Background: an optimization exercise with open tools, aiming at small area and a short achievable clock period. Do not read the settings as production practice.
Only simulation tests tie the RTL to the original design; equivalence was not proved.
Some runs may be left out. An edit can pass the tests and still lose a function that they never use.
No activity file was given, so power comes from the tool's default toggle rates.

## flow/design.v in outline (module list and top-level ports)
// module schoolbook: 2545 lines
module schoolbook(clk, rst, a, b, c);
  // ...
==> flow/flow/run.sh <==
#!/bin/bash
set -euo pipefail
bash standard.sh SETUP_SLACK_MARGIN=9.75 BUFFER_PORTS_ARGS="-buffer_cell sky130_fd_sc_hd__buf_1" CTS_ARGS="-sink_clustering_enable -repair_clock_nets -dont_use_dummy_load" finish > standard.log 2>&1
==> flow/standard.sh <==
#!/bin/bash
# synth_recipe.tcl (not shown) runs the flow's synth.tcl, then flattens the netlist and writes it again
# the make line also repeats each setting of config.mk as NAME=value (left out here)
make -C /OpenROAD-flow-scripts/flow DESIGN_CONFIG=/design/flow/config.mk WORK_HOME=/design/flow/orfs CLKGATE_MAP_FILE= SYNTH_SCRIPT=/design/flow/synth_recipe.tcl "${@:-finish}"
==> flow/config.mk <==
export PLATFORM = sky130hd
export DESIGN_NAME = schoolbook
export DESIGN_NICKNAME = schoolbook
export VERILOG_FILES = /design/flow/design.v
export SDC_FILE = /design/flow/constraint.sdc
export NUM_CORES = 4
export LEC_CHECK = 0
export CAP_MARGIN = 20
export CORE_AREA = 5 5 395 395
export DIE_AREA = 0 0 400 400
export PLACE_DENSITY = 0.35
export SLEW_MARGIN = 40
==> flow/constraint.sdc <==
create_clock -name core_clock -period 14.0 [get_ports {clk}]
set_input_delay 2.8000 -clock core_clock [delete_from_list [all_inputs] [get_ports {clk}]]
set_output_delay 2.8000 -clock core_clock [all_outputs]
set_load 0.01 [all_outputs]
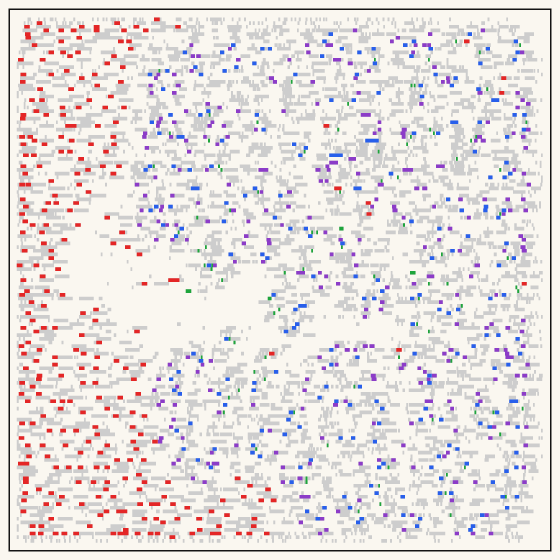
Fig. 1. Selected gate families (run 1).
colour	family	cells
red	multiplexers	292
blue	XOR/XNOR gates	231
purple	AND-OR and OR-AND gates	305
green	inverters	99

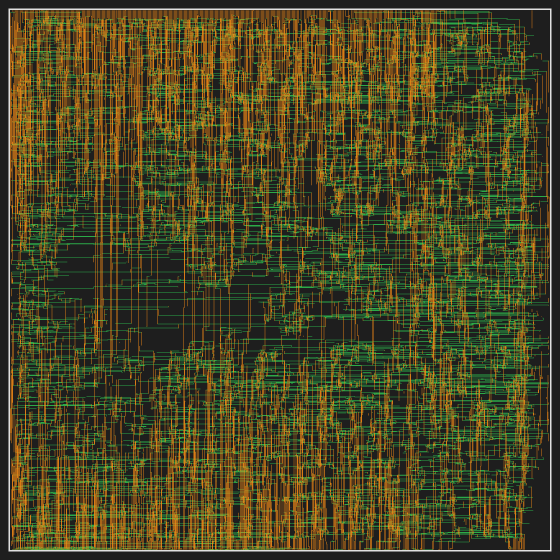
Fig. 2. Routed metal, one colour a layer (run 1).
Only two layers are drawn.
colour	layer	wire length
orange	met2	98.2 mm
green	met1	79.5 mm

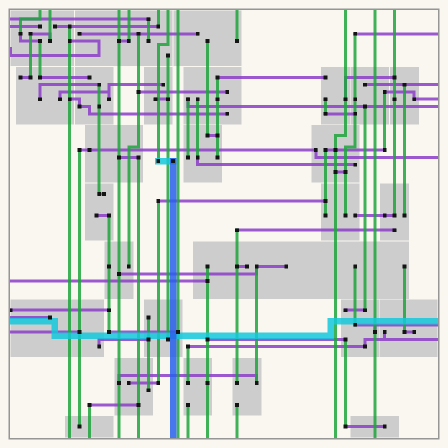
Fig. 3. Close-up of the layout (run 1).
Region (290, 290) to (310, 310) um. Cells in grey, sequential cells in the stronger grey; small squares are vias.
colour	layer
purple	met1
blue	met4
green	met2
cyan	met3
most frequent	nor2_1 (4), a21oi_1 (3)
sequential cells in the window	0
cells with their middle in the window	25

==> reports/qor.tcl, run 1 <==
set qor(synthesis.nets) 4988
set qor(timing.critical_path.buf_inv) 4
set qor(critPathKind) {register to register}
set qor(crit_path_top_delay_cell) {sky130_fd_sc_hd__a2111oi_4}
set qor(outcome) {timing/DRC/antenna clean}
set qor(yosysTopAreaCellShare_pct) 27.4
set qor(timing.setup.tns_ns) 0
set qor(finalClockSkew_ns) 0.0501
set qor(drc_errors) 0
set qor(number_of_h_tree_levels) 3
set qor(synthFlopType) {sky130_fd_sc_hd__dfxtp_1}
set qor(initial_antenna_violation_count) 99
set qor(clock_tree.buffer_depth) 3
set qor(muxShareOfSynthArea_pct) 7.77
set qor(rr_worst_depth) 19
set qor(tritoncts.num_buffers) 112
set qor(setup_repair_after_global_routing_missed_its_margin) {true}
set qor(period_share_pct) 30.6
set qor(largest_cells_by_area_after_synthesis) {sky130_fd_sc_hd__dfxtp_1, sky130_fd_sc_hd__edfxtp_1, sky130_fd_sc_hd__ha_1}
set qor(static_leakage_power_nw) 21.3
set qor(final-max-slew-violation-count) 0
set qor(cap_viol_max_count) 0
set qor(detailedPlacementHpwl_um) 153000
set qor(synth-seq-area-share_pct) 47.5
set qor(drtAntennaViolNets) 0
set qor(design.die.area_um2) 160000
set qor(placement.io_buffers) 1133
set qor(wl_um) 199000
set qor(timing.hold.worst_path_depth) 2
set qor(yosysTopAreaCell) {sky130_fd_sc_hd__dfxtp_1}
set qor(dominant_combinational_cell_family_by_area_after_synthesis) {compound AO/OA/AOI/OAI gates}
set qor(cts_tree) {yes}
set qor(synthMostInstantiatedCell) {sky130_fd_sc_hd__nand2_1}
set qor(max_slew.worst_pin.slew_ns) 0.847
set qor(setup-violations-final) 0
set qor(cts.sinks) 861
set qor(synth-edff-count) 283
set qor(worstPathArrival_ns) 4.89
set qor(detailroute.via_count) 36531
set qor(power_per_cell_area_nw_per_um2) 170
set qor(fp-row-count) 143
set qor(critical_path.startpoint_type) {register}
set qor(asyncSetResetFlopFracSynth_pct) 0
set qor(die_x_um) 400
set qor(start_util_pct) 27.9
set qor(min_period_ns) 4.28
set qor(max_freq_mhz) 234
set qor(max_stage_delay_ns) 0.43
set qor(routabilityCongestion) 0.850
set qor(synth_compound_area_share_pct) 17.5
set qor(syn-cell-area_um2) 42300
set qor(core-area_um2) 152000
set qor(pin_count) 1134
set qor(yosys_synthesis_warning_count) 1
set qor(end_kind) {register}
==> run 1: where the power goes <==
| group | switching, W | total, W | internal [W] |
|---|---|---|---|
| Clock | 0.00109 | 0.00247 | 0.00138 |
| Combinational | 0.00200 | 0.00327 | 0.00127 |
| Sequential | 0.000297 | 0.00334 | 0.00305 |
==> run 1: stage by stage <==
stage          utilization (%)  std cells  area [um^2]  power, W
2_1_floorplan                -       4126        42300   0.00530
3_3_place_gp              32.1       7127        48600   0.00656
3_5_place_dp              32.1       7128        48700   0.00653
4_1_cts                   34.5       7270        52300   0.00912
5_1_grt                   35.1       7322        53200   0.00963
6_report                  35.2       7342        53300   0.00908
==> run 1: worst reg2reg max path: stages (launching register included) <==
cell and delay (ns):
sky130_fd_sc_hd__dfxtp_2 0.35, sky130_fd_sc_hd__ha_4 0.13, sky130_fd_sc_hd__fa_2 0.20, sky130_fd_sc_hd__a21o_1 0.15, sky130_fd_sc_hd__nand4_1 0.14, sky130_fd_sc_hd__a31o_1 0.28
sky130_fd_sc_hd__a211o_4 0.37, sky130_fd_sc_hd__a2111oi_4 0.43, sky130_fd_sc_hd__buf_4 0.19, sky130_fd_sc_hd__buf_6 0.09, sky130_fd_sc_hd__o21ai_4 0.09, sky130_fd_sc_hd__and2_4 0.20
sky130_fd_sc_hd__a21o_4 0.23, sky130_fd_sc_hd__buf_4 0.14, sky130_fd_sc_hd__a2111oi_4 0.42, sky130_fd_sc_hd__buf_4 0.19, sky130_fd_sc_hd__o21a_4 0.14, sky130_fd_sc_hd__o21a_1 0.16
sky130_fd_sc_hd__o21ai_2 0.07, sky130_fd_sc_hd__a32o_1 0.24
==> run 1: timing repair <==
action / CTS / global route
gates resized for setup: 185 / 120
buffers inserted: 29 / 40
endpoints found under the setup margin: 558 / 238
gates cloned: 1 / 0
endpoints found under the hold margin: 0 / 0
pin swaps: 22 / 47
==> run 1: layout make-up <==
cell class	instances	area, um^2	share of cell area, %
Sequential cell	861	20100	37.7
Multi-Input combinational cell	2976	21900	41.1
Timing Repair Buffer	1234	5510	10.3
Tap cell	2030	2540	4.77
Antenna cell	30	75.1	0.141
Inverter	99	395	0.742
Clock buffer	112	2800	5.26
==> run 1: cell usage in the layout (no fill, tap or decap), types with 22 or more instances in the layout <==
| master | synthesis | layout |
|---|---|---|
| sky130_fd_sc_hd__edfxtp_1 | 283 | 283 |
| sky130_fd_sc_hd__and3_1 | 27 | 27 |
| sky130_fd_sc_hd__xor2_1 | 80 | 77 |
| sky130_fd_sc_hd__o22ai_1 | 115 | 112 |
| sky130_fd_sc_hd__nand4_1 | 45 | 45 |
| sky130_fd_sc_hd__dfxtp_1 | 578 | 572 |
| sky130_fd_sc_hd__buf_6 | 0 | 22 |
| sky130_fd_sc_hd__diode_2 | 0 | 30 |
| sky130_fd_sc_hd__or3_1 | 26 | 25 |
| sky130_fd_sc_hd__clkbuf_16 | 0 | 112 |
| sky130_fd_sc_hd__nor2_1 | 126 | 121 |
| sky130_fd_sc_hd__o21bai_1 | 39 | 34 |
| sky130_fd_sc_hd__buf_1 | 5 | 1029 |
| sky130_fd_sc_hd__a21o_1 | 66 | 65 |
| sky130_fd_sc_hd__o21a_1 | 30 | 29 |
| sky130_fd_sc_hd__o21ai_0 | 316 | 290 |
| sky130_fd_sc_hd__xnor2_1 | 151 | 148 |
| sky130_fd_sc_hd__mux2_2 | 285 | 285 |
| sky130_fd_sc_hd__ha_1 | 285 | 281 |
| sky130_fd_sc_hd__a22o_1 | 147 | 147 |
| sky130_fd_sc_hd__inv_1 | 97 | 95 |
| sky130_fd_sc_hd__nand2_1 | 584 | 583 |
| sky130_fd_sc_hd__buf_2 | 0 | 80 |
| sky130_fd_sc_hd__nor3_1 | 35 | 33 |
| sky130_fd_sc_hd__buf_4 | 0 | 81 |
| sky130_fd_sc_hd__nand3_1 | 85 | 85 |
| sky130_fd_sc_hd__o21ai_1 | 18 | 32 |
| sky130_fd_sc_hd__a21oi_1 | 190 | 172 |
==> run 1: per-layer routing <==
| metal | wire (um) | up-vias | GRT usage [%] |
|---|---|---|---|
| met2 | 98200 | 1007 | 41.5 |
| li1 | - | 17488 | - |
| met4 | 5990 | 68 | 6.39 |
| met3 | 15200 | 329 | 7.72 |
| met5 | 430 | - | 0 |
| met1 | 79500 | 17639 | 27.7 |
Fig. 4: run 1, port wiring
Bar = 100 um.
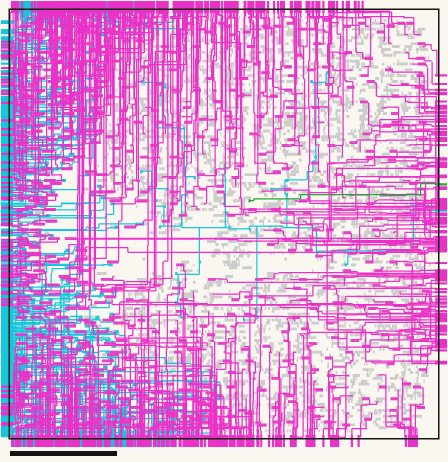

==> run 2, diff against run 1 <==
--- a/flow/design.v
+++ b/flow/design.v
@@ -10,6 +10,5 @@
 reg  [8:0]   count;
 reg          first;
-reg          done;    
-reg          hold;    
+reg          done;
 wire         bn = first ? b[1] : lo[1];
 wire [282:0] g0 = hi & am;
@@ -2526,10 +2525,9 @@
 assign c = {hi, lo};
 always @(posedge clk) begin
-	am <= hold ? s[283:1] : (bn ? a : 283'd0);
+	am <= bn ? a : 283'd0;
 	if (rst == 1'b0) begin
 		count <= 9'd0;
 		first <= 1'b1;
 		done  <= 1'b0;
-		hold  <= 1'b0;
 	end
 	else begin
@@ -2537,9 +2535,9 @@
 		if (!done) count <= count + 9'd1;
 		if (count == 9'd282) done <= 1'b1;
-		if (count == 9'd281) hold <= 1'b1;
 	end
-	hi <= sn[283:1];
-	if (!done)
+	if (!done) begin
+		hi <= sn[283:1];
 		lo <= first ? {sn[0], b[282:1]} : {sn[0], lo[282:1]};
+	end
 end
 endmodule
==> flow/run.sh (new file) <==
#!/bin/bash
# synth_recipe.tcl (not shown) runs the flow's synth.tcl, then flattens the netlist and writes it again
# the make line also repeats each setting of config.mk as NAME=value (left out here)
make -C /OpenROAD-flow-scripts/flow DESIGN_CONFIG=/design/flow/config.mk WORK_HOME=/design/flow/orfs CLKGATE_MAP_FILE= SYNTH_SCRIPT=/design/flow/synth_recipe.tcl finish
--- a/flow/config.mk
+++ b/flow/config.mk
@@ -10,3 +10,4 @@
 export DIE_AREA = 0 0 400 400
 export PLACE_DENSITY = 0.35
+export SETUP_SLACK_MARGIN = 5
 export SLEW_MARGIN = 40
removed: flow/flow/run.sh
removed: flow/standard.sh
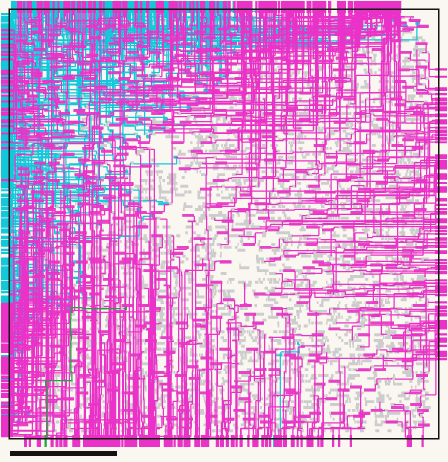
Fig. 5. Port wiring (run 2).
Bar = 100 um.
colour	port	bits	direction	end cells	buffers	wire
cyan	b	283	input	286	283	26.8 mm
magenta	c	566	output	566	566	69.1 mm
green	rst	1	input	1	1	199 um
count of buffers from port buffering: 1133
number of top-level pins: 1134

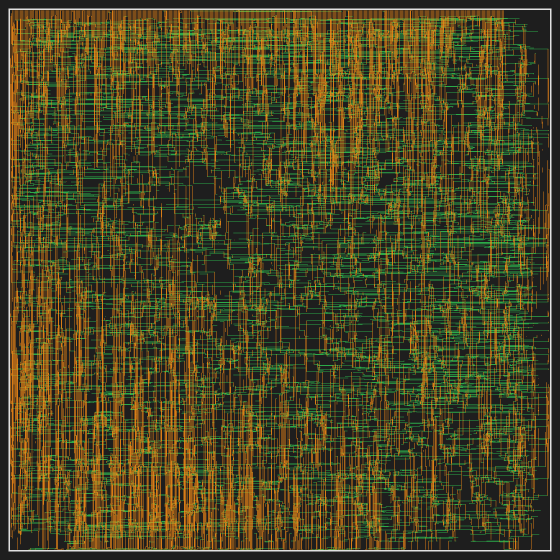
Fig. 6. Routed metal, one colour a layer (run 2).
Only two layers are drawn.
average wire per cell in the routed design: 29.8 um
Global Route Usage Sum: 24.8%
Total Routed Length: 207000 um
routed via count: 33068

==> reports/qor.tcl, run 2 <==
set qor(synthFlopType) {sky130_fd_sc_hd__edfxtp_1}
set qor(max_freq_mhz) 186 ;# -20%
set qor(setup_repair_after_global_routing_missed_its_margin) {false}
set qor(mostFrequentLayoutCells) {sky130_fd_sc_hd__clkdlybuf4s50_1, sky130_fd_sc_hd__edfxtp_1, sky130_fd_sc_hd__nand2_1}
set qor(synth-edff-count) 566 ;# +100%
set qor(cap_viol_max_count) 0 ;# unchanged
set qor(syn-cell-area_um2) 42600 ;# +0.86%
set qor(timing.hold.worst_path_depth) 2 ;# unchanged
set qor(asyncSetResetFlopFracSynth_pct) 0 ;# unchanged
set qor(setup-violations-final) 0 ;# unchanged
set qor(placed_cell_area_um2) 56400 ;# +16%
set qor(critPathKind) {register to register}
set qor(yosysTopAreaCell) {sky130_fd_sc_hd__edfxtp_1}
set qor(worstPathArrival_ns) 5.80 ;# +0.91 ns
set qor(synth-seq-area-share_pct) 53.7 ;# +6.2 points
set qor(timing.setup.tns_ns) 0 ;# unchanged
set qor(clock_tree.buffer_depth) 3 ;# unchanged
set qor(most_common_library_cell_in_the_layout_ignoring_fill_and_taps) {sky130_fd_sc_hd__clkdlybuf4s50_1}
set qor(drtAntennaViolNets) 0 ;# unchanged
set qor(switchingPower_w) 0.00323 ;# -4.6%
set qor(rr_worst_depth) 14 ;# -5
set qor(max_slew.worst_pin.slew_ns) 0.841 ;# -0.00653 ns
set qor(design.die.area_um2) 160000 ;# unchanged
set qor(end_kind) {register}
set qor(power_w) 0.00963 ;# +6.0%
set qor(initial_antenna_violation_count) 104 ;# +5.1%
set qor(critical_path.startpoint_type) {register}
set qor(clkPwrFrac_pct) 28.8 ;# +1.6 points
set qor(outcome) {timing/DRC/antenna clean}
set qor(cts_tree) {yes}
set qor(tritoncts.num_buffers) 109 ;# -2.7%
set qor(core-area_um2) 152000 ;# unchanged
set qor(synthesis.nets) 4513 ;# -9.5%
set qor(cts_setup_buffers) 0 ;# -100%
set qor(detailedPlacementHpwl_um) 164000 ;# +6.9%
set qor(power_per_cell_area_nw_per_um2) 160 ;# -5.8%
set qor(max_stage_delay_ns) 0.58 ;# +0.15 ns
set qor(largest_cells_by_area_after_synthesis) {sky130_fd_sc_hd__edfxtp_1, sky130_fd_sc_hd__dfxtp_1, sky130_fd_sc_hd__ha_1}
set qor(min_period_ns) 5.36 ;# +1.09 ns
set qor(drc_errors) 0 ;# unchanged
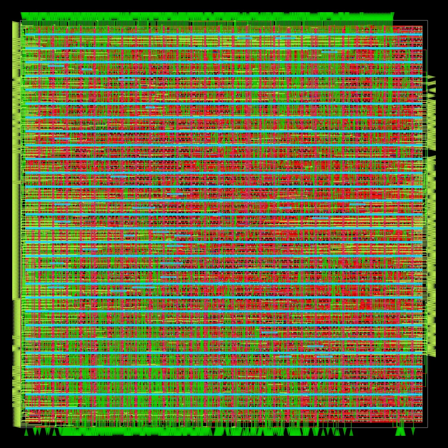
Fig. 7. The whole layout, all layers (run 2).
FP Rows: 143
final cell count without fillers: 6955
Layout Cell Area excl Fill: 60000 um^2
chip width: 400 um

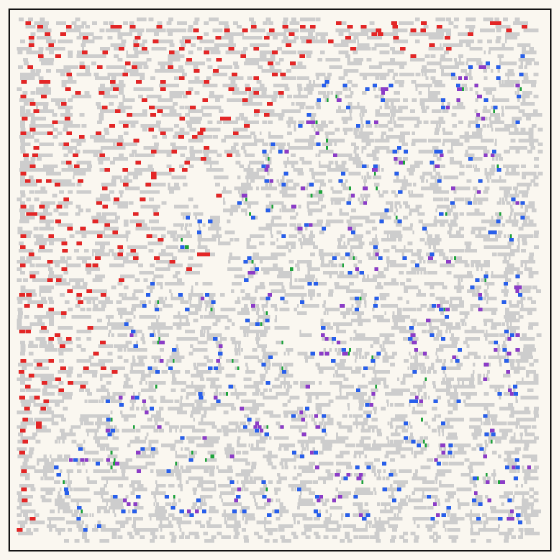
Fig. 8. Selected gate families (run 2).
colour	family	cells
blue	XOR/XNOR gates	272
red	multiplexers	282
purple	AND-OR and OR-AND gates	156
green	inverters	76

==> run 2: metal layers <==
layer,up-vias,track usage [%],share of wire (%)
met3,316,9.88,9.0
met5,-,0,0.20
met1,16057,27.6,38
met2,946,43.3,49
li1,15687,-,-
met4,62,7.65,3.4
==> run 2: final cells by class <==
class | instances | area [um^2] | share of cell area [%]
multi-input cells | 2588 | 19000 | 31.7
clock buffers | 156 | 3080 | 5.13
inverters | 76 | 292 | 0.486
clock inverters | 51 | 330 | 0.551
well taps | 2030 | 2540 | 4.23
repair buffers | 1157 | 11800 | 19.6
flip-flops and latches | 860 | 22900 | 38.2
diodes | 37 | 92.6 | 0.154
==> run 2: cell families after synthesis <==
kind of cell | share of synthesized area [%]
adders and majority gates | 8.76
buffers and inverters | 1.80
and+or+nand+nor | 10.9
muxes | 7.45
xor gates and xnor gates | 5.59
AOI/OAI and AO/OA | 11.8
DFF | 53.7
==> run 2: metrics by stage <==
stage          instances  util, %
2_1_floorplan       3652        -
4_1_cts             6915     39.5
6_report            6955     39.6
5_1_grt             6927     39.5
3_5_place_dp        6708     37.2
3_3_place_gp        6703     37.1
==> run 2: worst reg2reg max path: cells and delay by family, from the launching register on <==
| family | cells | cell delay, ns |
|---|---|---|
| flops | 1 | 0.39 |
| simple gates | 2 | 0.91 |
| xor+xnor | 1 | 0.16 |
| fa+ha+maj | 1 | 0.36 |
| compound gates | 10 | 3.27 |
==> run 2: power by group through the flow <==
stage               Sequential (W)  Clock (W)  Combinational [W]
floorplan                  0.00366          0            0.00153
global placement           0.00361          0            0.00335
detailed placement         0.00361          0            0.00332
CTS                        0.00356    0.00285            0.00335
global route               0.00360    0.00295            0.00358
finish                     0.00355    0.00277            0.00330
Fig. 9: run 2, close-up of the layout
Region (290, 290) to (310, 310) um. Cells in grey, sequential cells in the stronger grey; small squares are vias.
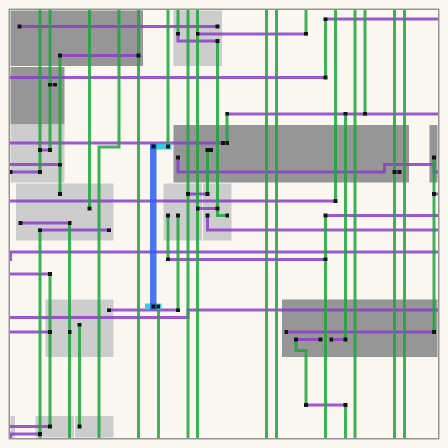

==> run 3, diff against run 2 <==
==> flow/flow/run.sh (new file) <==
#!/bin/bash
set -euo pipefail
bash standard.sh SETUP_SLACK_MARGIN=9.85 BUFFER_PORTS_ARGS="-buffer_cell sky130_fd_sc_hd__buf_1" CTS_ARGS="-sink_clustering_enable -repair_clock_nets -dont_use_dummy_load" finish > standard.log 2>&1
==> flow/standard.sh (new file) <==
#!/bin/bash
# synth_recipe.tcl (not shown) runs the flow's synth.tcl, then flattens the netlist and writes it again
# the make line also repeats each setting of config.mk as NAME=value (left out here)
make -C /OpenROAD-flow-scripts/flow DESIGN_CONFIG=/design/flow/config.mk WORK_HOME=/design/flow/orfs CLKGATE_MAP_FILE= SYNTH_SCRIPT=/design/flow/synth_recipe.tcl "${@:-finish}"
--- a/flow/config.mk
+++ b/flow/config.mk
@@ -10,4 +10,3 @@
 export DIE_AREA = 0 0 400 400
 export PLACE_DENSITY = 0.35
-export SETUP_SLACK_MARGIN = 5
 export SLEW_MARGIN = 40
removed: flow/run.sh
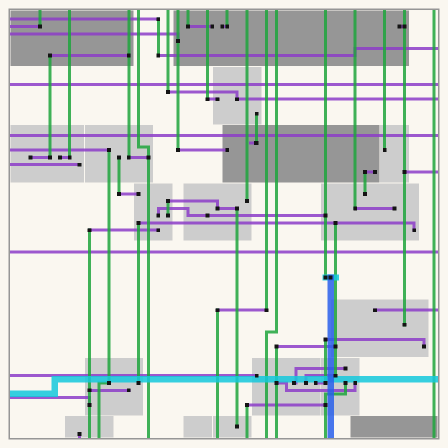
Fig. 10. Close-up of the layout (run 3).
Region (290, 290) to (310, 310) um. Cells in grey, sequential cells in the stronger grey; small squares are vias.
colour	layer
green	met2
blue	met4
cyan	met3
purple	met1
cells with their middle in the window	14
most frequent	ha_1 (3), a21oi_1 (2), dfxtp_1 (2)
sequential cells in the window	3

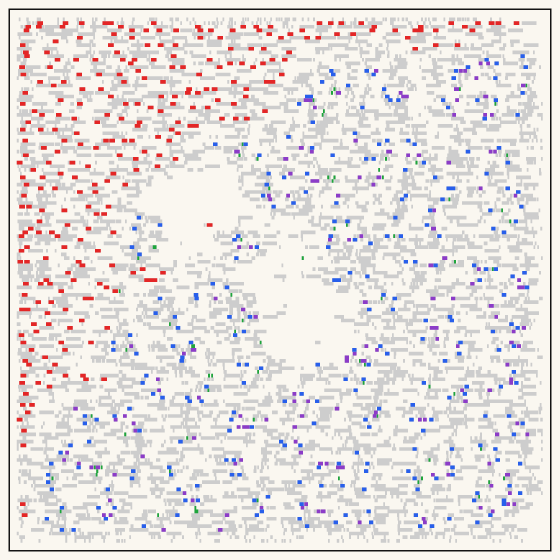
Fig. 11. Selected gate families (run 3).
colour	family	cells
red	multiplexers	282
green	inverters	76
purple	AND-OR and OR-AND gates	156
blue	XOR/XNOR gates	272

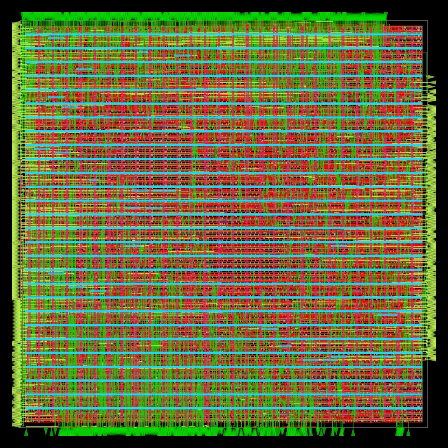
Fig. 12. The whole layout, all layers (run 3).
DIE AREA: 160000 um^2
final cell count without fillers: 7099
Total Routed Length: 203000 um

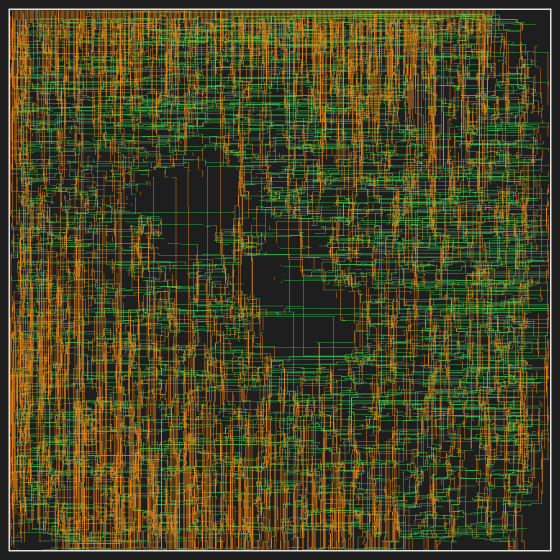
Fig. 13. Routed metal, one colour a layer (run 3).
Only two layers are drawn.
colour	layer	wire length
green	met1	79.2 mm
orange	met2	96.4 mm
routed via count: 33974
average wire per cell in the routed design: 28.6 um
Global Route Usage Sum: 24.2%

==> reports/qor.tcl, run 3 <==
set qor(power_per_cell_area_nw_per_um2) 163 ;# +1.7%
set qor(ff_latch_area_um2) 22900 ;# unchanged
set qor(drc_errors) 0 ;# unchanged
set qor(synth-edff-count) 566 ;# unchanged
set qor(cts.sinks) 860
set qor(setup-violations-final) 0 ;# unchanged
set qor(timing.setup.tns_ns) 0 ;# unchanged
set qor(tritoncts.num_buffers) 109 ;# unchanged
set qor(worstPathArrival_ns) 1.45 ;# -4.35 ns
set qor(ir_drop_v) 0.0000915
set qor(die_x_um) 400 ;# unchanged
set qor(mostFrequentLayoutCells) {sky130_fd_sc_hd__buf_1, sky130_fd_sc_hd__edfxtp_1, sky130_fd_sc_hd__nand2_1}
set qor(yosysTopAreaCell) {sky130_fd_sc_hd__edfxtp_1}
set qor(initial_antenna_violation_count) 101 ;# -2.9%
set qor(asyncSetResetFlopFracSynth_pct) 0 ;# unchanged
set qor(power_w) 0.00928 ;# -3.6%
set qor(start_util_pct) 28.1
set qor(max_freq_mhz) 235 ;# +26%
set qor(detailedPlacementHpwl_um) 160000 ;# -2.2%
set qor(ys_seq_elements) 860
set qor(min_period_ns) 4.25 ;# -1.12 ns
set qor(most_common_library_cell_in_the_layout_ignoring_fill_and_taps) {sky130_fd_sc_hd__buf_1}
set qor(cap_viol_max_count) 0 ;# unchanged
set qor(clock_tree.buffer_depth) 3 ;# unchanged
set qor(synthesis.nets) 4513 ;# unchanged
set qor(placement.io_buffers) 1133 ;# unchanged
set qor(fp-row-count) 143 ;# unchanged
set qor(outcome) {timing/DRC/antenna clean}
set qor(grt_overflow) 0
set qor(end_kind) {output pin}
set qor(drtAntennaViolNets) 0 ;# unchanged
set qor(critPathKind) {register to output pin}
set qor(setup_repair_after_global_routing_missed_its_margin) {true}
set qor(largest_cells_by_area_after_synthesis) {sky130_fd_sc_hd__edfxtp_1, sky130_fd_sc_hd__dfxtp_1, sky130_fd_sc_hd__ha_1}
set qor(post-place-cells) 6716 ;# +0.12%
set qor(critical_path.top_delay_family) {flip-flops}
set qor(path_clk_slew_ns) 0.05
set qor(core-area_um2) 152000 ;# unchanged
set qor(synth-seq-area-share_pct) 53.7 ;# unchanged
set qor(final-hold-violation-count) 0
set qor(cp_cell_sequence) {buf_6}
set qor(max_stage_delay_ns) 0.54 ;# -0.04 ns
set qor(pin_count) 1134 ;# unchanged
set qor(cts_tree) {yes}
set qor(syn-cell-area_um2) 42600 ;# unchanged
set qor(max_slew.worst_pin.slew_ns) 0.913 ;# +0.0718 ns
set qor(critical_path.startpoint_type) {register}
set qor(synthFlopType) {sky130_fd_sc_hd__edfxtp_1}
set qor(rr_worst_depth) 14 ;# unchanged
set qor(timing.hold.worst_path_depth) 2 ;# unchanged
set qor(multi_input_area_um2) 20100 ;# +5.6%
==> run 3: cell count changes in the layout (fill, tap and decap cells not counted), moves of 30 or more <==
cell                              before  now
sky130_fd_sc_hd__ha_4                  0   31
sky130_fd_sc_hd__clkdlybuf4s50_1    1133    0
sky130_fd_sc_hd__buf_2                 0   98
sky130_fd_sc_hd__o21ai_0             332  302
sky130_fd_sc_hd__ha_1                284  245
sky130_fd_sc_hd__buf_6                 7  225
sky130_fd_sc_hd__buf_4                 3  242
sky130_fd_sc_hd__clkbuf_2              0   48
sky130_fd_sc_hd__clkbuf_1             33    0
sky130_fd_sc_hd__buf_1                 0  762
==> run 3: area by class of cell <==
type | count | area share, %
tap | 2030 | 4.47
sequential | 860 | 40.3
timing repair buffer | 1389 | 14.5
antenna | 45 | 0.198
inverter | 76 | 0.508
multi-input combinational | 2590 | 35.3
clock buffer | 109 | 4.80
==> run 3: logic make-up after synthesis <==
kind of cell,share of synthesized area (%)
DFF,53.7
muxes,7.45
AOI/OAI and AO/OA,11.8
adders and majority gates,8.76
and+or+nand+nor,10.9
xor gates and xnor gates,5.59
buffers and inverters,1.80
==> run 3: layer usage <==
layer | share of wire, % | vias up | track usage, %
met4 | 5.1 | 50 | 10.5
met5 | 0.17 | - | 1.29
met2 | 47 | 1052 | 40.1
met1 | 39 | 16475 | 28.2
met3 | 8.4 | 332 | 8.53
li1 | - | 16065 | -
==> run 3: metrics by stage <==
stage | util [%] | cell area (um^2)
finish | 37.5 | 56900
CTS | 36.5 | 55300
detailed placement | 32.6 | 49400
global route | 37.5 | 56800
floorplan | - | 42600
global placement | 32.5 | 49200
==> run 3: where the power goes <==
part	internal (W)	switching, W
logic	0.00146	0.00183
clock network	0.00135	0.00109
registers	0.00324	0.000324
==> run 3: timing repair <==
action,CTS,global route
buffers inserted,153,72
pin swaps,28,57
gates cloned,2,0
setup endpoints to repair,629,348
gates resized for setup,773,221
==> run 3: worst min-delay path: cells and delay by family, from the launching register on <==
family | cells | cell delay (ns)
flip-flops | 1 | 0.31
AO/OA/AOI/OAI | 2 | 0.13
Fig. 14: run 3, port wiring
Bar = 100 um.
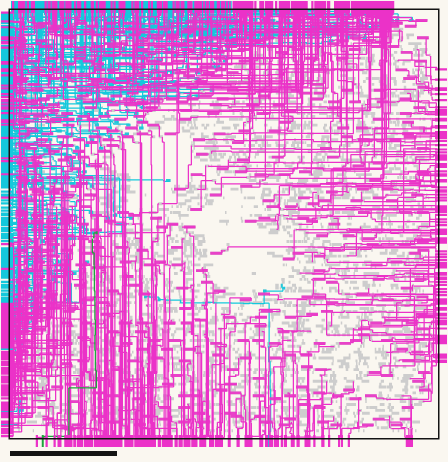

==> run 4, diff against run 3 <==
==> flow/flow/run.sh (replaced) <==
#!/bin/bash
set -euo pipefail
bash standard.sh SETUP_SLACK_MARGIN=9.75 BUFFER_PORTS_ARGS="-buffer_cell sky130_fd_sc_hd__buf_1" CTS_ARGS="-sink_clustering_enable -repair_clock_nets -dont_use_dummy_load -sink_clustering_size 30 -sink_clustering_max_diameter 100" finish > standard.log 2>&1
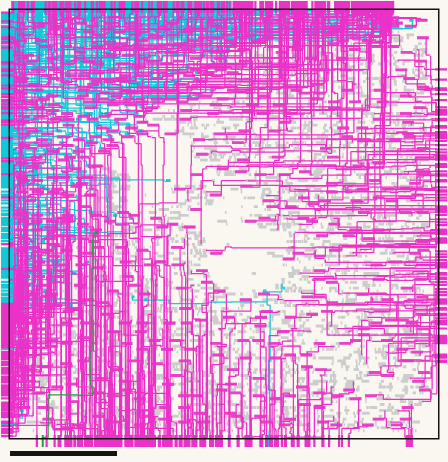
Fig. 15. Port wiring (run 4).
Bar = 100 um.

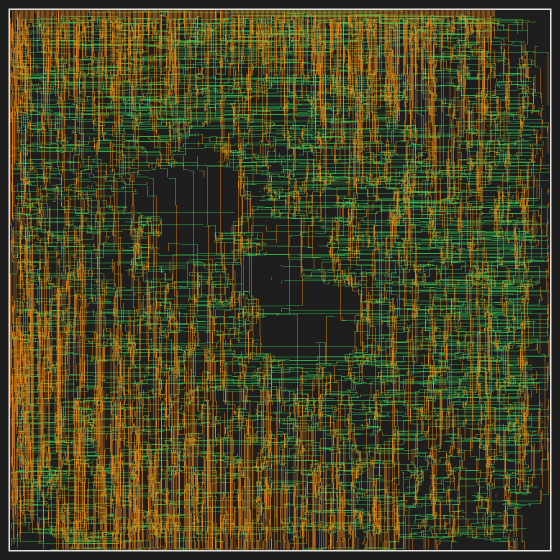
Fig. 16. Routed metal, one colour a layer (run 4).
Only two layers are drawn.
colour	layer	wire length
green	met1	78.6 mm
orange	met2	95.5 mm

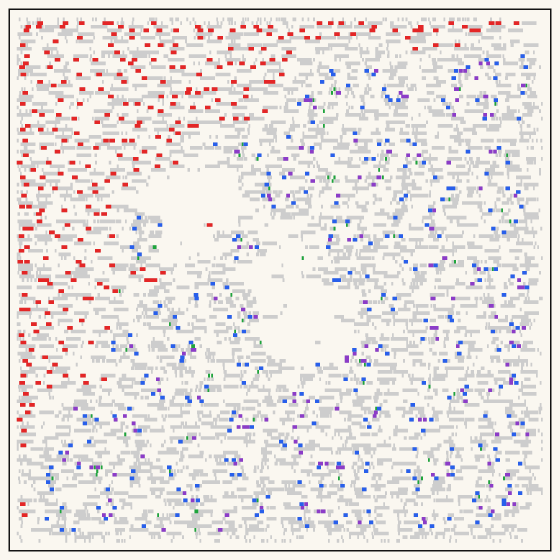
Fig. 17. Selected gate families (run 4).
colour	family	cells
purple	AND-OR and OR-AND gates	156
blue	XOR/XNOR gates	272
red	multiplexers	282
green	inverters	76
multi-input combinational area share: 37.8%
final cell count without fillers: 6856
most common library cell in the layout ignoring fill and taps: sky130_fd_sc_hd__buf_1

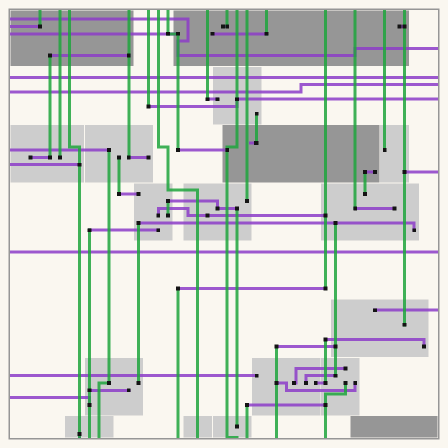
Fig. 18. Close-up of the layout (run 4).
Region (290, 290) to (310, 310) um. Cells in grey, sequential cells in the stronger grey; small squares are vias.

==> reports/qor.tcl, run 4 <==
set qor(outcome) {timing/DRC/antenna clean}
set qor(tritoncts.num_buffers) 48 ;# -56%
set qor(clkPwrFrac_pct) 19.1 ;# -7.1 points
set qor(start_util_pct) 28.1 ;# unchanged
set qor(globalRouteTotalUtil_pct) 23.8 ;# -0.36 points
set qor(path_clk_slew_ns) 0.09 ;# +0.04 ns
set qor(synthesis.nets) 4513 ;# unchanged
set qor(netSwitchingFraction_pct) 37.4 ;# +2.6 points
set qor(end_kind) {output pin}
set qor(pwr-share-seq_pct) 44.3 ;# +5.9 points
set qor(power_per_cell_area_nw_per_um2) 153 ;# -6.1%
set qor(placed_cell_area_um2) 49400 ;# unchanged
set qor(rr_worst_depth) 15 ;# +1
set qor(grt_overflow) 0 ;# unchanged
set qor(detailedPlacementHpwl_um) 160000 ;# unchanged
set qor(synth-edff-count) 566 ;# unchanged
set qor(max_stage_delay_ns) 0.48 ;# -0.06 ns
set qor(cap_viol_max_count) 0 ;# unchanged
set qor(drc_errors) 0 ;# unchanged
set qor(critical_path.top_delay_family) {flip-flops}
set qor(post-place-cells) 6716 ;# unchanged
set qor(wl_um) 201000 ;# -1.2%
set qor(timing.hold.worst_path_depth) 2 ;# unchanged
set qor(max_slew.worst_pin.slew_ns) 0.917 ;# +0.00410 ns
set qor(synthFlopType) {sky130_fd_sc_hd__edfxtp_1}
set qor(asyncSetResetFlopFracSynth_pct) 0 ;# unchanged
set qor(max_freq_mhz) 235 ;# about the same
set qor(fp-row-count) 143 ;# unchanged
set qor(cts.sinks) 860 ;# unchanged
set qor(design.die.area_um2) 160000 ;# unchanged
set qor(detailroute.via_count) 32995 ;# -2.9%
set qor(die_x_um) 400 ;# unchanged
run 4: logic make-up (layout without fill, tap and decap cells):
kind of cell / count (synthesis) / count (layout) / synth area share (%)
buffers and inverters: 204 / 1343 / 1.80
AOI/OAI and AO/OA: 823 / 823 / 11.8
xor gates and xnor gates: 272 / 272 / 5.59
DFF: 860 / 860 / 53.7
muxes: 282 / 282 / 7.45
adders and majority gates: 293 / 293 / 8.76
and+or+nand+nor: 918 / 920 / 10.9
other: 0 / 33 / 0
run 4: routing by layer:
metal  global-route usage, %  vias up
li1                        -    15578
met1                    27.8    16072
met2                    40.0      988
met3                    8.29      295
met4                    9.56       62
met5                       0        -
run 4: power groups by stage:
stage	clock network (W)	logic [W]	registers, W
global placement	0	0.00279	0.00361
global route	0.00168	0.00321	0.00359
finish	0.00153	0.00293	0.00355
floorplan	0	0.00153	0.00366
detailed placement	0	0.00277	0.00361
CTS	0.00161	0.00290	0.00355
run 4: timing repair:
item / in CTS / in global routing
pin swaps: 21 / 37
cloned: 2 / 0
resized for setup: 243 / 80
setup endpoints to repair: 404 / 123
setup buffers: 35 / 19
run 4: tightest hold or removal path: stages (launching register included):
cell and delay, ns:
sky130_fd_sc_hd__dfxtp_1 0.33, sky130_fd_sc_hd__o21ai_0 0.07, sky130_fd_sc_hd__a21oi_1 0.06
run 4: stage by stage:
| step | total power [W] | hold slack (ns) | utilization [%] |
|---|---|---|---|
| 3_5_place_dp | 0.00638 | 0.479 | 32.6 |
| 4_1_cts | 0.00805 | 0.493 | 34.0 |
| 6_report | 0.00801 | 0.496 | 34.5 |
| 3_3_place_gp | 0.00640 | 0.474 | 32.5 |
| 5_1_grt | 0.00848 | 0.553 | 34.4 |
| 2_1_floorplan | 0.00520 | 0.453 | - |
run 4: layout make-up:
class                           count  share of cell area, %
Clock buffer                       48                   2.30
Tap cell                         2030                   4.86
Antenna cell                       33                  0.158
Multi-Input combinational cell   2590                   37.8
Inverter                           76                  0.554
Sequential cell                   860                   43.8
Timing Repair Buffer             1219                   10.5
Fig. 19: run 4, the whole layout, all layers
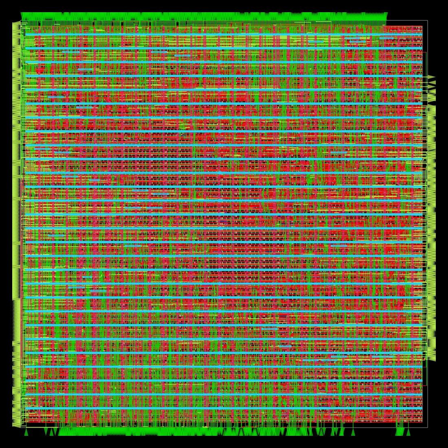

==> run 5, diff against run 4 <==
==> flow/flow/run.sh (replaced) <==
#!/bin/bash
set -euo pipefail
bash standard.sh SETUP_SLACK_MARGIN=9.75 BUFFER_PORTS_ARGS="-buffer_cell sky130_fd_sc_hd__buf_1" CTS_ARGS="-sink_clustering_enable -repair_clock_nets -dont_use_dummy_load -sink_clustering_size 25 -sink_clustering_max_diameter 100" finish > standard.log 2>&1
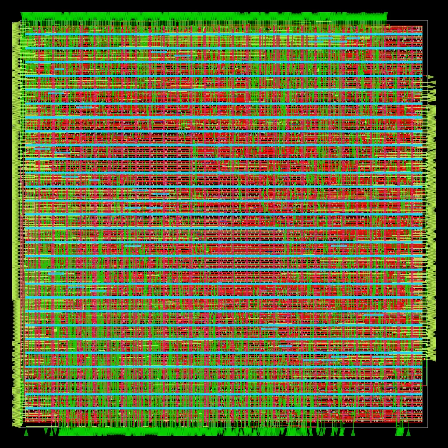
Fig. 20. The whole layout, all layers (run 5).
Total Routed Length: 201000 um
final cell count without fillers: 6853
Layout Cell Area excl Fill: 52000 um^2

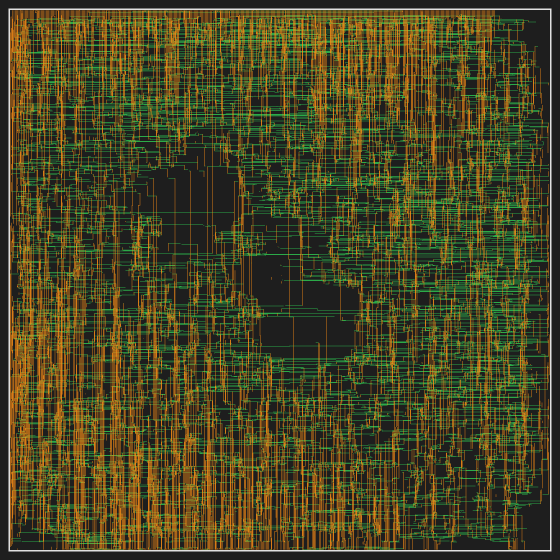
Fig. 21. Routed metal, one colour a layer (run 5).
Only two layers are drawn.
colour	layer	wire length
green	met1	78.7 mm
orange	met2	95.6 mm
routed via count: 32904
Global Route Usage Sum: 23.8%
average wire per cell in the routed design: 29.3 um

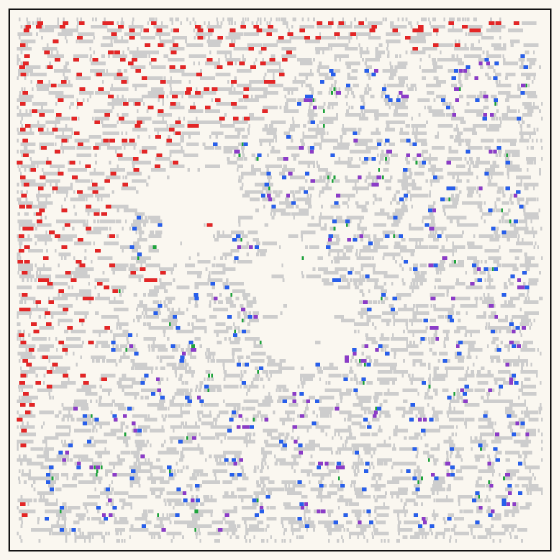
Fig. 22. Selected gate families (run 5).
colour	family	cells
green	inverters	76
blue	XOR/XNOR gates	272
purple	AND-OR and OR-AND gates	156
red	multiplexers	282

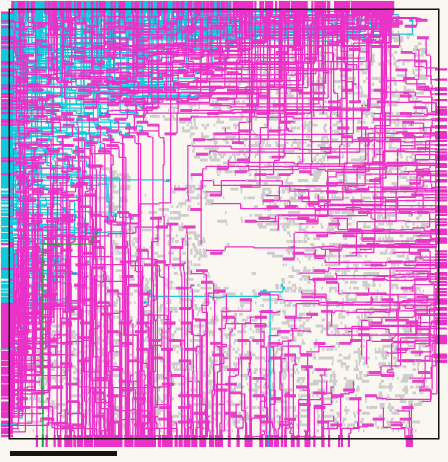
Fig. 23. Port wiring (run 5).
Bar = 100 um.

==> reports/qor.tcl, run 5 <==
set qor(outcome) {timing/DRC/antenna clean}
set qor(netSwitchingFraction_pct) 37.5 ;# about the same
set qor(max_freq_mhz) 233 ;# -0.97%
set qor(asyncSetResetFlopFracSynth_pct) 0 ;# unchanged
set qor(finalCoreUtilization_pct) 34.3 ;# -0.16 points
set qor(clkPwrFrac_pct) 19.2 ;# about the same
set qor(fin_worst_hold_slack_ns) 0.496 ;# -0.0000670 ns
set qor(detailedPlacementHpwl_um) 160000 ;# unchanged
set qor(fp-row-count) 143 ;# unchanged
set qor(cap_viol_max_count) 0 ;# unchanged
set qor(worstPathArrival_ns) 1.49
set qor(tritoncts.num_buffers) 48 ;# unchanged
set qor(path_clk_slew_ns) 0.09 ;# about the same
set qor(start_util_pct) 28.1 ;# unchanged
set qor(end_kind) {output pin}
set qor(timing.hold.worst_path_depth) 2 ;# unchanged
set qor(setup-violations-final) 0
set qor(synthesis.nets) 4513 ;# unchanged
set qor(synth-edff-count) 566 ;# unchanged
set qor(die_x_um) 400 ;# unchanged
set qor(rr_worst_depth) 14 ;# -1
set qor(design.die.area_um2) 160000 ;# unchanged
set qor(pwr-share-seq_pct) 44.4 ;# about the same
set qor(max_slew.worst_pin.slew_ns) 0.979 ;# +0.0625 ns
set qor(power.internal_w) 0.00499
set qor(critPathKind) {register to output pin}
set qor(cts.sinks) 860 ;# unchanged
set qor(drc_errors) 0 ;# unchanged
set qor(post-place-ws_ns) 8.58
set qor(synthFlopType) {sky130_fd_sc_hd__edfxtp_1}
set qor(grt_overflow) 0 ;# unchanged
set qor(ys_seq_elements) 860
set qor(power_w) 0.00798 ;# -0.35%
set qor(most_common_library_cell_in_the_layout_ignoring_fill_and_taps) {sky130_fd_sc_hd__buf_1}
set qor(grt_max_degree) 121
set qor(power_per_cell_area_nw_per_um2) 154 ;# +0.10%
set qor(post_route_cells_drive_above_1_share_pct) 13.9
## run 5: cell counts after synthesis
No cell type changed its count.
## run 5: timing repair
action	4_1_cts	5_1_grt
hold buffers	0	0
cloned	2	0
buffers inserted	33	17
pin swaps	23	33
endpoints found under the setup margin	393	138
gates resized for setup	234	60
## run 5: logic make-up (layout without fill, tap and decap cells)
logic type / after synthesis / count (layout) / share of synthesized area, %
AND/OR/NAND/NOR: 918 / 920 / 10.9
flip-flops: 860 / 860 / 53.7
AO/OA/AOI/OAI: 823 / 823 / 11.8
adder cells (fa/ha/maj): 293 / 293 / 8.76
multiplexers: 282 / 282 / 7.45
XOR/XNOR: 272 / 272 / 5.59
buffers and inverters: 204 / 1338 / 1.80
other: 0 / 35 / 0
## run 5: area by class of cell
type / instances / area, um^2
fill: 15758 / 99600
sequential: 860 / 22900
multi-input combinational: 2590 / 19600
timing repair buffer: 1214 / 5370
tap: 2030 / 2540
clock buffer: 48 / 1200
inverter: 76 / 289
antenna: 35 / 87.6
## run 5: critical path: stages, from the launching register on
cell and delay (ns):
sky130_fd_sc_hd__edfxtp_1 0.46, sky130_fd_sc_hd__buf_4 0.17, sky130_fd_sc_hd__buf_4 0.17
## run 5: through the flow
| stage | cell area [um^2] | instances |
|---|---|---|
| 2_1_floorplan | 42600 | 3652 |
| 3_3_place_gp | 49200 | 6709 |
| 3_5_place_dp | 49400 | 6716 |
| 4_1_cts | 51400 | 6799 |
| 5_1_grt | 51900 | 6825 |
| 6_report | 52000 | 6853 |
## run 5: power by group through the flow
stage / clock, W / combinational [W] / sequential (W)
2_1_floorplan: 0 / 0.00153 / 0.00366
3_3_place_gp: 0 / 0.00279 / 0.00361
3_5_place_dp: 0 / 0.00277 / 0.00361
4_1_cts: 0.00161 / 0.00290 / 0.00355
5_1_grt: 0.00168 / 0.00318 / 0.00359
6_report: 0.00153 / 0.00290 / 0.00355
## run 5: layer usage
metal	share of wire (%)	vias to the layer above	track usage (%)
met3	8.2	300	8.20
met1	39	16038	27.9
met5	0.19	-	0
met2	48	946	40.0
met4	4.8	58	9.49
li1	-	15562	-
Fig. 24: run 5, close-up of the layout
Region (290, 290) to (310, 310) um. Cells in grey, sequential cells in the stronger grey; small squares are vias.
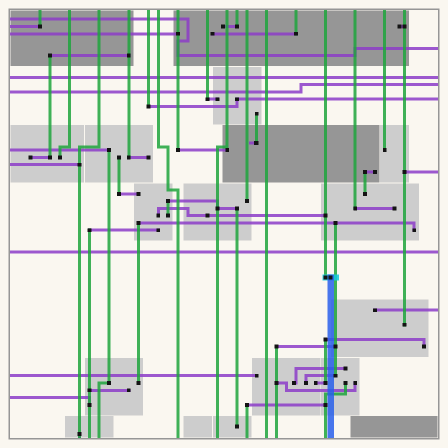

==> run 6, diff against run 5 <==
==> flow/flow/run.sh (replaced) <==
#!/bin/bash
set -euo pipefail
bash standard.sh SETUP_SLACK_MARGIN=9.75 BUFFER_PORTS_ARGS="-buffer_cell sky130_fd_sc_hd__buf_1" CTS_ARGS="-sink_clustering_enable -repair_clock_nets -dont_use_dummy_load -sink_clustering_size 30 -sink_clustering_max_diameter 80" finish > standard.log 2>&1
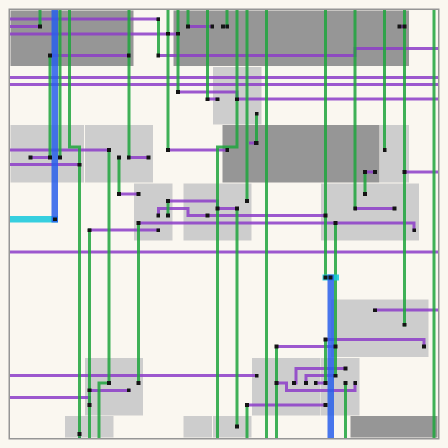
Fig. 25. Close-up of the layout (run 6).
Region (290, 290) to (310, 310) um. Cells in grey, sequential cells in the stronger grey; small squares are vias.
colour	layer
purple	met1
cyan	met3
blue	met4
green	met2
sequential cells in the window	3
cells with their middle in the window	14
most frequent	ha_1 (3), a21oi_1 (2), dfxtp_1 (2)

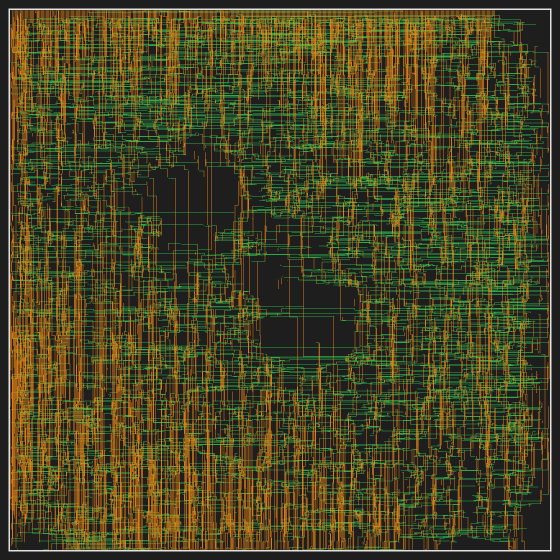
Fig. 26. Routed metal, one colour a layer (run 6).
Only two layers are drawn.
colour	layer	wire length
green	met1	79.6 mm
orange	met2	96.9 mm

==> reports/qor.tcl, run 6 <==
set qor(path_clk_slew_ns) 0.09 ;# about the same
set qor(fp-row-count) 143 ;# unchanged
set qor(grt_max_degree) 121 ;# unchanged
set qor(max_slew.worst_pin.slew_ns) 1.14 ;# +0.162 ns
set qor(grt_use_met1_pct) 28.1 ;# +0.17 points
set qor(dominant_combinational_cell_family_by_area_after_synthesis) {compound AO/OA/AOI/OAI gates}
set qor(critPathKind) {register to output pin}
set qor(post_synth_and_or_nand_nor_area_fraction_pct) 10.9 ;# unchanged
set qor(grt_overflow) 0 ;# unchanged
set qor(detailroute.via_count) 33106 ;# +0.61%
set qor(design.die.area_um2) 160000 ;# unchanged
set qor(timing.hold.worst_path_depth) 2 ;# unchanged
set qor(critical_path.top_delay_family) {flip-flops}
set qor(die_x_um) 400 ;# unchanged
set qor(cp.depth) 1 ;# -1
set qor(synth-edff-count) 566 ;# unchanged
set qor(outcome) {timing/DRC/antenna clean}
set qor(post_route_cells_drive_above_1_share_pct) 14.8 ;# +0.92 points
set qor(post-place-cells) 6716 ;# unchanged
set qor(most_common_library_cell_in_the_layout_ignoring_fill_and_taps) {sky130_fd_sc_hd__buf_1}
set qor(muxShareOfSynthArea_pct) 7.45 ;# unchanged
set qor(gr-usage-met3_pct) 8.43 ;# +0.23 points
set qor(max_stage_delay_ns) 0.58 ;# +0.12 ns
set qor(cp_cell_sequence) {buf_6}
set qor(synth_fa_ha_area_share_pct) 8.76 ;# unchanged
set qor(fillerInstances) 15692 ;# -0.42%
set qor(synthesis.nets) 4513 ;# unchanged
set qor(cts.sinks) 860 ;# unchanged
set qor(detailedPlacementHpwl_um) 160000 ;# unchanged
set qor(rr_worst_depth) 14 ;# unchanged
set qor(worstPathArrival_ns) 1.48 ;# about the same
set qor(synth_xor_xnor_area_share_pct) 5.59 ;# unchanged
set qor(global_route.peak_usage_layer) {met2}
set qor(tritoncts.num_buffers) 73 ;# +52%
set qor(routedWlPerCell_um) 29.3 ;# about the same
set qor(grt_util_met2_pct) 40.5 ;# +0.42 points
set qor(power.internal_w) 0.00532 ;# +6.6%
set qor(power_w) 0.00840 ;# +5.2%
set qor(netSwitchingFraction_pct) 36.7 ;# -0.81 points
set qor(timing.critical_path.buf_inv) 1 ;# -1
set qor(max_freq_mhz) 234 ;# +0.31%
set qor(synthFlopType) {sky130_fd_sc_hd__edfxtp_1}
set qor(setup-violations-final) 0 ;# unchanged
set qor(power_per_cell_area_nw_per_um2) 159 ;# +3.5%
set qor(hold_buffers) 0 ;# unchanged
set qor(crit_path_top_delay_cell) {sky130_fd_sc_hd__edfxtp_1}
set qor(drc_errors) 0 ;# unchanged
set qor(cap_viol_max_count) 0 ;# unchanged
set qor(synth_compound_area_share_pct) 11.8 ;# unchanged
set qor(clkPwrFrac_pct) 22.8 ;# +3.6 points
set qor(asyncSetResetFlopFracSynth_pct) 0 ;# unchanged
set qor(ys_seq_elements) 860 ;# unchanged
set qor(ff_latch_area_um2) 22900 ;# unchanged
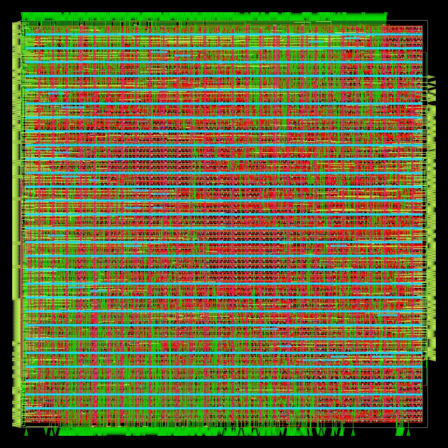
Fig. 27. The whole layout, all layers (run 6).
Total Routed Length: 202000 um
final cell count without fillers: 6887
Util after Layout: 34.9%

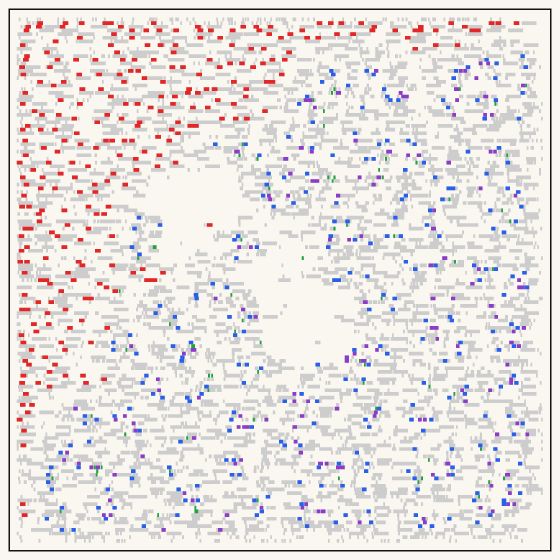
Fig. 28. Selected gate families (run 6).
colour	family	cells
red	multiplexers	282
blue	XOR/XNOR gates	272
purple	AND-OR and OR-AND gates	156
green	inverters	76

==> run 6: cell counts after synthesis <==
No cell type changed its count.
==> run 6: cell families (layout without fill, tap and decap cells) <==
group	count (synthesis)	count (layout)
fa+ha+maj	293	293
compound gates	823	823
mux	282	282
xor+xnor	272	272
flops	860	860
buf+inv	204	1372
other cells	0	35
simple gates	918	920
==> run 6: through the flow <==
| stage | utilization [%] | hold slack (ns) | area (um^2) |
|---|---|---|---|
| final | 34.9 | 0.492 | 52800 |
| after global routing | 34.8 | 0.548 | 52800 |
| after CTS | 34.3 | 0.489 | 52000 |
| after detailed placement | 32.6 | 0.479 | 49400 |
| after global placement | 32.5 | 0.474 | 49200 |
| after floorplan | - | 0.453 | 42600 |
==> run 6: final cells by class <==
type	count	share of cell area [%]
timing repair buffer	1223	10.3
multi-input combinational	2590	37.4
tap	2030	4.81
sequential	860	43.3
clock buffer	73	3.46
antenna	35	0.166
inverter	76	0.547
==> run 6: power groups by stage <==
stage	Clock [W]	Combinational [W]	Sequential, W
detailed placement	0	0.00277	0.00361
global placement	0	0.00279	0.00361
finish	0.00191	0.00293	0.00355
floorplan	0	0.00153	0.00366
CTS	0.00200	0.00288	0.00355
global route	0.00207	0.00321	0.00360
==> run 6: metal layers <==
metal | vias up | part of all wire, %
li1 | 15638 | -
met1 | 16134 | 39
met2 | 982 | 48
met3 | 300 | 8.0
met4 | 52 | 4.4
met5 | - | 0.18
==> run 6: what timing repair did <==
item | in CTS | in global routing
setup buffers | 27 | 33
gates resized for setup | 222 | 90
pin swaps | 20 | 39
gates cloned | 2 | 0
endpoints found under the setup margin | 379 | 145
Fig. 29: run 6, port wiring
Bar = 100 um.
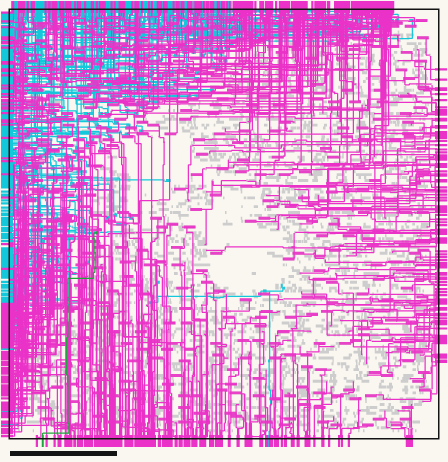

--- run 7: outline of the changes from run 6 ---
flow/design.v: 2543 -> 2631 lines; modules unchanged: 0
  schoolbook: edited, 2543 -> 2631 lines
==> flow/flow/run.sh (replaced) <==
#!/bin/bash
set -euo pipefail
bash standard.sh SETUP_SLACK_MARGIN=9.75 BUFFER_PORTS_ARGS="-buffer_cell sky130_fd_sc_hd__buf_1" finish > standard.log 2>&1
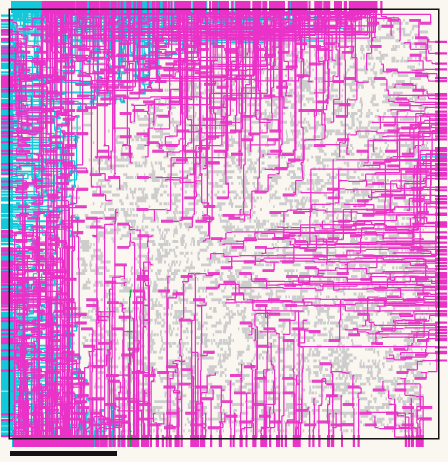
Fig. 30. Port wiring (run 7).
Bar = 100 um.
colour	port	bits	direction	end cells	buffers	wire
green	rst	1	input	1	1	140 um
magenta	c	566	output	566	583	59.1 mm
cyan	b	283	input	283	283	16900 um

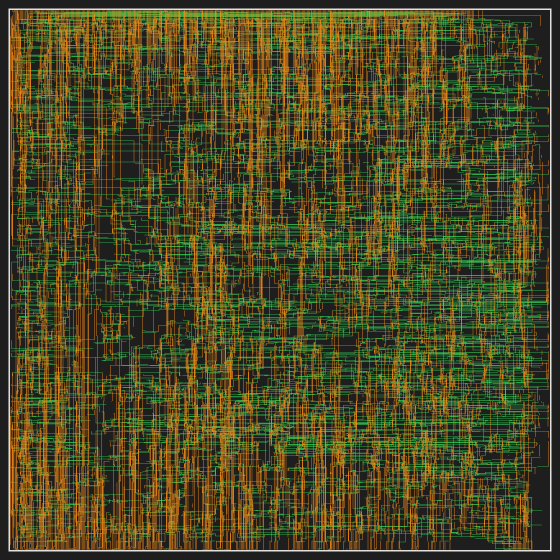
Fig. 31. Routed metal, one colour a layer (run 7).
Only two layers are drawn.
average wire per cell in the routed design: 28.0 um
Total Routed Length: 218000 um

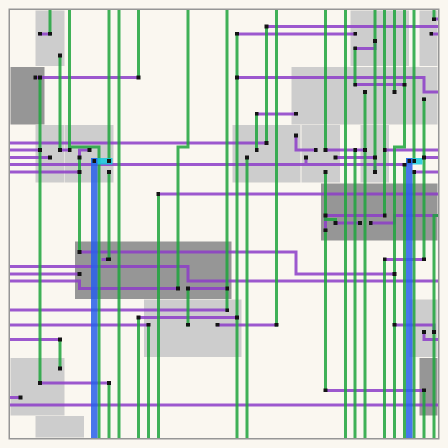
Fig. 32. Close-up of the layout (run 7).
Region (290, 290) to (310, 310) um. Cells in grey, sequential cells in the stronger grey; small squares are vias.
colour	layer
green	met2
purple	met1
blue	met4
cyan	met3
most frequent	nand2_1 (2), and2_1 (2)
sequential cells in the window	1
cells with their middle in the window	12

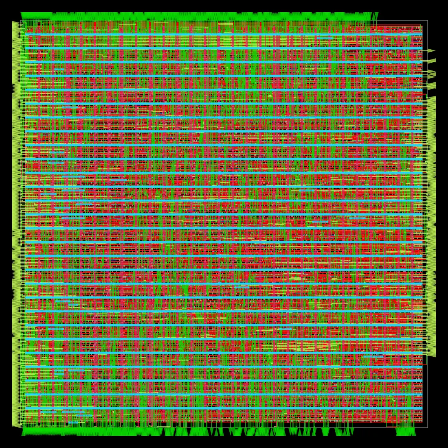
Fig. 33. The whole layout, all layers (run 7).
height of the die: 400 um
final cell count without fillers: 7788
Layout Cell Area excl Fill: 60900 um^2

==> reports/qor.tcl, run 7 <==
set qor(outcome) {timing/DRC/antenna clean}
set qor(placed_cell_area_um2) 53600 ;# +8.4%
set qor(grt_overflow) 0 ;# unchanged
set qor(number_of_h_tree_levels) 3
set qor(critPathKind) {register to register}
set qor(pwr-share-seq_pct) 36.0
set qor(fillerInstances) 15349 ;# -2.2%
set qor(timing.hold.worst_path_depth) 2 ;# unchanged
set qor(period_share_pct) 32.1
set qor(fp-row-count) 143 ;# unchanged
set qor(design.die.area_um2) 160000 ;# unchanged
set qor(max_freq_mhz) 223 ;# -4.7%
set qor(power_per_cell_area_nw_per_um2) 164 ;# +3.2%
set qor(synthesis.nets) 5312 ;# +18%
set qor(gate_count_post_synth) 4319
set qor(asyncSetResetFlopFracSynth_pct) 0 ;# unchanged
set qor(global_route.peak_usage_layer) {met2}
set qor(cap_viol_max_count) 0 ;# unchanged
set qor(cts.sinks) 860 ;# unchanged
set qor(worstPathArrival_ns) 4.93 ;# +3.45 ns
set qor(hold_buffers) 0 ;# unchanged
set qor(power.internal_w) 0.00624 ;# +17%
set qor(post_synth_and_or_nand_nor_area_fraction_pct) 12.7 ;# +1.8 points
set qor(synth-edff-count) 566 ;# unchanged
set qor(gr-usage-met3_pct) 7.43 ;# -0.99 points
set qor(tritoncts.num_buffers) 111 ;# +52%
set qor(ff_latch_area_um2) 22900 ;# unchanged
set qor(post_route_cells_drive_above_1_share_pct) 20.2 ;# +5.4 points
set qor(dominant_combinational_cell_family_by_area_after_synthesis) {adder cells}
set qor(synthFlopType) {sky130_fd_sc_hd__edfxtp_1}
set qor(rr_worst_depth) 19 ;# +5
set qor(synth_xor_xnor_area_share_pct) 2.77 ;# -2.8 points
set qor(clkPwrFrac_pct) 28.5 ;# +5.7 points
set qor(slew_headroom_pct) 41.3
set qor(muxShareOfSynthArea_pct) 6.78 ;# -0.67 points
set qor(die_x_um) 400 ;# unchanged
set qor(layout.nets) 6631
set qor(synth_fa_ha_area_share_pct) 13.6 ;# +4.9 points
set qor(drc_errors) 0 ;# unchanged
set qor(detailedPlacementHpwl_um) 173000 ;# +7.9%
set qor(grt_util_met2_pct) 43.7 ;# +3.2 points
set qor(ys_seq_elements) 860 ;# unchanged
set qor(highest_net_fanout_along_the_worst_path) 3
set qor(detailroute.via_count) 38573 ;# +17%
set qor(path_clk_slew_ns) 0.06 ;# -0.03 ns
set qor(synth_compound_area_share_pct) 11.9 ;# +0.083 points
set qor(pin_count) 1134
set qor(grt_use_met1_pct) 32.6 ;# +4.6 points
set qor(netSwitchingFraction_pct) 37.6 ;# +0.90 points
set qor(crit_path_top_delay_cell) {sky130_fd_sc_hd__a311o_2}
set qor(grt_max_degree) 130 ;# +7.4%
set qor(max_stage_delay_ns) 0.41 ;# -0.17 ns
set qor(cp_cell_sequence) {ha_2 > inv_2 > fa_2 > nand2b_4 > a21o_1 > a311o_2 > a2111oi_4 > buf_4 > o311ai_4 > a21oi_2 > buf_6 > o2111ai_4 > o21ai_4 > a31oi_4 > a211oi_4 > a221o_1 > fa_1 > inv_1 > o21ai_0}
set qor(max_slew.worst_pin.slew_ns) 0.874 ;# -0.267 ns
set qor(drt_iter0_markers) 2425
set qor(setup-violations-final) 0 ;# unchanged
-- run 7: cell count changes after synthesis, sizes merged, moves of 74 or more --
cell,before,now
inv,76,286
nand2,349,495
fa,9,142
o21ai,338,446
nor2,89,187
xnor2,149,75
-- run 7: power groups by stage --
stage	Combinational, W	Sequential, W	Clock [W]
after floorplan	0.00162	0.00372	0
after global placement	0.00308	0.00366	0
after detailed placement	0.00306	0.00366	0
after CTS	0.00341	0.00360	0.00292
after global routing	0.00389	0.00365	0.00301
final	0.00355	0.00360	0.00285
-- run 7: timing repair --
item	4_1_cts	5_1_grt
buffers inserted	116	57
resized for setup	500	247
hold endpoints to repair	0	0
pin swaps	112	100
endpoints found under the setup margin	368	177
-- run 7: worst max-delay path, delay by kind of cell, from the launching register on --
kind                     cells  cell delay (ns)
AND/OR/NAND/NOR              1             0.15
flip-flops                   1             0.35
AO/OA/AOI/OAI               11             2.34
adder cells (fa/ha/maj)      3             0.91
buffers and inverters        4             0.41
-- run 7: final cells by class --
class	count	area share (%)
diodes	24	0.0986
inverters	286	1.78
flip-flops and latches	860	37.6
multi-input cells	3043	39.9
well taps	2030	4.17
clock buffers	164	5.02
repair buffers	1336	10.8
clock inverters	45	0.692
-- run 7: logic make-up after synthesis --
family | after synthesis
DFF | 860
buffers and inverters | 416
AOI/OAI and AO/OA | 957
adders and majority gates | 425
and+or+nand+nor | 1231
xor gates and xnor gates | 148
muxes | 282
-- run 7: per-layer routing --
| layer | wire (um) | up-vias | share of wire (%) |
|---|---|---|---|
| met5 | 375 | - | 0.17 |
| met4 | 7840 | 56 | 3.6 |
| met3 | 16300 | 376 | 7.5 |
| met2 | 104000 | 1176 | 48 |
| met1 | 89400 | 18892 | 41 |
| li1 | - | 18073 | - |
-- run 7: metrics by stage --
stage | instances | power, W | hold slack (ns) | utilization, %
6_report | 7788 | 0.00999 | 0.509 | 40.2
5_1_grt | 7771 | 0.0106 | 0.539 | 40.2
4_1_cts | 7706 | 0.00994 | 0.514 | 39.3
3_5_place_dp | 7381 | 0.00673 | 0.492 | 35.3
3_3_place_gp | 7377 | 0.00674 | 0.493 | 35.2
2_1_floorplan | 4319 | 0.00534 | 0.471 | -
Fig. 34: run 7, selected gate families
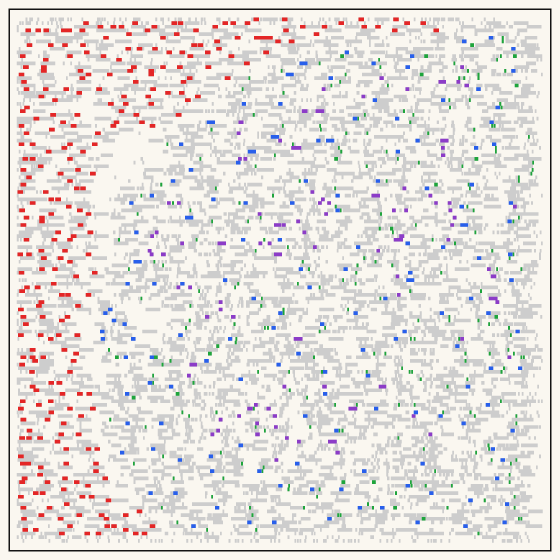

--- run 8: outline of the changes from run 7 ---
flow/design.v: 2631 -> 4393 lines; modules unchanged: 0
  schoolbook: edited, 2631 -> 4393 lines
==> flow/flow/run.sh (replaced) <==
#!/bin/bash
set -euo pipefail
bash standard.sh SETUP_SLACK_MARGIN=9.75 BUFFER_PORTS_ARGS="-buffer_cell sky130_fd_sc_hd__buf_1" CTS_ARGS="-sink_clustering_enable -repair_clock_nets -dont_use_dummy_load" finish > standard.log 2>&1
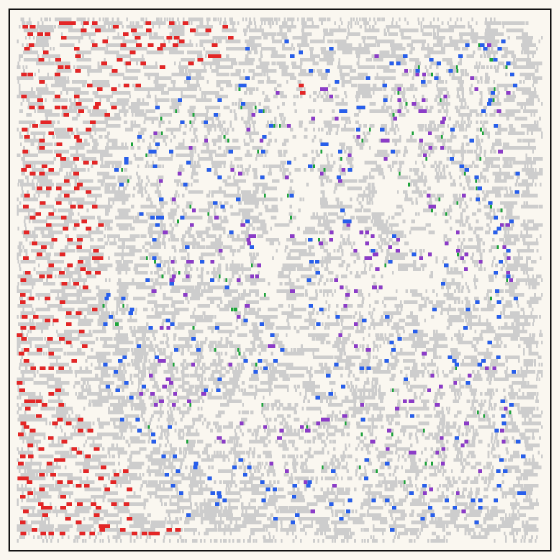
Fig. 35. Selected gate families (run 8).
colour	family	cells
red	multiplexers	284
blue	XOR/XNOR gates	280
green	inverters	107
purple	AND-OR and OR-AND gates	192

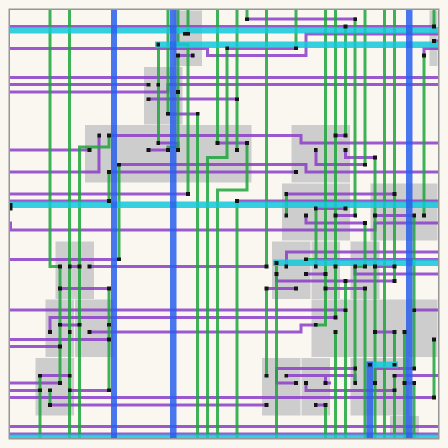
Fig. 36. Close-up of the layout (run 8).
Region (290, 290) to (310, 310) um. Cells in grey, sequential cells in the stronger grey; small squares are vias.
colour	layer
purple	met1
cyan	met3
blue	met4
green	met2
sequential cells in the window	0
most frequent	nand2_1 (3), o21ai_0 (3)
cells with their middle in the window	16

==> reports/qor.tcl, run 8 <==
set qor(timing.hold.worst_path_depth) 2 ;# unchanged
set qor(outcome) {timing/DRC/antenna clean}
set qor(layout.nets) 7743 ;# +17%
set qor(detailedPlacementHpwl_um) 244000 ;# +41%
set qor(highest_net_fanout_along_the_worst_path) 7 ;# +4
set qor(tritoncts.num_buffers) 104 ;# -6.3%
set qor(slew_headroom_pct) 37.0 ;# -4.4 points
set qor(path_clk_slew_ns) 0.06 ;# about the same
set qor(cts.sinks) 860 ;# unchanged
set qor(synthFlopType) {sky130_fd_sc_hd__edfxtp_1}
set qor(synth-edff-count) 566 ;# unchanged
set qor(crit_path_top_delay_cell) {sky130_fd_sc_hd__a311o_2}
set qor(post_route_cells_drive_above_1_share_pct) 18.4 ;# -1.8 points
set qor(routedWlPerCell_um) 33.0 ;# +18%
set qor(die_x_um) 400 ;# unchanged
set qor(ys_seq_elements) 860 ;# unchanged
set qor(drc_errors) 0 ;# unchanged
set qor(drt_iter0_markers) 4917 ;# +100%
set qor(fillerInstances) 15500 ;# +0.98%
set qor(floorplan.die.height_um) 400 ;# unchanged
set qor(design.die.area_um2) 160000 ;# unchanged
set qor(fp-row-count) 143 ;# unchanged
set qor(number_of_h_tree_levels) 3 ;# unchanged
set qor(worstPathArrival_ns) 4.80 ;# -0.13 ns
set qor(synthesis.nets) 6550 ;# +23%
set qor(max_stage_delay_ns) 0.50 ;# +0.09 ns
set qor(cap_viol_max_count) 0 ;# unchanged
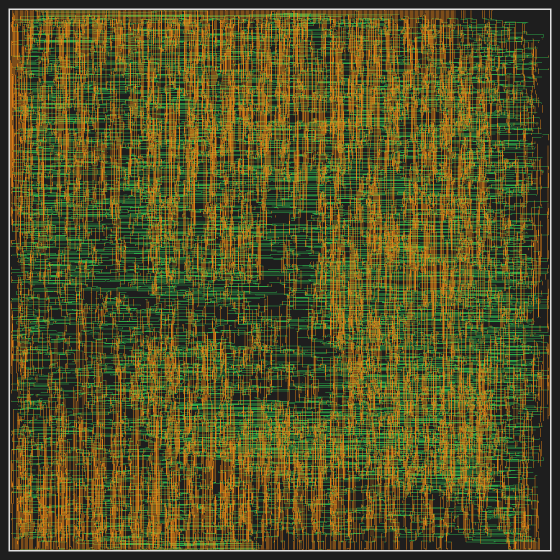
Fig. 37. Routed metal, one colour a layer (run 8).
Only two layers are drawn.
routed via count: 51190
Total Routed Length: 295000 um

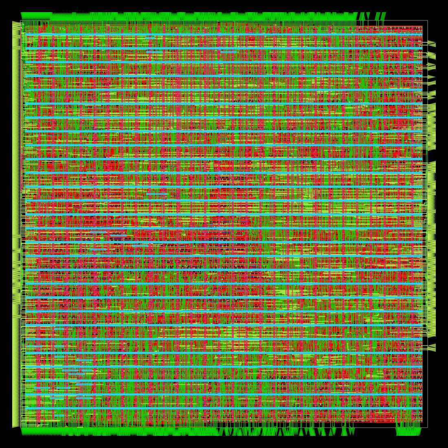
Fig. 38. The whole layout, all layers (run 8).
Layout Cell Area excl Fill: 66700 um^2
Util after Layout: 44.0%
final cell count without fillers: 8935

-- run 8: timing repair --
action                     in CTS  in global routing
pin swaps                     112                122
setup buffers                 148                 65
setup endpoints to repair     454                233
resized for setup             665                256
-- run 8: metal layers --
layer	vias to the layer above	track usage [%]	part of all wire [%]
li1	23233	-	-
met1	25230	45.3	41
met2	2200	54.5	44
met3	483	10.6	9.7
met4	44	13.6	4.9
met5	-	0	0.090
-- run 8: kinds of logic after synthesis --
group                      count (synthesis)  share of synthesized area, %
AOI/OAI and AO/OA                       1716                          19.1
buffers and inverters                    405                          3.07
and+or+nand+nor                         1865                          17.0
xor gates and xnor gates                 280                          4.65
adders and majority gates                286                          6.80
muxes                                    284                          6.06
DFF                                      860                          43.4
-- run 8: metrics by stage --
step / area [um^2] / instances / setup slack, ns / utilization, % / hold slack (ns)
after CTS: 65100 / 8851 / 9.61 / 42.9 / 0.520
after global routing: 66700 / 8923 / 9.56 / 44.0 / 0.539
after global placement: 58700 / 8594 / 7.73 / 38.7 / 0.495
after detailed placement: 58900 / 8599 / 8.10 / 38.9 / 0.505
after floorplan: 52800 / 5696 / 4.73 / - / 0.471
final: 66700 / 8935 / 9.60 / 44.0 / 0.513
-- run 8: final cells by class --
cell class	instances	area, um^2	share of cell area, %
diodes	18	45.0	0.0675
clock buffers	104	2600	3.90
multi-input cells	4431	31100	46.6
repair buffers	1385	7140	10.7
well taps	2030	2540	3.81
flip-flops and latches	860	22900	34.3
inverters	107	405	0.608
-- run 8: critical path, delay by kind of cell (launching register included) --
kind	cells	cell delay, ns
AOI/OAI and AO/OA	6	1.30
adders and majority gates	1	0.47
DFF	1	0.40
xor gates and xnor gates	1	0.19
buffers and inverters	3	0.48
and+or+nand+nor	5	1.24
-- run 8: where the power goes --
part | internal, W | switching (W) | leakage (nW)
clock network | 0.00129 | 0.00105 | 1.28
logic | 0.00179 | 0.00336 | 14.6
registers | 0.00326 | 0.000342 | 8.65
total | 0.00633 | 0.00475 | 24.5

static timing again, ports no longer ideal:
No port has a modelled driver above. Below, the same layouts with a new extraction and two added sets of constraints.
Step 1 sets driving cells, clkbuf_16 on the clock port and buf_2 on the other inputs (assumed; they add their load-dependent delay and slew).
Step 2, shift: input delay + t, output delay - t, t = (earliest + latest rising clock arrival at the registers) / 2. This alone moves slack from input paths to output paths.
Three values: no drivers, after step 1, after step 2; two values: the first two.
run	t, ns	setup slack, ns	clock arrival spread, ns
run 1	0.787	9.721 / 9.665 / 9.115	0.056 / 0.056
run 2	0.788	8.635 / 8.635 / 8.635	0.041 / 0.041
run 3	0.776	9.750 / 9.666 / 9.218	0.060 / 0.060
run 4	0.731	9.749 / 9.663 / 9.322	0.098 / 0.099
run 5	0.744	9.708 / 9.623 / 9.220	0.101 / 0.101
run 6	0.747	9.721 / 9.636 / 9.222	0.074 / 0.074
run 7	0.793	9.509 / 9.509 / 9.219	0.021 / 0.020
run 8	0.761	9.605 / 9.605 / 9.049	0.117 / 0.117
After both steps every run listed still meets setup and hold. For run 1, which loses most, drivers alone change the setup slack by -0.056 ns; drivers and shift together by -0.606 ns.
